This design comes from an exercise in tuning for a short achievable clock period and few clock cycles on the open sky130 flow, not from production work.
In this exercise RTL edits were held to simulation tests only and were not proved equivalent to the original.
The series may have gaps, and a smaller design here may also do less where the tests do not look.
Power is estimated from default activity; no workload was simulated.

==> run_1/clock_wires.png <==
Scale: 1 px per um.
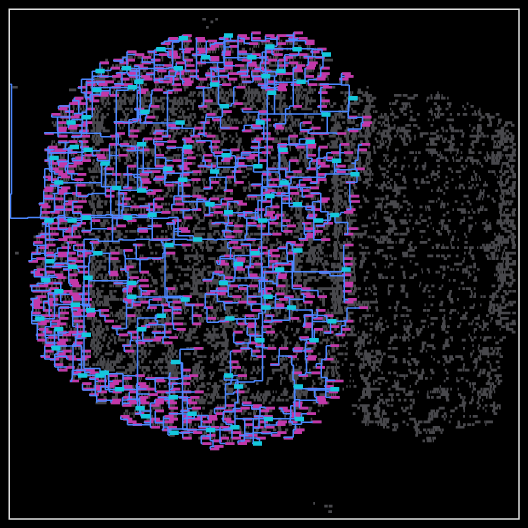
==> run_1/ff_map.png <==
Scale: 1 px per um. Other cells in grey.
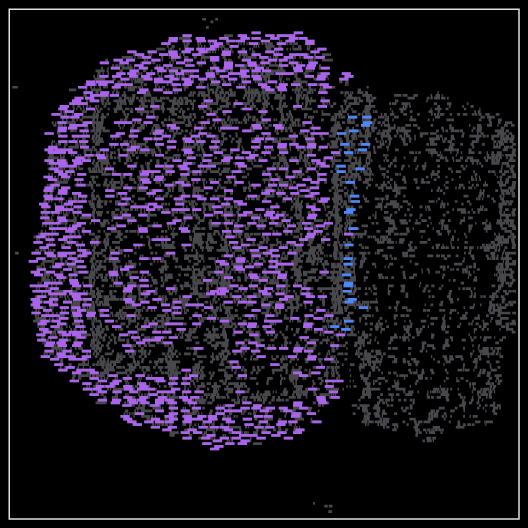
==> run_1/gates.png <==
Scale: 1.5 px per um.
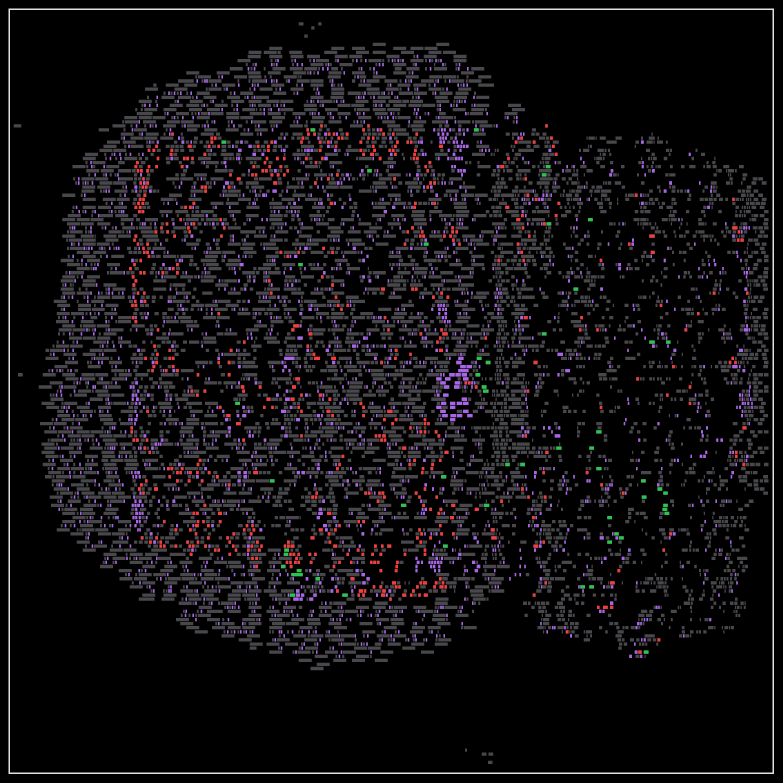
==> run_1/class_map.png <==
Scale: 1 px per um.
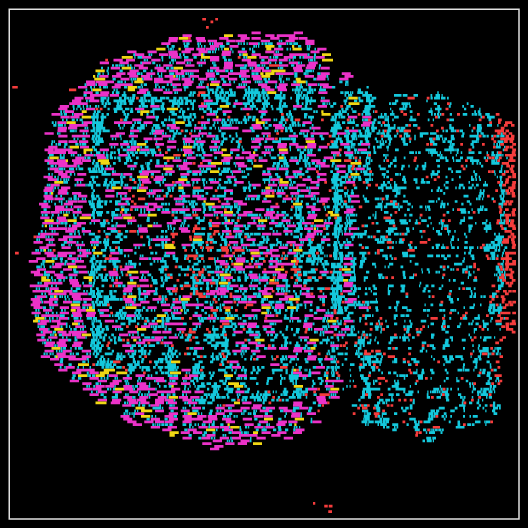
`run.sh`:
```
#!/bin/bash
# synth_recipe.tcl (not shown) runs the flow's synth.tcl, then flattens the netlist and writes it again
# the make line also repeats each setting of config.mk as NAME=value (left out here)
make -C /OpenROAD-flow-scripts/flow DESIGN_CONFIG=/design/flow/config.mk WORK_HOME=/design/flow/orfs CLKGATE_MAP_FILE= SYNTH_SCRIPT=/design/flow/synth_recipe.tcl finish
```
`design.v`:
```
module MUX2X5(A0, A1, S, Y);
	input [4:0] A0;
	input [4:0] A1;
	input S;
	output [4:0] Y;
	assign Y = S? A1 : A0;
endmodule
module MUX2X32(A0, A1, S, Y);
	input [31:0] A0;
	input [31:0] A1;
	input S;
	output [31:0] Y;
	assign Y = S? A1 : A0; 
endmodule
module MUX4X32(A0 , A1, A2, A3, S, Y);
    input [31:0] A0, A1, A2, A3;
    input [1:0] S;
    output [31:0] Y;
    assign Y = (S == 2'b00)? A0 : (S == 2'b01)? A1 :
	             (S == 2'b10)? A2 : A3; 
endmodule
module dff32(D, Clock, Reset, Q);	 
	input Clock, Reset;
	input [31:0] D;
	output reg [31:0] Q;
	always @(posedge Clock or negedge Reset) begin
		if(Reset == 0) Q <= 0;
		else     Q <= D;
	end
endmodule
module addsub32(A, B, sub, Result);
	input [31:0] A, B;
	input sub;
	output[31:0] Result;
	cla32 as32(A , B^{32{sub}} , sub , Result); 
endmodule
module cla32(a, b, c, s);
	input [31:0] a, b;
	input c;
	output[31:0] s;
	assign s = a + b + c; 
endmodule
module SHIFTER_32(X,Sa, Right, Arith, Sh);
    input[31:0]X;
    input[4:0]Sa;
    input Arith,Right;
    output [31:0]Sh;
    wire [31:0]T4,S4,T3,S3,T2,S2,T1,S1,T0;
    wire a = X[31] & Arith;
    wire [15:0]e={16{a}};
    parameter z=16'b0;
    wire [31:0]L1u,L1d,L2u,L2d,L3u,L3d,L4u,L4d,L5u,L5d;
    assign L1u={X[15:0],z};
    assign L1d={e,X[31:16]};
    MUX2X32 M1l(L1u,L1d,Right,T4);
    MUX2X32 M1r(X,T4,Sa[4],S4);
    assign L2u={S4[23:0],z[7:0]};
    assign L2d={e[7:0],S4[31:8]};
    MUX2X32 M2l(L2u,L2d,Right,T3);
    MUX2X32 M2r(S4,T3,Sa[3],S3);
    assign L3u={S3[27:0],z[3:0]};
    assign L3d={e[3:0],S3[31:4]};
    MUX2X32 M3l(L3u,L3d,Right,T2);
    MUX2X32 M3r(S3,T2,Sa[2],S2);
    assign L4u={S2[29:0],z[1:0]};
    assign L4d={e[1:0],S2[31:2]};
    MUX2X32 M4l(L4u,L4d,Right,T1);
    MUX2X32 M4r(S2,T1,Sa[1],S1);
    assign L5u={S1[30:0],z[0]};
    assign L5d={e[0],S1[31:1]};
    MUX2X32 M5l(L5u,L5d,Right,T0);
    MUX2X32 M5r(S1,T0,Sa[0],Sh);
endmodule
module ALU(X, Y, Aluc, R, Z);
	input [31:0] X, Y;
	input [3:0] Aluc;
	output wire [31:0] R;
	output wire Z;
	wire [31:0] d_and = X & Y;
	wire [31:0] d_or  = X | Y;
	wire [31:0] d_xor = X ^ Y;
	wire [31:0] d_lui = {Y[15:0],16'h0};
	wire [31:0] d_and_or = Aluc[2]? d_or:d_and;
	wire [31:0] d_xor_lui = Aluc[2]? d_lui:d_xor;
	wire [31:0] d_as, d_sh;
	addsub32 as32 (X, Y, Aluc[2], d_as);
	SHIFTER_32 shift_1 (Y, X[4:0], Aluc[2], Aluc[3], d_sh);
	MUX4X32 sel(d_as, d_and_or, d_xor_lui, d_sh, Aluc[1:0], R);
	assign Z = ~|R;
endmodule
module RegFile(Ra, Rb, D, Wr, We, Clk, Clrn, Qa, Qb);
	input [4:0] Ra, Rb, Wr;
	input [31:0] D;
	input Clk, Clrn, We;
	output [31:0] Qa, Qb;
    reg [31:0] Register[1:31];
	 assign Qa = (Ra == 0)? 0 : Register[Ra];
	 assign Qb = (Rb == 0)? 0 : Register[Rb];
	 integer i;
	 always @ (posedge Clk or negedge Clrn) begin
		if (Clrn == 0) begin				
			for (i=1 ; i <=31 ; i = i+1) Register[i] <= 0;
		end else  if (( We ) && ( Wr != 0)) 	
			Register[Wr] <= D;
	end
endmodule
module ControlUnit(Op, Func, Z, Wmem, Wreg, Regrt, Reg2reg, Aluc, Shift, Aluqb, Pcsrc, jal, Se);
	input [5:0] Op, Func;
	input Z;
	output [3:0] Aluc;
	output [1:0] Pcsrc;
	output Wmem, Wreg, Regrt, Se, Shift, Aluqb, Reg2reg, jal;
	wire i_add = (Op == 6'b000000 & Func == 6'b100000)?1:0;
	wire i_sub = (Op == 6'b000000 & Func == 6'b100010)?1:0;
	wire i_and = (Op == 6'b000000 & Func == 6'b100100)?1:0;
	wire i_or  = (Op == 6'b000000 & Func == 6'b100101)?1:0;
	wire i_xor = (Op == 6'b000000 & Func == 6'b100110)?1:0;
	wire i_sll = (Op == 6'b000000 & Func == 6'b000000)?1:0;
	wire i_srl = (Op == 6'b000000 & Func == 6'b000010)?1:0;
	wire i_sra = (Op == 6'b000000 & Func == 6'b000011)?1:0;
	wire i_jr  = (Op == 6'b000000 & Func == 6'b001000)?1:0;
	wire i_addi = (Op == 6'b001000)?1:0;
	wire i_andi = (Op == 6'b001100)?1:0; 
	wire i_ori  = (Op == 6'b001101)?1:0;
	wire i_xori = (Op == 6'b001110)?1:0;
	wire i_lw   = (Op == 6'b100011)?1:0;
	wire i_sw   = (Op == 6'b101011)?1:0;
	wire i_beq  = (Op == 6'b000100)?1:0;
	wire i_bne  = (Op == 6'b000101)?1:0;
	wire i_lui  = (Op == 6'b001111)?1:0;
	wire i_j    = (Op == 6'b000010)?1:0;
	wire i_jal  = (Op == 6'b000011)?1:0; 
	assign Wreg  = i_add  | i_sub  | i_and | i_or | i_xor  | 
	i_sll | i_srl |i_sra |	i_addi | i_andi | 
	i_ori | i_or | i_xori | i_lw  | i_lui |i_jal;
	assign Regrt  = i_addi | i_andi | i_ori | i_xori |i_lw |i_lui;
	assign jal = i_jal;
	assign Reg2reg  = i_lw;
	assign Shift  = i_sll | i_srl |i_sra;
	assign Aluqb = i_addi | i_andi | i_ori | i_xori | i_lw | i_lui |i_sw;
	assign Se = i_addi | i_lw | i_sw | i_beq | i_bne;
	assign Aluc[3] = i_sra;
	assign Aluc[2] = i_sub |i_or | i_srl | i_sra | i_ori |i_lui;
	assign Aluc[1] = i_xor | i_sll | i_srl | i_sra | i_xori |
	 i_beq | i_bne | i_lui;
	assign Aluc[0] = i_and | i_or | i_sll | i_srl |i_sra |
	 i_andi  | i_ori;
	assign Wmem  = i_sw;
	assign Pcsrc[1] = i_jr | i_j | i_jal;
	assign Pcsrc[0] = i_beq & Z | i_bne&~Z | i_j | i_jal;
endmodule
module CPU(Clk, Clrn, Inst, Dread, Iaddr, Wmem, Dwirte, Daddr);
	input Clk, Clrn;
	input [31:0] Inst, Dread;
	output [31:0] Iaddr, Daddr, Dwirte;
	output Wmem;
    wire [31:0] p4, adr, npc, res, ra, alu_mem, alua, alub;
    wire [4:0] reg_dest, wn;
    wire [3:0] aluc;
    wire [1:0] Pcsrc;
    wire zero, wreg, regrt, reg2reg, shift, aluqb, jal, se;
	ControlUnit CU (Inst[31:26], Inst[5:0], zero,         
					Wmem, wreg, regrt, reg2reg, aluc,
                    shift, aluqb, Pcsrc, jal, se);
	wire [31:0] sa = {27'b0 , Inst[10:6]};  
	wire e = se & Inst[15];
	wire [15:0] sign = {16{e}};
	wire [31:0] offset = {sign[13:0], Inst[15:0], 2'b00}; 
    wire [31:0] immdiate = {sign , Inst[15:0]}; 
	dff32 ip (npc , Clk , Clrn , Iaddr); 
	cla32 pcplus4(Iaddr , 32'h4 , 1'b0 , p4);
	cla32 br_adr(p4, offset, 1'b0, adr);
	wire [31:0] jpc = {p4[31:28] , Inst[25:0],2'b00}; 
	assign wn = reg_dest | {5{jal}}; 
	RegFile rf (Inst[25:21], Inst[20:16], res, wn,
	                wreg, Clk, Clrn, ra, Daddr);               
	MUX2X32 alu_a (ra , sa , shift , alua);
	MUX2X32 alu_b (Daddr, immdiate, aluqb, alub);
	ALU alu(alua, alub, aluc, Dwirte, zero);
	MUX2X5 reg_wn (Inst[15:11], Inst[20:16], regrt, reg_dest);
	MUX2X32 res_mem(Dwirte, Dread, reg2reg , alu_mem);
	MUX2X32 link(alu_mem,  p4 , jal , res);
	MUX4X32 nextpc( p4 , adr , ra , jpc , Pcsrc , npc);		
endmodule
```
`config.mk`:
```
export PLATFORM = sky130hd
export DESIGN_NAME = CPU
export DESIGN_NICKNAME = CPU
export VERILOG_FILES = /design/flow/design.v
export SDC_FILE = /design/flow/constraint.sdc
export NUM_CORES = 4
export LEC_CHECK = 0
export CAP_MARGIN = 20
export CORE_MARGIN = 2
export CORE_UTILIZATION = 25
export SLEW_MARGIN = 20
```
`constraint.sdc`:
```
create_clock -name core_clock -period 13.5 [get_ports {Clk}]
set_input_delay 2.7000 -clock core_clock [delete_from_list [all_inputs] [get_ports {Clk}]]
set_output_delay 2.7000 -clock core_clock [all_outputs]
set_load 0.01 [all_outputs]
```
==> flow_summary.json, run 1 <==
{
  "antenna_found_initial": 40,
  "fin_crit_ns": 13.32,
  "dpl.hpwl_mm": 308,
  "status": "timing/DRC/antenna clean",
  "seqCellArea_um2": 25600,
  "sw_frac_of_total": 0.367,
  "startpoint": "Inst[20]",
  "grt_max_degree": 147,
  "synth_area_um2": 63600,
  "path_delay_family": "compound AO/OA/AOI/OAI gates",
  "io_buffers": 162,
  "sequential_cell_total": 1024,
  "synth-main-ff-cell": "dfrtp_1",
  "hold_class": "flip-flop to flip-flop",
  "drive_gt1_frac": 0.133,
  "largestClassByArea": "multi-input combinational cells",
  "largest_reg_flops": 992,
  "num_tap_cells": 3366,
  "crit_arrival_ns": 10.62,
  "setup_viol": 0,
  "inv_count": 137,
  "max_cap_viol_count": 0,
  "setup_slack_ns": 0.179,
  "crit_buf_inv": 6,
  "fillerInstances": 26800,
  "dp.cells": 11100,
  "dr.pass1.iters": 13,
  "r2r.worst_path.cells": 32,
  "cts_root_buf": "clkbuf_16",
  "multi_input_area_share": 0.464,
  "seq_area_frac_synth": 0.403,
  "synth_cells": 7720,
  "min_delay_path_depth": 2,
  "final_common_cell": "nand2_1",
  "cts_buffers": 109,
  "synthSimpleGateAreaFrac": 0.217,
  "syn_area_per_cell_um2": 8.24,
  "top_regs": "rf.Register (992), ip.Q (32)",
  "die_w_um": 508,
  "maxSlewViolCount": 0,
  "min_from": "rf.Register[26][2]",
  "synthTopCellsByCount": "1338 x nand2_1, 1172 x o21ai_0, 1024 x dfrtp_1",
  "post_synth_fa_ha_maj_area_fraction": 0.0282,
  "intPower_mw": 6.18,
  "postCtsHoldBufs": 0,
  "met3_usage": 0.120,
  "routedWlPerCell_um": 38.5,
  "fin_skew_ns": 0.0476,
  "cts_setup_buffers": 0,
  "synth_top_family_by_area": "compound AO/OA/AOI/OAI gates",
  "yosysUniqueCellTypes": 118,
  "areaGrowthSynthToFinish_pct": 20.0,
  "nNetsFinal": 8061,
  "largest-register": "rf.Register",
  "dr_wl_met3_mm": 59.2,
  "synthMuxAreaShare": 0.00874,
  "critical-path-max-stage-delay_ns": 0.67,
  "routabilityCongestion": 1.06,
  "topRoutingLayerUsed": "met5",
  "multi_input_gates": 5843,
  "cts.clk_slew.worst_paths_ns": 0.06,
  "tightest_slew_ns": 1.38,
  "buffers": 738,
  "cp_data_required_time_ns": 10.80,
  "reg2reg_from": "rf.Register[7][7]",
  "ir_drop_uv": 108,
  "p_clk_frac": 0.354,
  "avgViaCountPerCell": 6.39,
  "synth_xor_xnor_area_share": 0.0123,
  "vias": 72400,
  "synth_top_area_frac": 0.403,
  "clk_latency_ns": 0.78,
  "crit_cells": 26,
  "synth.area.top_cells": "dfrtp_1 40%, o21ai_0 9.2%, nand2_1 7.9%",
  "drc_errors": 0,
  "clock_buffers": 147,
  "gr-total-overflow": 0,
  "synthArstFlopShare": 1.00,
  "endpoint": "Dwirte[30]",
  "post-place-ws_ns": 0.392,
  "cp-start-kind": "primary input",
  "clk_path_buf_depth": 3,
  "synth_top_area_cell": "dfrtp_1",
  "crit_path_max_fanout": 38,
  "setup_tns_ns": 0,
  "die_h_um": 508,
  "power_density_nw_per_um2": 128,
  "synth-edff-count": 0,
  "top_usage_layer": "met2",
  "rrSetupSlack_ns": 4.60,
  "place_area_um2": 72000,
  "power_switching_mw": 3.58,
  "fmaxAchievable_mhz": 75.1,
  "grt_use_met2": 0.454,
  "htreeDepth": 3,
  "relSlewSlack": 0.0685,
  "seq_cell_power_mw": 3.70,
  "fin_crit_sh": 0.987,
  "clock_sinks": 1024,
  "n_antenna_cell": 24,
  "antenna_left": 0,
  "ys_warn_count": 3,
  "synth_compound_area_frac": 0.275,
  "instances_no_fill": 11300,
  "clock_area_frac": 0.0531,
  "grt_pass1_wl_mm": 584,
  "grtUsageTotal": 0.325,
  "r2r-end": "ip.Q[20]",
  "synth_seq_cells": 1024
}
Testbench counts for the RTL of run 1, summed over its fixed seeds: cycles 27,706.
-- clock_wires.png (at the start) --
[flip-flops] magenta | count: 1024
[clock wires] blue | length: 14700 um
[clock-net drivers] cyan | count: 109
routed clock nets	110

-- ff_map.png (at the start) --
signal	colour	placed flops
`rf.Register`	purple	992
`ip.Q`	blue	32

-- gates.png (at the start) --
family	colour	cells
mux cells	green	53
nand cells	purple	1813
and/or cells	red	564

-- class_map.png (at the start) --
class	colour	cells
clock drivers and dummy loads	yellow	202
sequential cells	magenta	1024
remaining buffers and delay cells	red	738
remaining logic cells	cyan	5980
row count: 185
sequential cell area share: 0.336
Placeable Area: 253000 um2
final instance area: 76300 um2

## Run 2: files that changed since run 1, shown whole
==> design.v <==
module MUX2X5(A0, A1, S, Y);
	input [4:0] A0;
	input [4:0] A1;
	input S;
	output [4:0] Y;
	assign Y = S? A1 : A0;
endmodule
module MUX2X32(A0, A1, S, Y);
	input [31:0] A0;
	input [31:0] A1;
	input S;
	output [31:0] Y;
	assign Y = S? A1 : A0; 
endmodule
module MUX4X32(A0 , A1, A2, A3, S, Y);
    input [31:0] A0, A1, A2, A3;
    input [1:0] S;
    output [31:0] Y;
    assign Y = (S == 2'b00)? A0 : (S == 2'b01)? A1 :
	             (S == 2'b10)? A2 : A3; 
endmodule
module dff32(D, Clock, Reset, Q);	 
	input Clock, Reset;
	input [31:0] D;
	output reg [31:0] Q;
	always @(posedge Clock or negedge Reset) begin
		if(Reset == 0) Q <= 0;
		else     Q <= D;
	end
endmodule
module addsub32(A, B, sub, Result);
	input [31:0] A, B;
	input sub;
	output[31:0] Result;
	cla32 as32(A , B^{32{sub}} , sub , Result); 
endmodule
module cla32(a, b, c, s);
	input [31:0] a, b;
	input c;
	output[31:0] s;
	assign s = a + b + c; 
endmodule
module SHIFTER_32(X,Sa, Right, Arith, Sh);
    input[31:0]X;
    input[4:0]Sa;
    input Arith,Right;
    output [31:0]Sh;
    wire [31:0]T4,S4,T3,S3,T2,S2,T1,S1,T0;
    wire a = X[31] & Arith;
    wire [15:0]e={16{a}};
    parameter z=16'b0;
    wire [31:0]L1u,L1d,L2u,L2d,L3u,L3d,L4u,L4d,L5u,L5d;
    assign L1u={X[15:0],z};
    assign L1d={e,X[31:16]};
    MUX2X32 M1l(L1u,L1d,Right,T4);
    MUX2X32 M1r(X,T4,Sa[4],S4);
    assign L2u={S4[23:0],z[7:0]};
    assign L2d={e[7:0],S4[31:8]};
    MUX2X32 M2l(L2u,L2d,Right,T3);
    MUX2X32 M2r(S4,T3,Sa[3],S3);
    assign L3u={S3[27:0],z[3:0]};
    assign L3d={e[3:0],S3[31:4]};
    MUX2X32 M3l(L3u,L3d,Right,T2);
    MUX2X32 M3r(S3,T2,Sa[2],S2);
    assign L4u={S2[29:0],z[1:0]};
    assign L4d={e[1:0],S2[31:2]};
    MUX2X32 M4l(L4u,L4d,Right,T1);
    MUX2X32 M4r(S2,T1,Sa[1],S1);
    assign L5u={S1[30:0],z[0]};
    assign L5d={e[0],S1[31:1]};
    MUX2X32 M5l(L5u,L5d,Right,T0);
    MUX2X32 M5r(S1,T0,Sa[0],Sh);
endmodule
module ALU(X, Y, Aluc, R, Z);
	input [31:0] X, Y;
	input [3:0] Aluc;
	output wire [31:0] R;
	output wire Z;
	wire [31:0] d_and = X & Y;
	wire [31:0] d_or  = X | Y;
	wire [31:0] d_xor = X ^ Y;
	wire [31:0] d_lui = {Y[15:0],16'h0};
	wire [31:0] d_and_or = Aluc[2]? d_or:d_and;
	wire [31:0] d_xor_lui = Aluc[2]? d_lui:d_xor;
	wire [31:0] d_as, d_sh;
	addsub32 as32 (X, Y, Aluc[2], d_as);
	SHIFTER_32 shift_1 (Y, X[4:0], Aluc[2], Aluc[3], d_sh);
	MUX4X32 sel(d_as, d_and_or, d_xor_lui, d_sh, Aluc[1:0], R);
	assign Z = ~|R;
endmodule
module RegFile(Ra, Rb, D, Wr, Clk, Clrn, Qa, Qb);
	input [4:0] Ra, Rb, Wr;
	input [31:0] D;
	input Clk, Clrn;
	output [31:0] Qa, Qb;
	reg [31:0] Register[1:31];
	assign Qa = (Ra == 0) ? 32'h0 : Register[Ra];
	assign Qb = (Rb == 0) ? 32'h0 : Register[Rb];
	integer i;
	always @(posedge Clk or negedge Clrn) begin
		if (Clrn == 0) begin
			for (i = 1; i <= 31; i = i + 1) Register[i] <= 0;
		end else if (Wr != 0)
			Register[Wr] <= D;
	end
endmodule
module ControlUnit(Op, Func, Z, Wmem, Wreg, Regrt, Reg2reg, Aluc, Shift, Aluqb, Pcsrc, jal, Se);
	input [5:0] Op, Func;
	input Z;
	output [3:0] Aluc;
	output [1:0] Pcsrc;
	output Wmem, Wreg, Regrt, Se, Shift, Aluqb, Reg2reg, jal;
	wire i_add = (Op == 6'b000000 & Func == 6'b100000)?1:0;
	wire i_sub = (Op == 6'b000000 & Func == 6'b100010)?1:0;
	wire i_and = (Op == 6'b000000 & Func == 6'b100100)?1:0;
	wire i_or  = (Op == 6'b000000 & Func == 6'b100101)?1:0;
	wire i_xor = (Op == 6'b000000 & Func == 6'b100110)?1:0;
	wire i_sll = (Op == 6'b000000 & Func == 6'b000000)?1:0;
	wire i_srl = (Op == 6'b000000 & Func == 6'b000010)?1:0;
	wire i_sra = (Op == 6'b000000 & Func == 6'b000011)?1:0;
	wire i_jr  = (Op == 6'b000000 & Func == 6'b001000)?1:0;
	wire i_addi = (Op == 6'b001000)?1:0;
	wire i_andi = (Op == 6'b001100)?1:0; 
	wire i_ori  = (Op == 6'b001101)?1:0;
	wire i_xori = (Op == 6'b001110)?1:0;
	wire i_lw   = (Op == 6'b100011)?1:0;
	wire i_sw   = (Op == 6'b101011)?1:0;
	wire i_beq  = (Op == 6'b000100)?1:0;
	wire i_bne  = (Op == 6'b000101)?1:0;
	wire i_lui  = (Op == 6'b001111)?1:0;
	wire i_j    = (Op == 6'b000010)?1:0;
	wire i_jal  = (Op == 6'b000011)?1:0; 
	assign Wreg  = i_add  | i_sub  | i_and | i_or | i_xor  | 
	i_sll | i_srl |i_sra |	i_addi | i_andi | 
	i_ori | i_or | i_xori | i_lw  | i_lui |i_jal;
	assign Regrt  = i_addi | i_andi | i_ori | i_xori |i_lw |i_lui;
	assign jal = i_jal;
	assign Reg2reg  = i_lw;
	assign Shift  = i_sll | i_srl |i_sra;
	assign Aluqb = i_addi | i_andi | i_ori | i_xori | i_lw | i_lui |i_sw;
	assign Se = i_addi | i_lw | i_sw | i_beq | i_bne;
	assign Aluc[3] = i_sra;
	assign Aluc[2] = i_sub |i_or | i_srl | i_sra | i_ori |i_lui;
	assign Aluc[1] = i_xor | i_sll | i_srl | i_sra | i_xori |
	 i_beq | i_bne | i_lui;
	assign Aluc[0] = i_and | i_or | i_sll | i_srl |i_sra |
	 i_andi  | i_ori;
	assign Wmem  = i_sw;
	assign Pcsrc[1] = i_jr | i_j | i_jal;
	assign Pcsrc[0] = i_beq & Z | i_bne&~Z | i_j | i_jal;
endmodule
module CPU(Clk, Clrn, Inst, Dread, Iaddr, Wmem, Dwirte, Daddr);
	input Clk, Clrn;
	input [31:0] Inst, Dread;
	output [31:0] Iaddr, Daddr, Dwirte;
	output Wmem;
	reg [31:0] pc;               
	reg [31:0] ir;               
	reg [31:0] pc4x;             
	reg [31:0] res_m;            
	reg [4:0]  rd_m;             
	reg        ld_m;             
	reg [31:0] dadr_m, dst_m;    
	reg        wmem_m;
	assign Iaddr  = pc;
	assign Dwirte = dadr_m;
	assign Daddr  = dst_m;
	assign Wmem   = wmem_m;
	wire [31:0] pc4  = pc + 32'd4;
	wire        f_j  = (Inst[31:27] == 5'b00001);           
	wire [31:0] f_jt = {pc4[31:28], Inst[25:0], 2'b00};
	wire [5:0] op = ir[31:26];
	wire [5:0] fn = ir[5:0];
	wire [4:0] rs = ir[25:21];
	wire [4:0] rt = ir[20:16];
	wire [4:0] rd = ir[15:11];
	wire rtype  = (op == 6'h00);
	wire i_add  = rtype & (fn == 6'h20);
	wire i_sub  = rtype & (fn == 6'h22);
	wire i_and  = rtype & (fn == 6'h24);
	wire i_or   = rtype & (fn == 6'h25);
	wire i_xor  = rtype & (fn == 6'h26);
	wire i_sll  = rtype & (fn == 6'h00);
	wire i_srl  = rtype & (fn == 6'h02);
	wire i_sra  = rtype & (fn == 6'h03);
	wire i_jr   = rtype & (fn == 6'h08);
	wire i_addi = (op == 6'h08);
	wire i_andi = (op == 6'h0c);
	wire i_ori  = (op == 6'h0d);
	wire i_xori = (op == 6'h0e);
	wire i_lui  = (op == 6'h0f);
	wire i_lw   = (op == 6'h23);
	wire i_sw   = (op == 6'h2b);
	wire i_beq  = (op == 6'h04);
	wire i_bne  = (op == 6'h05);
	wire i_jal  = (op == 6'h03);
	wire wr_rd = i_add | i_sub | i_and | i_or | i_xor | i_sll | i_srl | i_sra;
	wire wr_rt = i_addi | i_andi | i_ori | i_xori | i_lui | i_lw;
	wire [4:0] dest = wr_rd ? rd : wr_rt ? rt : i_jal ? 5'd31 : 5'd0;
	wire use_rs = i_add | i_sub | i_and | i_or | i_xor | i_jr | i_addi | i_andi |
	              i_ori | i_xori | i_lw | i_sw | i_beq | i_bne;
	wire use_rt = i_add | i_sub | i_and | i_or | i_xor | i_sll | i_srl | i_sra |
	              i_sw | i_beq | i_bne;
	wire stall = ld_m & (rd_m != 5'd0) &
	             ((use_rs & (rd_m == rs)) | (use_rt & (rd_m == rt)));
	wire [31:0] qa, qb;
	wire [31:0] wdata = ld_m ? Dread : res_m;
	RegFile rf (rs, rt, wdata, rd_m, Clk, Clrn, qa, qb);
	wire fwd_a = (rd_m != 5'd0) & (rd_m == rs);
	wire fwd_b = (rd_m != 5'd0) & (rd_m == rt);
	wire [31:0] a = fwd_a ? res_m : qa;
	wire [31:0] b = fwd_b ? res_m : qb;
	wire        sext  = i_addi | i_lw | i_sw;
	wire        useimm = sext | i_andi | i_ori | i_xori;
	wire [31:0] imm   = {{16{sext & ir[15]}}, ir[15:0]};
	wire [31:0] bo    = useimm ? imm : b;
	wire [31:0] sum   = a + (i_sub ? ~bo : bo) + {31'b0, i_sub};
	wire [63:0] shr64 = {{32{i_sra & b[31]}}, b} >> ir[10:6];
	wire [31:0] shr   = shr64[31:0];
	wire [31:0] shl   = b << ir[10:6];
	wire s_add = i_add | i_sub | i_addi | i_lw | i_sw;
	wire s_and = i_and | i_andi;
	wire s_or  = i_or | i_ori;
	wire s_xor = i_xor | i_xori;
	wire [31:0] res = ({32{s_add}} & sum) |
	                  ({32{s_and}} & (a & bo)) |
	                  ({32{s_or}}  & (a | bo)) |
	                  ({32{s_xor}} & (a ^ bo)) |
	                  ({32{i_sll}} & shl) |
	                  ({32{i_srl | i_sra}} & shr) |
	                  ({32{i_lui}} & {ir[15:0], 16'h0}) |
	                  ({32{i_jal}} & pc4x);
	wire        eq     = (a == b);
	wire        taken  = ~stall & ((i_beq & eq) | (i_bne & ~eq));
	wire        jr_go  = ~stall & i_jr;
	wire [31:0] btgt   = pc4x + {{14{ir[15]}}, ir[15:0], 2'b00};
	wire        xred   = taken | jr_go;
	wire [31:0] xtgt   = i_jr ? a : btgt;
	always @(posedge Clk or negedge Clrn) begin
		if (Clrn == 0) begin
			pc     <= 32'h0;
			ir     <= 32'h0;
			pc4x   <= 32'h0;
			res_m  <= 32'h0;
			rd_m   <= 5'd0;
			ld_m   <= 1'b0;
			dadr_m <= 32'h0;
			dst_m  <= 32'h0;
			wmem_m <= 1'b0;
		end else begin
			res_m  <= res;
			rd_m   <= stall ? 5'd0 : dest;
			ld_m   <= ~stall & i_lw;
			dadr_m <= sum;
			dst_m  <= b;
			wmem_m <= ~stall & i_sw;
			if (!stall) begin
				if (xred) begin
					pc <= xtgt;
					ir <= 32'h0;
				end else begin
					pc   <= f_j ? f_jt : pc4;
					ir   <= Inst;
					pc4x <= pc4;
				end
			end
		end
	end
endmodule
==> run_2/clock_wires.png <==
Scale: 1 px per um.
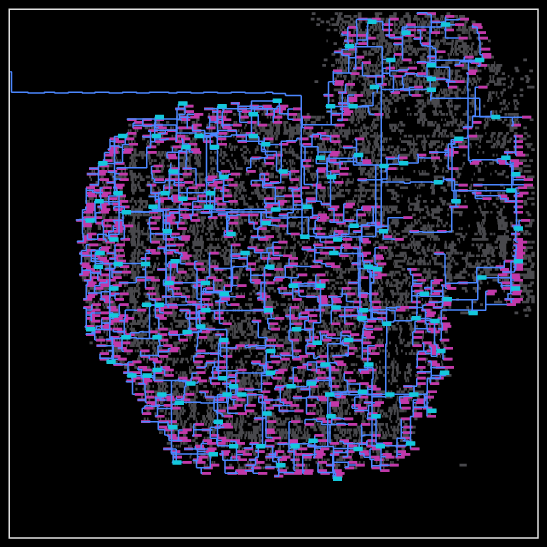
[clock wires] blue | length: 18000 um
[clock-net drivers] cyan | count: 142
[flip-flops] magenta | count: 1191
routed clock nets	143

==> run_2/class_map.png <==
Scale: 1 px per um.
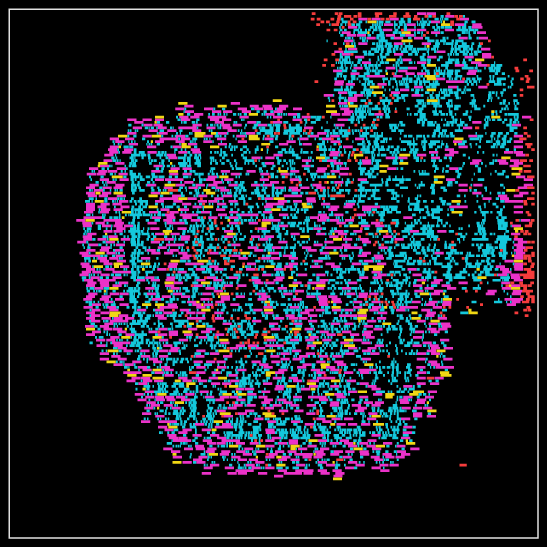
class	colour	cells
sequential cells	magenta	1191
remaining buffers and delay cells	red	467
clock drivers and dummy loads	yellow	258
remaining logic cells	cyan	6111

==> run_2/gates.png <==
Scale: 1.5 px per um.
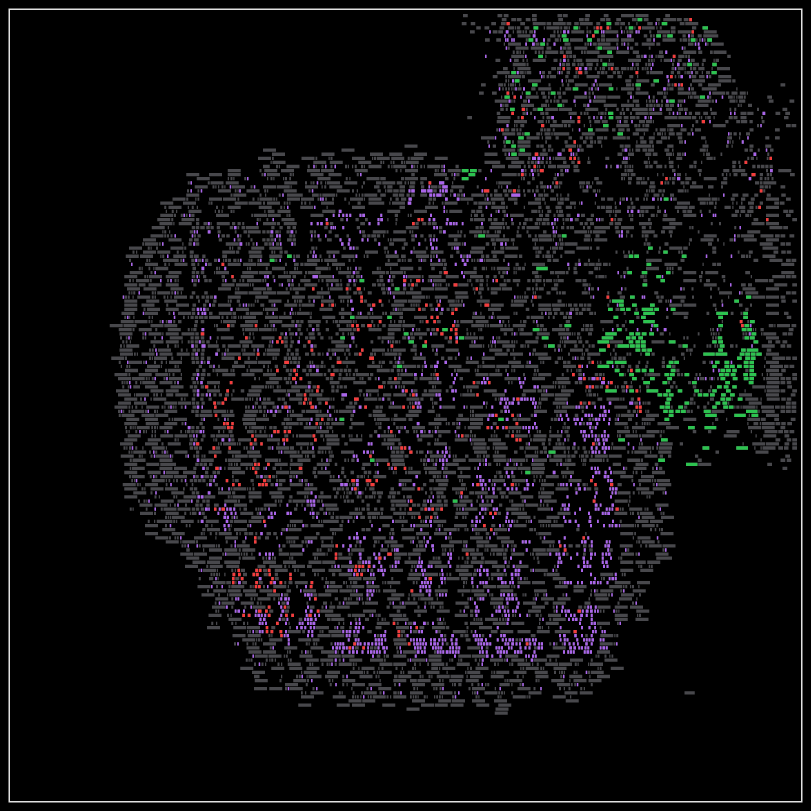
family	colour	cells
mux cells	green	266
and/or cells	red	330
nand cells	purple	1726
multi-input gate share of total cell area: 0.447
commonest non-fill, non-tap cell in the layout: dfrtp_1
Layout Cells excl Fill: 11600

==> run_2/clock_nets.png <==
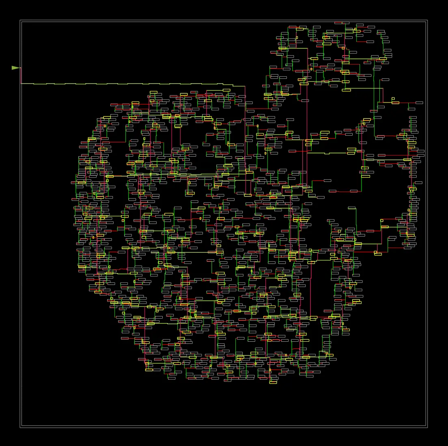
seq_cells: 1191
CTS Buf Count: 142

==> run 2 against run 1 <==
  * Still clean
  * Worst setup slack better by 4.2 ns
  * Register-to-register slack got worse by 0.25 ns
  * First-iteration DRC count decreased by 1.3%
  * Count of clock-buffer cells in the layout up 43
  * Final cell count grew 2.8%
  * Sequential cell count increased by 167
  * Synthesized area up 7.6%
  * Combinational power grew 25%
  * Global-route usage is 5.1 points lower
  * Core utilization decreased by 0.82 points
  * Sequential power grew 26%
==> flow_summary.json, run 2 <==
{
  "synthSimpleGateAreaFrac": 0.222,
  "post_synth_fa_ha_maj_area_fraction": 0.0232,
  "drive_gt1_frac": 0.0999,
  "grt_use_met2": 0.385,
  "r2r.worst_path.cells": 26,
  "critical-path-max-stage-delay_ns": 0.85,
  "setup_tns_ns": 0,
  "fin_skew_ns": 0.0611,
  "n_antenna_cell": 31,
  "min_delay_path_depth": 2,
  "dr.pass1.iters": 12,
  "status": "timing/DRC/antenna clean",
  "synth_top_area_cell": "dfrtp_1",
  "largestClassByArea": "multi-input combinational cells",
  "multi_input_gates": 5956,
  "synth.area.top_cells": "dfrtp_1 44%, a21oi_1 6.3%, nand3_1 6.0%",
  "io_buffers": 162,
  "crit_cells": 26,
  "intPower_mw": 7.75,
  "reg2reg_from": "ir[17]",
  "ir_drop_uv": 117,
  "synthArstFlopShare": 1.00,
  "core_area_um2": 273000,
  "dpl.hpwl_mm": 256,
  "synthMuxAreaShare": 0.0418,
  "synth_area_um2": 68500,
  "rows": 192,
  "yosysUniqueCellTypes": 94,
  "grt_pass1_wl_mm": 545,
  "dr_wl_met3_mm": 56.6,
  "relSlewSlack": 0.165,
  "fin_crit_ns": 9.15,
  "routedWlPerCell_um": 34.0,
  "synth_top_family_by_area": "simple AND/OR/NAND/NOR gates",
  "clk_path_buf_depth": 3,
  "clk_latency_ns": 0.87,
  "synth_seq_cells": 1191,
  "startpoint": "ir[17]",
  "synth_cells": 8056,
  "fmaxAchievable_mhz": 109,
  "cp_data_required_time_ns": 14.22,
  "areaGrowthSynthToFinish_pct": 16.8,
  "r2r-end": "res_m[16]",
  "cts_root_buf": "clkbuf_16",
  "hold_class": "flip-flop to flip-flop",
  "path_delay_family": "compound AO/OA/AOI/OAI gates",
  "dp.cells": 11400,
  "seq_cell_power_mw": 4.67
}
Testbench counts for the RTL of run 2, summed over its fixed seeds: cycles 30,609.
--- run 3 (changed files replaced; the others as in run 2) ---
removed: run.sh
==> design.v <==
module MUX2X5(A0, A1, S, Y);
	input [4:0] A0;
	input [4:0] A1;
	input S;
	output [4:0] Y;
	assign Y = S? A1 : A0;
endmodule
module MUX2X32(A0, A1, S, Y);
	input [31:0] A0;
	input [31:0] A1;
	input S;
	output [31:0] Y;
	assign Y = S? A1 : A0; 
endmodule
module MUX4X32(A0 , A1, A2, A3, S, Y);
    input [31:0] A0, A1, A2, A3;
    input [1:0] S;
    output [31:0] Y;
    assign Y = (S == 2'b00)? A0 : (S == 2'b01)? A1 :
	             (S == 2'b10)? A2 : A3; 
endmodule
module dff32(D, Clock, Reset, Q);	 
	input Clock, Reset;
	input [31:0] D;
	output reg [31:0] Q;
	always @(posedge Clock or negedge Reset) begin
		if(Reset == 0) Q <= 0;
		else     Q <= D;
	end
endmodule
module addsub32(A, B, sub, Result);
	input [31:0] A, B;
	input sub;
	output[31:0] Result;
	cla32 as32(A , B^{32{sub}} , sub , Result); 
endmodule
module cla32(a, b, c, s);
	input [31:0] a, b;
	input c;
	output[31:0] s;
	assign s = a + b + c; 
endmodule
module SHIFTER_32(X,Sa, Right, Arith, Sh);
    input[31:0]X;
    input[4:0]Sa;
    input Arith,Right;
    output [31:0]Sh;
    wire [31:0]T4,S4,T3,S3,T2,S2,T1,S1,T0;
    wire a = X[31] & Arith;
    wire [15:0]e={16{a}};
    parameter z=16'b0;
    wire [31:0]L1u,L1d,L2u,L2d,L3u,L3d,L4u,L4d,L5u,L5d;
    assign L1u={X[15:0],z};
    assign L1d={e,X[31:16]};
    MUX2X32 M1l(L1u,L1d,Right,T4);
    MUX2X32 M1r(X,T4,Sa[4],S4);
    assign L2u={S4[23:0],z[7:0]};
    assign L2d={e[7:0],S4[31:8]};
    MUX2X32 M2l(L2u,L2d,Right,T3);
    MUX2X32 M2r(S4,T3,Sa[3],S3);
    assign L3u={S3[27:0],z[3:0]};
    assign L3d={e[3:0],S3[31:4]};
    MUX2X32 M3l(L3u,L3d,Right,T2);
    MUX2X32 M3r(S3,T2,Sa[2],S2);
    assign L4u={S2[29:0],z[1:0]};
    assign L4d={e[1:0],S2[31:2]};
    MUX2X32 M4l(L4u,L4d,Right,T1);
    MUX2X32 M4r(S2,T1,Sa[1],S1);
    assign L5u={S1[30:0],z[0]};
    assign L5d={e[0],S1[31:1]};
    MUX2X32 M5l(L5u,L5d,Right,T0);
    MUX2X32 M5r(S1,T0,Sa[0],Sh);
endmodule
module ALU(X, Y, Aluc, R, Z);
	input [31:0] X, Y;
	input [3:0] Aluc;
	output wire [31:0] R;
	output wire Z;
	wire [31:0] d_and = X & Y;
	wire [31:0] d_or  = X | Y;
	wire [31:0] d_xor = X ^ Y;
	wire [31:0] d_lui = {Y[15:0],16'h0};
	wire [31:0] d_and_or = Aluc[2]? d_or:d_and;
	wire [31:0] d_xor_lui = Aluc[2]? d_lui:d_xor;
	wire [31:0] d_as, d_sh;
	addsub32 as32 (X, Y, Aluc[2], d_as);
	SHIFTER_32 shift_1 (Y, X[4:0], Aluc[2], Aluc[3], d_sh);
	MUX4X32 sel(d_as, d_and_or, d_xor_lui, d_sh, Aluc[1:0], R);
	assign Z = ~|R;
endmodule
module RegFile(Sa, Sb, D, We, Clk, Clrn, Qa, Qb);
	input [31:1] Sa, Sb, We;
	input [31:0] D;
	input Clk, Clrn;
	output reg [31:0] Qa, Qb;
	reg [31:0] Register[1:31];
	integer k;
	always @(*) begin
		Qa = 32'h0;
		Qb = 32'h0;
		for (k = 1; k <= 31; k = k + 1) begin
			Qa = Qa | ({32{Sa[k]}} & Register[k]);
			Qb = Qb | ({32{Sb[k]}} & Register[k]);
		end
	end
	integer i;
	always @(posedge Clk or negedge Clrn) begin
		if (Clrn == 0) begin
			for (i = 1; i <= 31; i = i + 1) Register[i] <= 0;
		end else begin
			for (i = 1; i <= 31; i = i + 1)
				if (We[i]) Register[i] <= D;
		end
	end
endmodule
module ControlUnit(Op, Func, Z, Wmem, Wreg, Regrt, Reg2reg, Aluc, Shift, Aluqb, Pcsrc, jal, Se);
	input [5:0] Op, Func;
	input Z;
	output [3:0] Aluc;
	output [1:0] Pcsrc;
	output Wmem, Wreg, Regrt, Se, Shift, Aluqb, Reg2reg, jal;
	wire i_add = (Op == 6'b000000 & Func == 6'b100000)?1:0;
	wire i_sub = (Op == 6'b000000 & Func == 6'b100010)?1:0;
	wire i_and = (Op == 6'b000000 & Func == 6'b100100)?1:0;
	wire i_or  = (Op == 6'b000000 & Func == 6'b100101)?1:0;
	wire i_xor = (Op == 6'b000000 & Func == 6'b100110)?1:0;
	wire i_sll = (Op == 6'b000000 & Func == 6'b000000)?1:0;
	wire i_srl = (Op == 6'b000000 & Func == 6'b000010)?1:0;
	wire i_sra = (Op == 6'b000000 & Func == 6'b000011)?1:0;
	wire i_jr  = (Op == 6'b000000 & Func == 6'b001000)?1:0;
	wire i_addi = (Op == 6'b001000)?1:0;
	wire i_andi = (Op == 6'b001100)?1:0; 
	wire i_ori  = (Op == 6'b001101)?1:0;
	wire i_xori = (Op == 6'b001110)?1:0;
	wire i_lw   = (Op == 6'b100011)?1:0;
	wire i_sw   = (Op == 6'b101011)?1:0;
	wire i_beq  = (Op == 6'b000100)?1:0;
	wire i_bne  = (Op == 6'b000101)?1:0;
	wire i_lui  = (Op == 6'b001111)?1:0;
	wire i_j    = (Op == 6'b000010)?1:0;
	wire i_jal  = (Op == 6'b000011)?1:0; 
	assign Wreg  = i_add  | i_sub  | i_and | i_or | i_xor  | 
	i_sll | i_srl |i_sra |	i_addi | i_andi | 
	i_ori | i_or | i_xori | i_lw  | i_lui |i_jal;
	assign Regrt  = i_addi | i_andi | i_ori | i_xori |i_lw |i_lui;
	assign jal = i_jal;
	assign Reg2reg  = i_lw;
	assign Shift  = i_sll | i_srl |i_sra;
	assign Aluqb = i_addi | i_andi | i_ori | i_xori | i_lw | i_lui |i_sw;
	assign Se = i_addi | i_lw | i_sw | i_beq | i_bne;
	assign Aluc[3] = i_sra;
	assign Aluc[2] = i_sub |i_or | i_srl | i_sra | i_ori |i_lui;
	assign Aluc[1] = i_xor | i_sll | i_srl | i_sra | i_xori |
	 i_beq | i_bne | i_lui;
	assign Aluc[0] = i_and | i_or | i_sll | i_srl |i_sra |
	 i_andi  | i_ori;
	assign Wmem  = i_sw;
	assign Pcsrc[1] = i_jr | i_j | i_jal;
	assign Pcsrc[0] = i_beq & Z | i_bne&~Z | i_j | i_jal;
endmodule
module CPU(Clk, Clrn, Inst, Dread, Iaddr, Wmem, Dwirte, Daddr);
	input Clk, Clrn;
	input [31:0] Inst, Dread;
	output [31:0] Iaddr, Daddr, Dwirte;
	output Wmem;
	reg [31:0] pc;                  
	reg [31:0] ras;                 
	reg [31:0] pc4x;                
	reg [31:1] sa_x, sb_x;          
	reg        fa_x, fb_x;          
	reg        stall_x;             
	reg [31:0] immv_x;              
	reg [31:0] constv_x;            
	reg [4:0]  sh_x;                
	reg [4:0]  dest_x;              
	reg        useimm_x, sub_x, sra_x;
	reg        s_add_x, s_and_x, s_or_x, s_xor_x, s_sll_x, s_sr_x;
	reg        lw_x, sw_x, beq_x, bne_x, jr_x;
	reg [31:0] res_m;               
	reg [31:1] we_m;                
	reg        ld_m;                
	reg [31:0] dadr_m, dst_m;       
	reg        wmem_m;
	assign Iaddr  = pc;
	assign Dwirte = dadr_m;
	assign Daddr  = dst_m;
	assign Wmem   = wmem_m;
	wire [5:0] op = Inst[31:26];
	wire [5:0] fn = Inst[5:0];
	wire [4:0] rs = Inst[25:21];
	wire [4:0] rt = Inst[20:16];
	wire [4:0] rd = Inst[15:11];
	wire rtype  = (op == 6'h00);
	wire i_add  = rtype & (fn == 6'h20);
	wire i_sub  = rtype & (fn == 6'h22);
	wire i_and  = rtype & (fn == 6'h24);
	wire i_or   = rtype & (fn == 6'h25);
	wire i_xor  = rtype & (fn == 6'h26);
	wire i_sll  = rtype & (fn == 6'h00);
	wire i_srl  = rtype & (fn == 6'h02);
	wire i_sra  = rtype & (fn == 6'h03);
	wire i_jr   = rtype & (fn == 6'h08);
	wire i_addi = (op == 6'h08);
	wire i_andi = (op == 6'h0c);
	wire i_ori  = (op == 6'h0d);
	wire i_xori = (op == 6'h0e);
	wire i_lui  = (op == 6'h0f);
	wire i_lw   = (op == 6'h23);
	wire i_sw   = (op == 6'h2b);
	wire i_beq  = (op == 6'h04);
	wire i_bne  = (op == 6'h05);
	wire i_j    = (op == 6'h02);
	wire i_jal  = (op == 6'h03);
	wire wr_rd = i_add | i_sub | i_and | i_or | i_xor | i_sll | i_srl | i_sra;
	wire wr_rt = i_addi | i_andi | i_ori | i_xori | i_lui | i_lw;
	wire [4:0] dest = wr_rd ? rd : wr_rt ? rt : i_jal ? 5'd31 : 5'd0;
	wire use_rs = i_add | i_sub | i_and | i_or | i_xor | i_jr | i_addi | i_andi |
	              i_ori | i_xori | i_lw | i_sw | i_beq | i_bne;
	wire use_rt = i_add | i_sub | i_and | i_or | i_xor | i_sll | i_srl | i_sra |
	              i_sw | i_beq | i_bne;
	wire sext = i_addi | i_lw | i_sw | i_beq | i_bne;
	wire [31:0] immv = {{16{sext & Inst[15]}}, Inst[15:0]};
	wire fa = (dest_x != 5'd0) & (dest_x == rs) & ~lw_x;
	wire fb = (dest_x != 5'd0) & (dest_x == rt) & ~lw_x;
	wire ldu = lw_x & (dest_x != 5'd0) &
	           ((use_rs & (dest_x == rs)) | (use_rt & (dest_x == rt)));
	reg [31:1] rs_oh, rt_oh;
	integer n;
	always @(*) begin
		for (n = 1; n <= 31; n = n + 1) begin
			rs_oh[n] = (rs == n) & ~fa;
			rt_oh[n] = (rt == n) & ~fb;
		end
	end
	wire [31:0] pc4    = pc + 32'd4;
	wire        f_same = (rs == rt);
	wire        f_pt   = (i_beq & f_same) | (i_bne & ~f_same);
	wire [11:0] f_blo  = pc4[13:2] + Inst[11:0];
	wire [31:0] f_btgt = {pc4[31:14], f_blo, 2'b00};
	wire [31:0] f_jt   = {pc4[31:28], Inst[25:0], 2'b00};
	wire [31:0] f_npc  = f_pt ? f_btgt : (i_j | i_jal) ? f_jt : i_jr ? ras : pc4;
	wire [31:0] qa, qb;
	wire [31:0] wdata = ld_m ? Dread : res_m;
	RegFile rf (sa_x, sb_x, wdata, we_m, Clk, Clrn, qa, qb);
	wire [31:0] a  = qa | ({32{fa_x}} & res_m);
	wire [31:0] b  = qb | ({32{fb_x}} & res_m);
	wire [31:0] bo = useimm_x ? immv_x : b;
	wire [31:0] sum = a + (sub_x ? ~bo : bo) + {31'b0, sub_x};
	wire [31:0] shl = b << sh_x;
	wire [63:0] shr64 = {{32{sra_x & b[31]}}, b} >> sh_x;
	wire [31:0] res = ({32{s_add_x}} & sum) |
	                  ({32{s_and_x}} & (a & bo)) |
	                  ({32{s_or_x}}  & (a | bo)) |
	                  ({32{s_xor_x}} & (a ^ bo)) |
	                  ({32{s_sll_x}} & shl) |
	                  ({32{s_sr_x}}  & shr64[31:0]) |
	                  constv_x;
	wire [31:0] btgtx = pc4x + {immv_x[29:0], 2'b00};
	wire        eq    = (a == b);
	wire        taken = (beq_x & eq) | (bne_x & ~eq);
	wire        m_t   = (pc == btgtx);
	wire        m_n   = (pc == pc4x);
	wire        m_j   = (pc == a);
	wire        xred  = ~stall_x & ((((beq_x | bne_x) & (taken ? ~m_t : ~m_n))) | (jr_x & ~m_j));
	wire [31:0] xtgt  = jr_x ? a : taken ? btgtx : pc4x;
	wire        go    = ~stall_x & ~xred;    
	reg [31:1] dest_oh;
	integer m;
	always @(*)
		for (m = 1; m <= 31; m = m + 1) dest_oh[m] = (dest_x == m);
	always @(posedge Clk or negedge Clrn) begin
		if (Clrn == 0) begin
			pc       <= 32'h0;
			ras      <= 32'h0;
			pc4x     <= 32'h0;
			sa_x     <= 31'h0;
			sb_x     <= 31'h0;
			fa_x     <= 1'b0;
			fb_x     <= 1'b0;
			stall_x  <= 1'b0;
			immv_x   <= 32'h0;
			constv_x <= 32'h0;
			sh_x     <= 5'd0;
			dest_x   <= 5'd0;
			useimm_x <= 1'b0;
			sub_x    <= 1'b0;
			sra_x    <= 1'b0;
			s_add_x  <= 1'b0;
			s_and_x  <= 1'b0;
			s_or_x   <= 1'b0;
			s_xor_x  <= 1'b0;
			s_sll_x  <= 1'b0;
			s_sr_x   <= 1'b0;
			lw_x     <= 1'b0;
			sw_x     <= 1'b0;
			beq_x    <= 1'b0;
			bne_x    <= 1'b0;
			jr_x     <= 1'b0;
			res_m    <= 32'h0;
			we_m     <= 31'h0;
			ld_m     <= 1'b0;
			dadr_m   <= 32'h0;
			dst_m    <= 32'h0;
			wmem_m   <= 1'b0;
		end else begin
			res_m  <= res;
			we_m   <= stall_x ? 31'h0 : dest_oh;
			ld_m   <= ~stall_x & lw_x;
			dadr_m <= sum;
			dst_m  <= b;
			wmem_m <= ~stall_x & sw_x;
			if (stall_x) begin
				stall_x <= 1'b0;
			end else if (xred) begin
				pc       <= xtgt;
				sa_x     <= 31'h0;
				sb_x     <= 31'h0;
				fa_x     <= 1'b0;
				fb_x     <= 1'b0;
				constv_x <= 32'h0;
				dest_x   <= 5'd0;
				s_add_x  <= 1'b0;
				s_and_x  <= 1'b0;
				s_or_x   <= 1'b0;
				s_xor_x  <= 1'b0;
				s_sll_x  <= 1'b0;
				s_sr_x   <= 1'b0;
				lw_x     <= 1'b0;
				sw_x     <= 1'b0;
				beq_x    <= 1'b0;
				bne_x    <= 1'b0;
				jr_x     <= 1'b0;
			end else begin
				pc       <= f_npc;
				if (i_jal) ras <= pc4;
				pc4x     <= pc4;
				sa_x     <= rs_oh;
				sb_x     <= rt_oh;
				fa_x     <= fa;
				fb_x     <= fb;
				stall_x  <= ldu;
				immv_x   <= immv;
				constv_x <= i_lui ? {Inst[15:0], 16'h0} : i_jal ? pc4 : 32'h0;
				sh_x     <= Inst[10:6];
				dest_x   <= dest;
				useimm_x <= i_addi | i_lw | i_sw | i_andi | i_ori | i_xori;
				sub_x    <= i_sub;
				sra_x    <= i_sra;
				s_add_x  <= i_add | i_sub | i_addi | i_lw | i_sw;
				s_and_x  <= i_and | i_andi;
				s_or_x   <= i_or | i_ori;
				s_xor_x  <= i_xor | i_xori;
				s_sll_x  <= i_sll;
				s_sr_x   <= i_srl | i_sra;
				lw_x     <= i_lw;
				sw_x     <= i_sw;
				beq_x    <= i_beq;
				bne_x    <= i_bne;
				jr_x     <= i_jr;
			end
		end
	end
endmodule
==> flow/run.sh <==
#!/bin/bash
set -euo pipefail
bash standard.sh SETUP_SLACK_MARGIN=9.5 finish > orfs_make.log 2>&1
==> standard.sh <==
#!/bin/bash
# synth_recipe.tcl (not shown) runs the flow's synth.tcl, then flattens the netlist and writes it again
# the make line also repeats each setting of config.mk as NAME=value (left out here)
make -C /OpenROAD-flow-scripts/flow DESIGN_CONFIG=/design/flow/config.mk WORK_HOME=/design/flow/orfs CLKGATE_MAP_FILE= SYNTH_SCRIPT=/design/flow/synth_recipe.tcl "${@:-finish}"
==> config.mk <==
export PLATFORM = sky130hd
export DESIGN_NAME = CPU
export DESIGN_NICKNAME = CPU
export VERILOG_FILES = /design/flow/design.v
export SDC_FILE = /design/flow/constraint.sdc
export NUM_CORES = 4
export LEC_CHECK = 0
export ABC_CLOCK_PERIOD_IN_PS = 3000
export CAP_MARGIN = 20
export CORE_MARGIN = 2
export CORE_UTILIZATION = 25
export SLEW_MARGIN = 20
==> run_3/ff_map.png <==
Scale: 1 px per um. Other sequential cells in the stronger grey, the rest of the logic in the fainter grey.
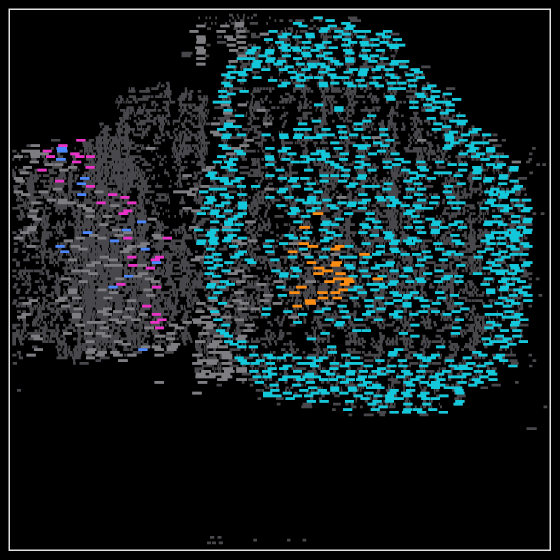
signal	colour	placed flops
`sb_x`	orange	31
`immv_x`	blue	17
`rf.Register`	cyan	992
`constv_x`	magenta	32
P_seq: 5.34 mW
sequential cell area share: 0.376
Storage cell area: 34100 um2

==> run_3/clock_wires.png <==
Scale: 1 px per um.
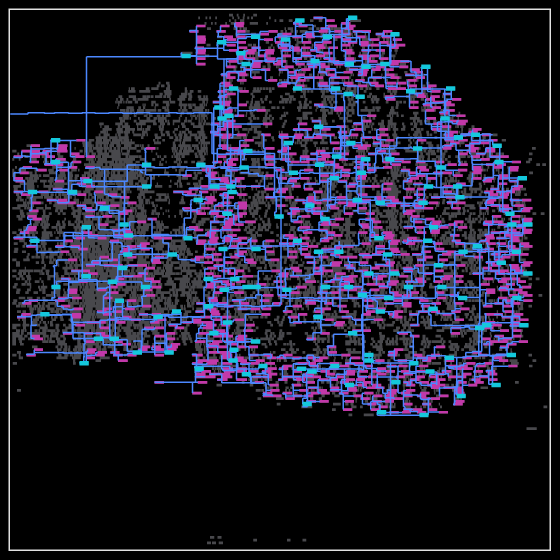
[clock wires] blue | length: 20.0 mm
[clock-net drivers] cyan | count: 155
[flip-flops] magenta | count: 1350
routed clock nets	156
Final Skew: 0.0920 ns
P_clk: 4.52 mW
Clk pwr share: 0.311
worst skew pair latency: 0.87 ns

==> run_3/gates.png <==
Scale: 1.5 px per um.
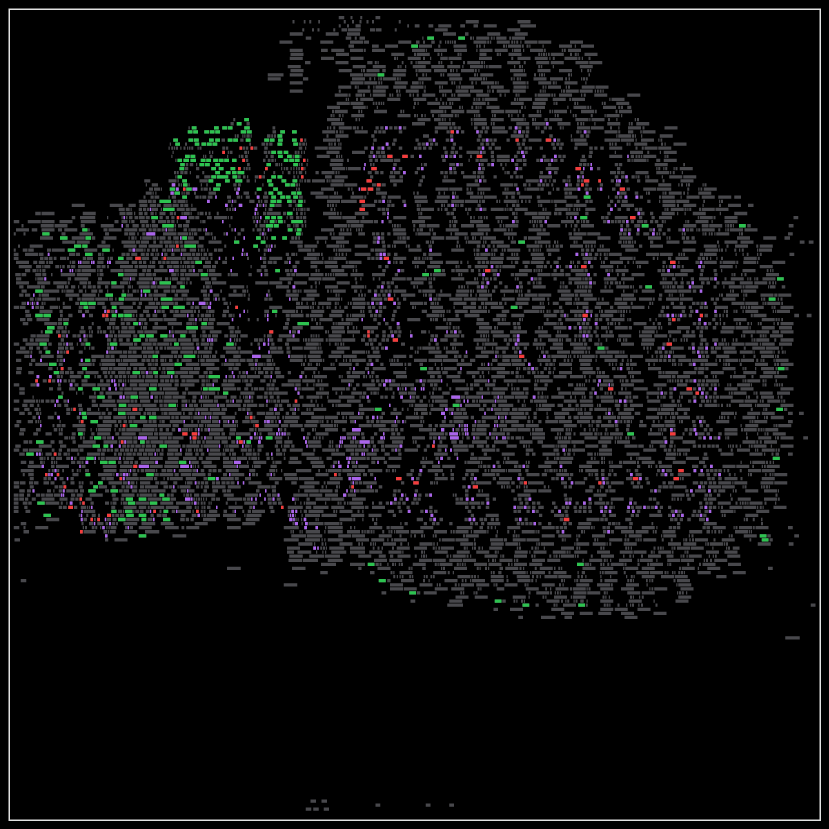
family	colour	cells
mux cells	green	287
and/or cells	red	102
nand cells	purple	657
Layout Cells excl Fill: 11900
commonest non-fill, non-tap cell in the layout: nor2_1
multi-input gate share of total cell area: 0.417

==> run_3/class_map.png <==
Scale: 1 px per um.
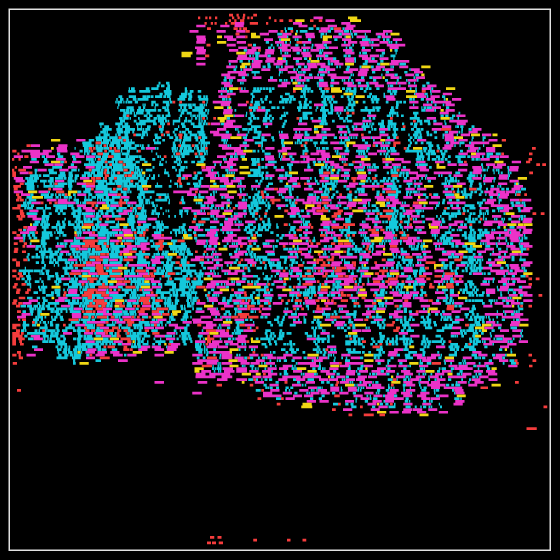
class	colour	cells
remaining logic cells	cyan	5729
remaining buffers and delay cells	red	743
sequential cells	magenta	1350
clock drivers and dummy loads	yellow	267

==> run 3 against run 2 <==
  * Sequential power increased by 14%
  * Cell area increased by 14%
  * Worst setup slack improved by 3.2 ns
  * Routed wire length increased by 4.9%
  * Core utilization increased by 2.6 points
  * Final cell count increased by 1.9%
  * Synthesized area increased by 4.8%
  * Critical path depth decreased by 5
  * Sequential cell count increased by 159
  * Highest routed layer unchanged
  * Clock power increased by 5.1%
  * First-iteration DRC count increased by 1.2%
  * Via count increased by 2.0%
==> flow_summary.json, run 3 <==
{
  "rows": 196,
  "rrSetupSlack_ns": 7.58,
  "fin_crit_ns": 5.92,
  "cts_buffers": 155,
  "die_h_um": 540,
  "avgViaCountPerCell": 6.27,
  "dp.cells": 11200,
  "htreeDepth": 4,
  "synthArstFlopShare": 1.00,
  "place_area_um2": 78100,
  "topRoutingLayerUsed": "met5",
  "tightest_slew_ns": 1.41,
  "fin_crit_sh": 0.439,
  "startpoint": "sa_x[17]",
  "min_delay_path_depth": 2,
  "power_density_nw_per_um2": 160,
  "setup_tns_ns": 0,
  "path_delay_family": "simple AND/OR/NAND/NOR gates",
  "clock_sinks": 1350,
  "cp-start-kind": "flip-flop",
  "setup_slack_ns": 7.58,
  "relSlewSlack": 0.0581,
  "synth_cells": 7848,
  "ir_drop_uv": 105,
  "synth_top_family_by_area": "compound AO/OA/AOI/OAI gates",
  "sequential_cell_total": 1350,
  "maxSlewViolCount": 0,
  "status": "timing/DRC/antenna clean",
  "grtUsageTotal": 0.271,
  "max_cap_viol_count": 0,
  "synth_seq_cells": 1350,
  "synth.area.top_cells": "dfrtp_1 47%, a22oi_1 11%, a21oi_1 8.0%",
  "post_synth_fa_ha_maj_area_fraction": 0.0244,
  "synth_compound_area_frac": 0.245,
  "die_w_um": 540,
  "drive_gt1_frac": 0.206,
  "sw_frac_of_total": 0.371,
  "n_antenna_cell": 18,
  "buffers": 743,
  "synth_xor_xnor_area_share": 0.0322,
  "critical-path-max-stage-delay_ns": 0.61,
  "areaGrowthSynthToFinish_pct": 26.7,
  "clock_area_frac": 0.0578,
  "fillerInstances": 28900,
  "grt_pass1_wl_mm": 563,
  "cts_setup_buffers": 232,
  "crit_cells": 21,
  "crit_path_max_fanout": 16,
  "intPower_mw": 9.16,
  "multi_input_gates": 5579,
  "largest_reg_flops": 992,
  "inv_count": 150,
  "clock_buffers": 220,
  "synthSimpleGateAreaFrac": 0.136,
  "synth_area_um2": 71700,
  "routabilityCongestion": 1.05,
  "dr_wl_met3_mm": 64.6,
  "post-place-ws_ns": 5.51,
  "drc_errors": 0
}
Testbench counts for the RTL of run 3, summed over its fixed seeds: cycles 28,818.
==> run 3 -> run 4 <==
--- a/design.v
+++ b/design.v
@@ -88,10 +88,10 @@
 	MUX4X32 sel(d_as, d_and_or, d_xor_lui, d_sh, Aluc[1:0], R);
 	assign Z = ~|R;
 endmodule
-module RegFile(Sa, Sb, D, We, Clk, Clrn, Qa, Qb);
+module RegFile(Sa, Sb, D, We, Clk, Qa, Qb);
 	input [31:1] Sa, Sb, We;
 	input [31:0] D;
-	input Clk, Clrn;
+	input Clk;
 	output reg [31:0] Qa, Qb;
 	reg [31:0] Register[1:31];
 	integer k;
@@ -104,14 +104,9 @@
 		end
 	end
 	integer i;
-	always @(posedge Clk or negedge Clrn) begin
-		if (Clrn == 0) begin
-			for (i = 1; i <= 31; i = i + 1) Register[i] <= 0;
-		end else begin
-			for (i = 1; i <= 31; i = i + 1)
-				if (We[i]) Register[i] <= D;
-		end
-	end
+	always @(posedge Clk)
+		for (i = 1; i <= 31; i = i + 1)
+			if (We[i]) Register[i] <= D;
 endmodule
 module ControlUnit(Op, Func, Z, Wmem, Wreg, Regrt, Reg2reg, Aluc, Shift, Aluqb, Pcsrc, jal, Se);
 	input [5:0] Op, Func;
@@ -165,10 +160,12 @@
 	output Wmem;
 	reg [31:0] pc;                  
 	reg [31:0] ras;                 
+	reg [31:1] rv;                  
+	reg        v_x;                 
+	reg        stall_x;             
 	reg [31:0] pc4x;                
 	reg [31:1] sa_x, sb_x;          
 	reg        fa_x, fb_x;          
-	reg        stall_x;             
 	reg [31:0] immv_x;              
 	reg [31:0] constv_x;            
 	reg [4:0]  sh_x;                
@@ -220,16 +217,18 @@
 	              i_sw | i_beq | i_bne;
 	wire sext = i_addi | i_lw | i_sw | i_beq | i_bne;
 	wire [31:0] immv = {{16{sext & Inst[15]}}, Inst[15:0]};
-	wire fa = (dest_x != 5'd0) & (dest_x == rs) & ~lw_x;
-	wire fb = (dest_x != 5'd0) & (dest_x == rt) & ~lw_x;
-	wire ldu = lw_x & (dest_x != 5'd0) &
-	           ((use_rs & (dest_x == rs)) | (use_rt & (dest_x == rt)));
-	reg [31:1] rs_oh, rt_oh;
+	wire [4:0] dx  = v_x ? dest_x : 5'd0;
+	wire fa  = (dx != 5'd0) & (dx == rs) & ~lw_x;
+	wire fb  = (dx != 5'd0) & (dx == rt) & ~lw_x;
+	wire ldu = lw_x & (dx != 5'd0) &
+	           ((use_rs & (dx == rs)) | (use_rt & (dx == rt)));
+	reg [31:1] rs_oh, rt_oh, dx_oh;
 	integer n;
 	always @(*) begin
 		for (n = 1; n <= 31; n = n + 1) begin
-			rs_oh[n] = (rs == n) & ~fa;
-			rt_oh[n] = (rt == n) & ~fb;
+			dx_oh[n] = (dx == n);
+			rs_oh[n] = (rs == n) & ~fa & (rv[n] | we_m[n] | dx_oh[n]);
+			rt_oh[n] = (rt == n) & ~fb & (rv[n] | we_m[n] | dx_oh[n]);
 		end
 	end
 	wire [31:0] pc4    = pc + 32'd4;
@@ -241,7 +240,7 @@
 	wire [31:0] f_npc  = f_pt ? f_btgt : (i_j | i_jal) ? f_jt : i_jr ? ras : pc4;
 	wire [31:0] qa, qb;
 	wire [31:0] wdata = ld_m ? Dread : res_m;
-	RegFile rf (sa_x, sb_x, wdata, we_m, Clk, Clrn, qa, qb);
+	RegFile rf (sa_x, sb_x, wdata, we_m, Clk, qa, qb);
 	wire [31:0] a  = qa | ({32{fa_x}} & res_m);
 	wire [31:0] b  = qb | ({32{fb_x}} & res_m);
 	wire [31:0] bo = useimm_x ? immv_x : b;
@@ -255,109 +254,72 @@
 	                  ({32{s_sll_x}} & shl) |
 	                  ({32{s_sr_x}}  & shr64[31:0]) |
 	                  constv_x;
+	wire        xgo   = v_x & ~stall_x;      
 	wire [31:0] btgtx = pc4x + {immv_x[29:0], 2'b00};
 	wire        eq    = (a == b);
 	wire        taken = (beq_x & eq) | (bne_x & ~eq);
 	wire        m_t   = (pc == btgtx);
 	wire        m_n   = (pc == pc4x);
 	wire        m_j   = (pc == a);
-	wire        xred  = ~stall_x & ((((beq_x | bne_x) & (taken ? ~m_t : ~m_n))) | (jr_x & ~m_j));
+	wire        xred  = xgo & ((((beq_x | bne_x) & (taken ? ~m_t : ~m_n))) | (jr_x & ~m_j));
 	wire [31:0] xtgt  = jr_x ? a : taken ? btgtx : pc4x;
-	wire        go    = ~stall_x & ~xred;    
 	reg [31:1] dest_oh;
 	integer m;
 	always @(*)
-		for (m = 1; m <= 31; m = m + 1) dest_oh[m] = (dest_x == m);
+		for (m = 1; m <= 31; m = m + 1) dest_oh[m] = xgo & (dest_x == m);
 	always @(posedge Clk or negedge Clrn) begin
 		if (Clrn == 0) begin
-			pc       <= 32'h0;
-			ras      <= 32'h0;
-			pc4x     <= 32'h0;
-			sa_x     <= 31'h0;
-			sb_x     <= 31'h0;
-			fa_x     <= 1'b0;
-			fb_x     <= 1'b0;
-			stall_x  <= 1'b0;
-			immv_x   <= 32'h0;
-			constv_x <= 32'h0;
-			sh_x     <= 5'd0;
-			dest_x   <= 5'd0;
-			useimm_x <= 1'b0;
-			sub_x    <= 1'b0;
-			sra_x    <= 1'b0;
-			s_add_x  <= 1'b0;
-			s_and_x  <= 1'b0;
-			s_or_x   <= 1'b0;
-			s_xor_x  <= 1'b0;
-			s_sll_x  <= 1'b0;
-			s_sr_x   <= 1'b0;
-			lw_x     <= 1'b0;
-			sw_x     <= 1'b0;
-			beq_x    <= 1'b0;
-			bne_x    <= 1'b0;
-			jr_x     <= 1'b0;
-			res_m    <= 32'h0;
-			we_m     <= 31'h0;
-			ld_m     <= 1'b0;
-			dadr_m   <= 32'h0;
-			dst_m    <= 32'h0;
-			wmem_m   <= 1'b0;
+			pc      <= 32'h0;
+			ras     <= 32'h0;
+			rv      <= 31'h0;
+			v_x     <= 1'b0;
+			stall_x <= 1'b0;
+			we_m    <= 31'h0;
+			ld_m    <= 1'b0;
+			wmem_m  <= 1'b0;
 		end else begin
-			res_m  <= res;
-			we_m   <= stall_x ? 31'h0 : dest_oh;
-			ld_m   <= ~stall_x & lw_x;
-			dadr_m <= sum;
-			dst_m  <= b;
-			wmem_m <= ~stall_x & sw_x;
+			rv     <= rv | we_m;
+			we_m   <= dest_oh;
+			ld_m   <= xgo & lw_x;
+			wmem_m <= xgo & sw_x;
 			if (stall_x) begin
 				stall_x <= 1'b0;
-			end else if (xred) begin
-				pc       <= xtgt;
-				sa_x     <= 31'h0;
-				sb_x     <= 31'h0;
-				fa_x     <= 1'b0;
-				fb_x     <= 1'b0;
-				constv_x <= 32'h0;
-				dest_x   <= 5'd0;
-				s_add_x  <= 1'b0;
-				s_and_x  <= 1'b0;
-				s_or_x   <= 1'b0;
-				s_xor_x  <= 1'b0;
-				s_sll_x  <= 1'b0;
-				s_sr_x   <= 1'b0;
-				lw_x     <= 1'b0;
-				sw_x     <= 1'b0;
-				beq_x    <= 1'b0;
-				bne_x    <= 1'b0;
-				jr_x     <= 1'b0;
 			end else begin
-				pc       <= f_npc;
+				v_x     <= ~xred;
+				stall_x <= ldu & ~xred;
+				pc      <= xred ? xtgt : f_npc;
 				if (i_jal) ras <= pc4;
-				pc4x     <= pc4;
-				sa_x     <= rs_oh;
-				sb_x     <= rt_oh;
-				fa_x     <= fa;
-				fb_x     <= fb;
-				stall_x  <= ldu;
-				immv_x   <= immv;
-				constv_x <= i_lui ? {Inst[15:0], 16'h0} : i_jal ? pc4 : 32'h0;
-				sh_x     <= Inst[10:6];
-				dest_x   <= dest;
-				useimm_x <= i_addi | i_lw | i_sw | i_andi | i_ori | i_xori;
-				sub_x    <= i_sub;
-				sra_x    <= i_sra;
-				s_add_x  <= i_add | i_sub | i_addi | i_lw | i_sw;
-				s_and_x  <= i_and | i_andi;
-				s_or_x   <= i_or | i_ori;
-				s_xor_x  <= i_xor | i_xori;
-				s_sll_x  <= i_sll;
-				s_sr_x   <= i_srl | i_sra;
-				lw_x     <= i_lw;
-				sw_x     <= i_sw;
-				beq_x    <= i_beq;
-				bne_x    <= i_bne;
-				jr_x     <= i_jr;
 			end
 		end
 	end
+	always @(posedge Clk) begin
+		res_m  <= res;
+		dadr_m <= sum;
+		dst_m  <= b;
+		if (!stall_x) begin
+			pc4x     <= pc4;
+			sa_x     <= rs_oh;
+			sb_x     <= rt_oh;
+			fa_x     <= fa;
+			fb_x     <= fb;
+			immv_x   <= immv;
+			constv_x <= i_lui ? {Inst[15:0], 16'h0} : i_jal ? pc4 : 32'h0;
+			sh_x     <= Inst[10:6];
+			dest_x   <= dest;
+			useimm_x <= i_addi | i_lw | i_sw | i_andi | i_ori | i_xori;
+			sub_x    <= i_sub;
+			sra_x    <= i_sra;
+			s_add_x  <= i_add | i_sub | i_addi | i_lw | i_sw;
+			s_and_x  <= i_and | i_andi;
+			s_or_x   <= i_or | i_ori;
+			s_xor_x  <= i_xor | i_xori;
+			s_sll_x  <= i_sll;
+			s_sr_x   <= i_srl | i_sra;
+			lw_x     <= i_lw;
+			sw_x     <= i_sw;
+			beq_x    <= i_beq;
+			bne_x    <= i_bne;
+			jr_x     <= i_jr;
+		end
+	end
 endmodule
==> run_4/gates.png <==
Scale: 1.5 px per um.
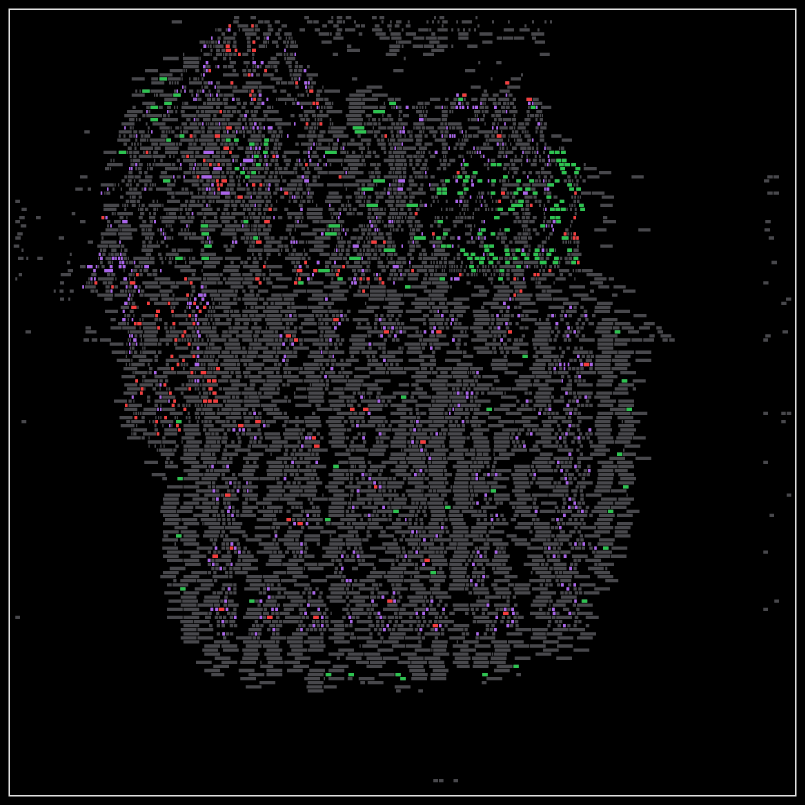
family	colour	cells
nand cells	purple	588
mux cells	green	182
and/or cells	red	177

==> run_4/class_map.png <==
Scale: 1 px per um.
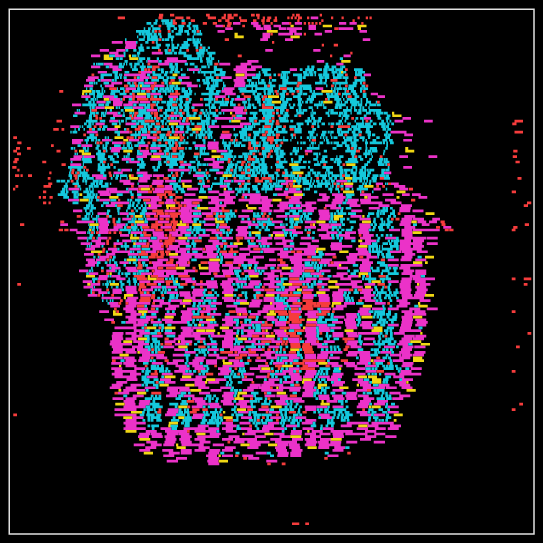
class	colour	cells
clock drivers and dummy loads	yellow	269
remaining logic cells	cyan	3716
sequential cells	magenta	1382
remaining buffers and delay cells	red	856

==> run_4/clock_nets.png <==
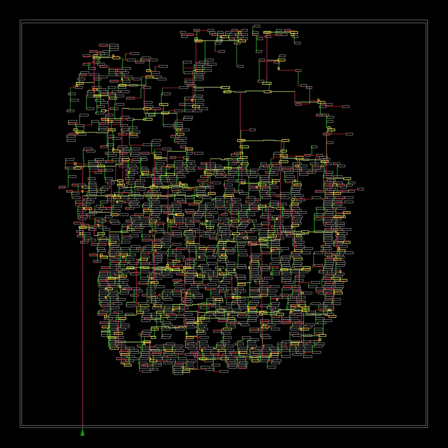
P_clk: 4.26 mW
Final Skew: 0.0786 ns

==> run_4/ff_map.png <==
Scale: 1 px per um. Other sequential cells in the stronger grey, the rest of the logic in the fainter grey.
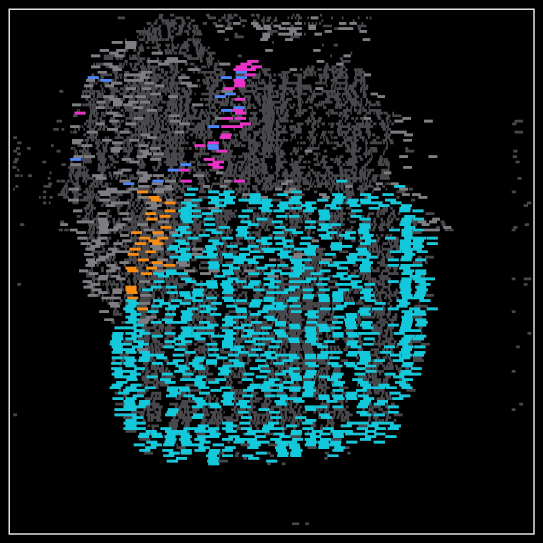
signal	colour	placed flops
`rf.Register`	cyan	992
`immv_x`	blue	17
`sb_x`	orange	31
`constv_x`	magenta	32
Storage cell area: 40100 um2
post-layout util: 0.327
sequential cell area share: 0.457
P_seq: 5.07 mW

==> run 4 against run 3 <==
  * Core utilization up 0.83 points
  * Critical path depth down 1
  * Global-route usage down 0.18 points
  * Synthesized area down 6.0%
  * Critical path type unchanged
  * Critical endpoint is now res_m[30]
  * Largest cell class is now flip-flops and latches
  * Largest power group unchanged
  * Highest routed layer unchanged
==> flow_summary.json, run 4 <==
{
  "postCtsHoldBufs": 0,
  "routabilityCongestion": 1.03,
  "cts_buffers": 146,
  "avgViaCountPerCell": 6.51,
  "rrSetupSlack_ns": 8.42,
  "post-place-ws_ns": 7.39,
  "synth-main-ff-cell": "edfxtp_1",
  "crit_cells": 20,
  "synthTopCellsByCount": "1156 x edfxtp_1, 1004 x a22oi_1, 276 x nor2_1",
  "n_antenna_cell": 40,
  "cts_setup_buffers": 339,
  "clock_area_frac": 0.0568,
  "top_usage_layer": "met2",
  "r2r.worst_path.cells": 20,
  "routedWlPerCell_um": 39.8,
  "relSlewSlack": 0.209,
  "syn_area_per_cell_um2": 12.3,
  "path_delay_family": "compound AO/OA/AOI/OAI gates",
  "setup_tns_ns": 0,
  "endpoint": "res_m[30]",
  "cts.clk_slew.worst_paths_ns": 0.06,
  "antenna_found_initial": 34,
  "clk_path_buf_depth": 3,
  "grt_max_degree": 85,
  "place_area_um2": 73700,
  "reg2reg_from": "sb_x[16]",
  "nNetsFinal": 6306,
  "grt_pass1_wl_mm": 506,
  "fmaxAchievable_mhz": 197,
  "cp_data_required_time_ns": 14.20,
  "sw_frac_of_total": 0.317,
  "synth_top_family_by_area": "compound AO/OA/AOI/OAI gates",
  "critical-path-max-stage-delay_ns": 0.68,
  "status": "timing/DRC/antenna clean",
  "ys_warn_count": 3,
  "drive_gt1_frac": 0.274,
  "antenna_left": 0,
  "fin_crit_sh": 0.376,
  "synth_cells": 5493,
  "maxSlewViolCount": 0,
  "grt_use_met2": 0.357,
  "setup_viol": 0
}
Testbench counts for the RTL of run 4, summed over its fixed seeds: cycles 28,818.

## port drivers added, routing unchanged
No port has a modelled driver above. Below, the same layouts with a new extraction and two added sets of constraints. Step 1, drivers: a clkbuf_16 drives Clk and a buf_2 each remaining input, both assumed. Step 2, shift: input delay + t, output delay - t, t = (earliest + latest rising clock arrival at the registers) / 2. This alone moves slack from input paths to output paths. Three values: no drivers, after step 1, after step 2; two values: the first two.
run | t (ns) | setup slack, ns | hold WS [ns]
run 1 | 0.836 | 0.179 / 0.142 / 0.142 | 0.497 / 0.497 / 0.497
run 2 | 0.913 | 4.350 / 4.350 / 4.350 | 0.504 / 0.504 / 0.504
run 3 | 0.913 | 7.578 / 7.578 / 7.227 | 0.492 / 0.492 / 0.492
run 4 | 0.926 | 8.422 / 8.422 / 8.124 | 0.445 / 0.445 / 0.445
After both steps every run listed still meets setup and hold. For run 3, which loses most, drivers alone change the setup slack by 0.000 ns; drivers and shift together by -0.351 ns.
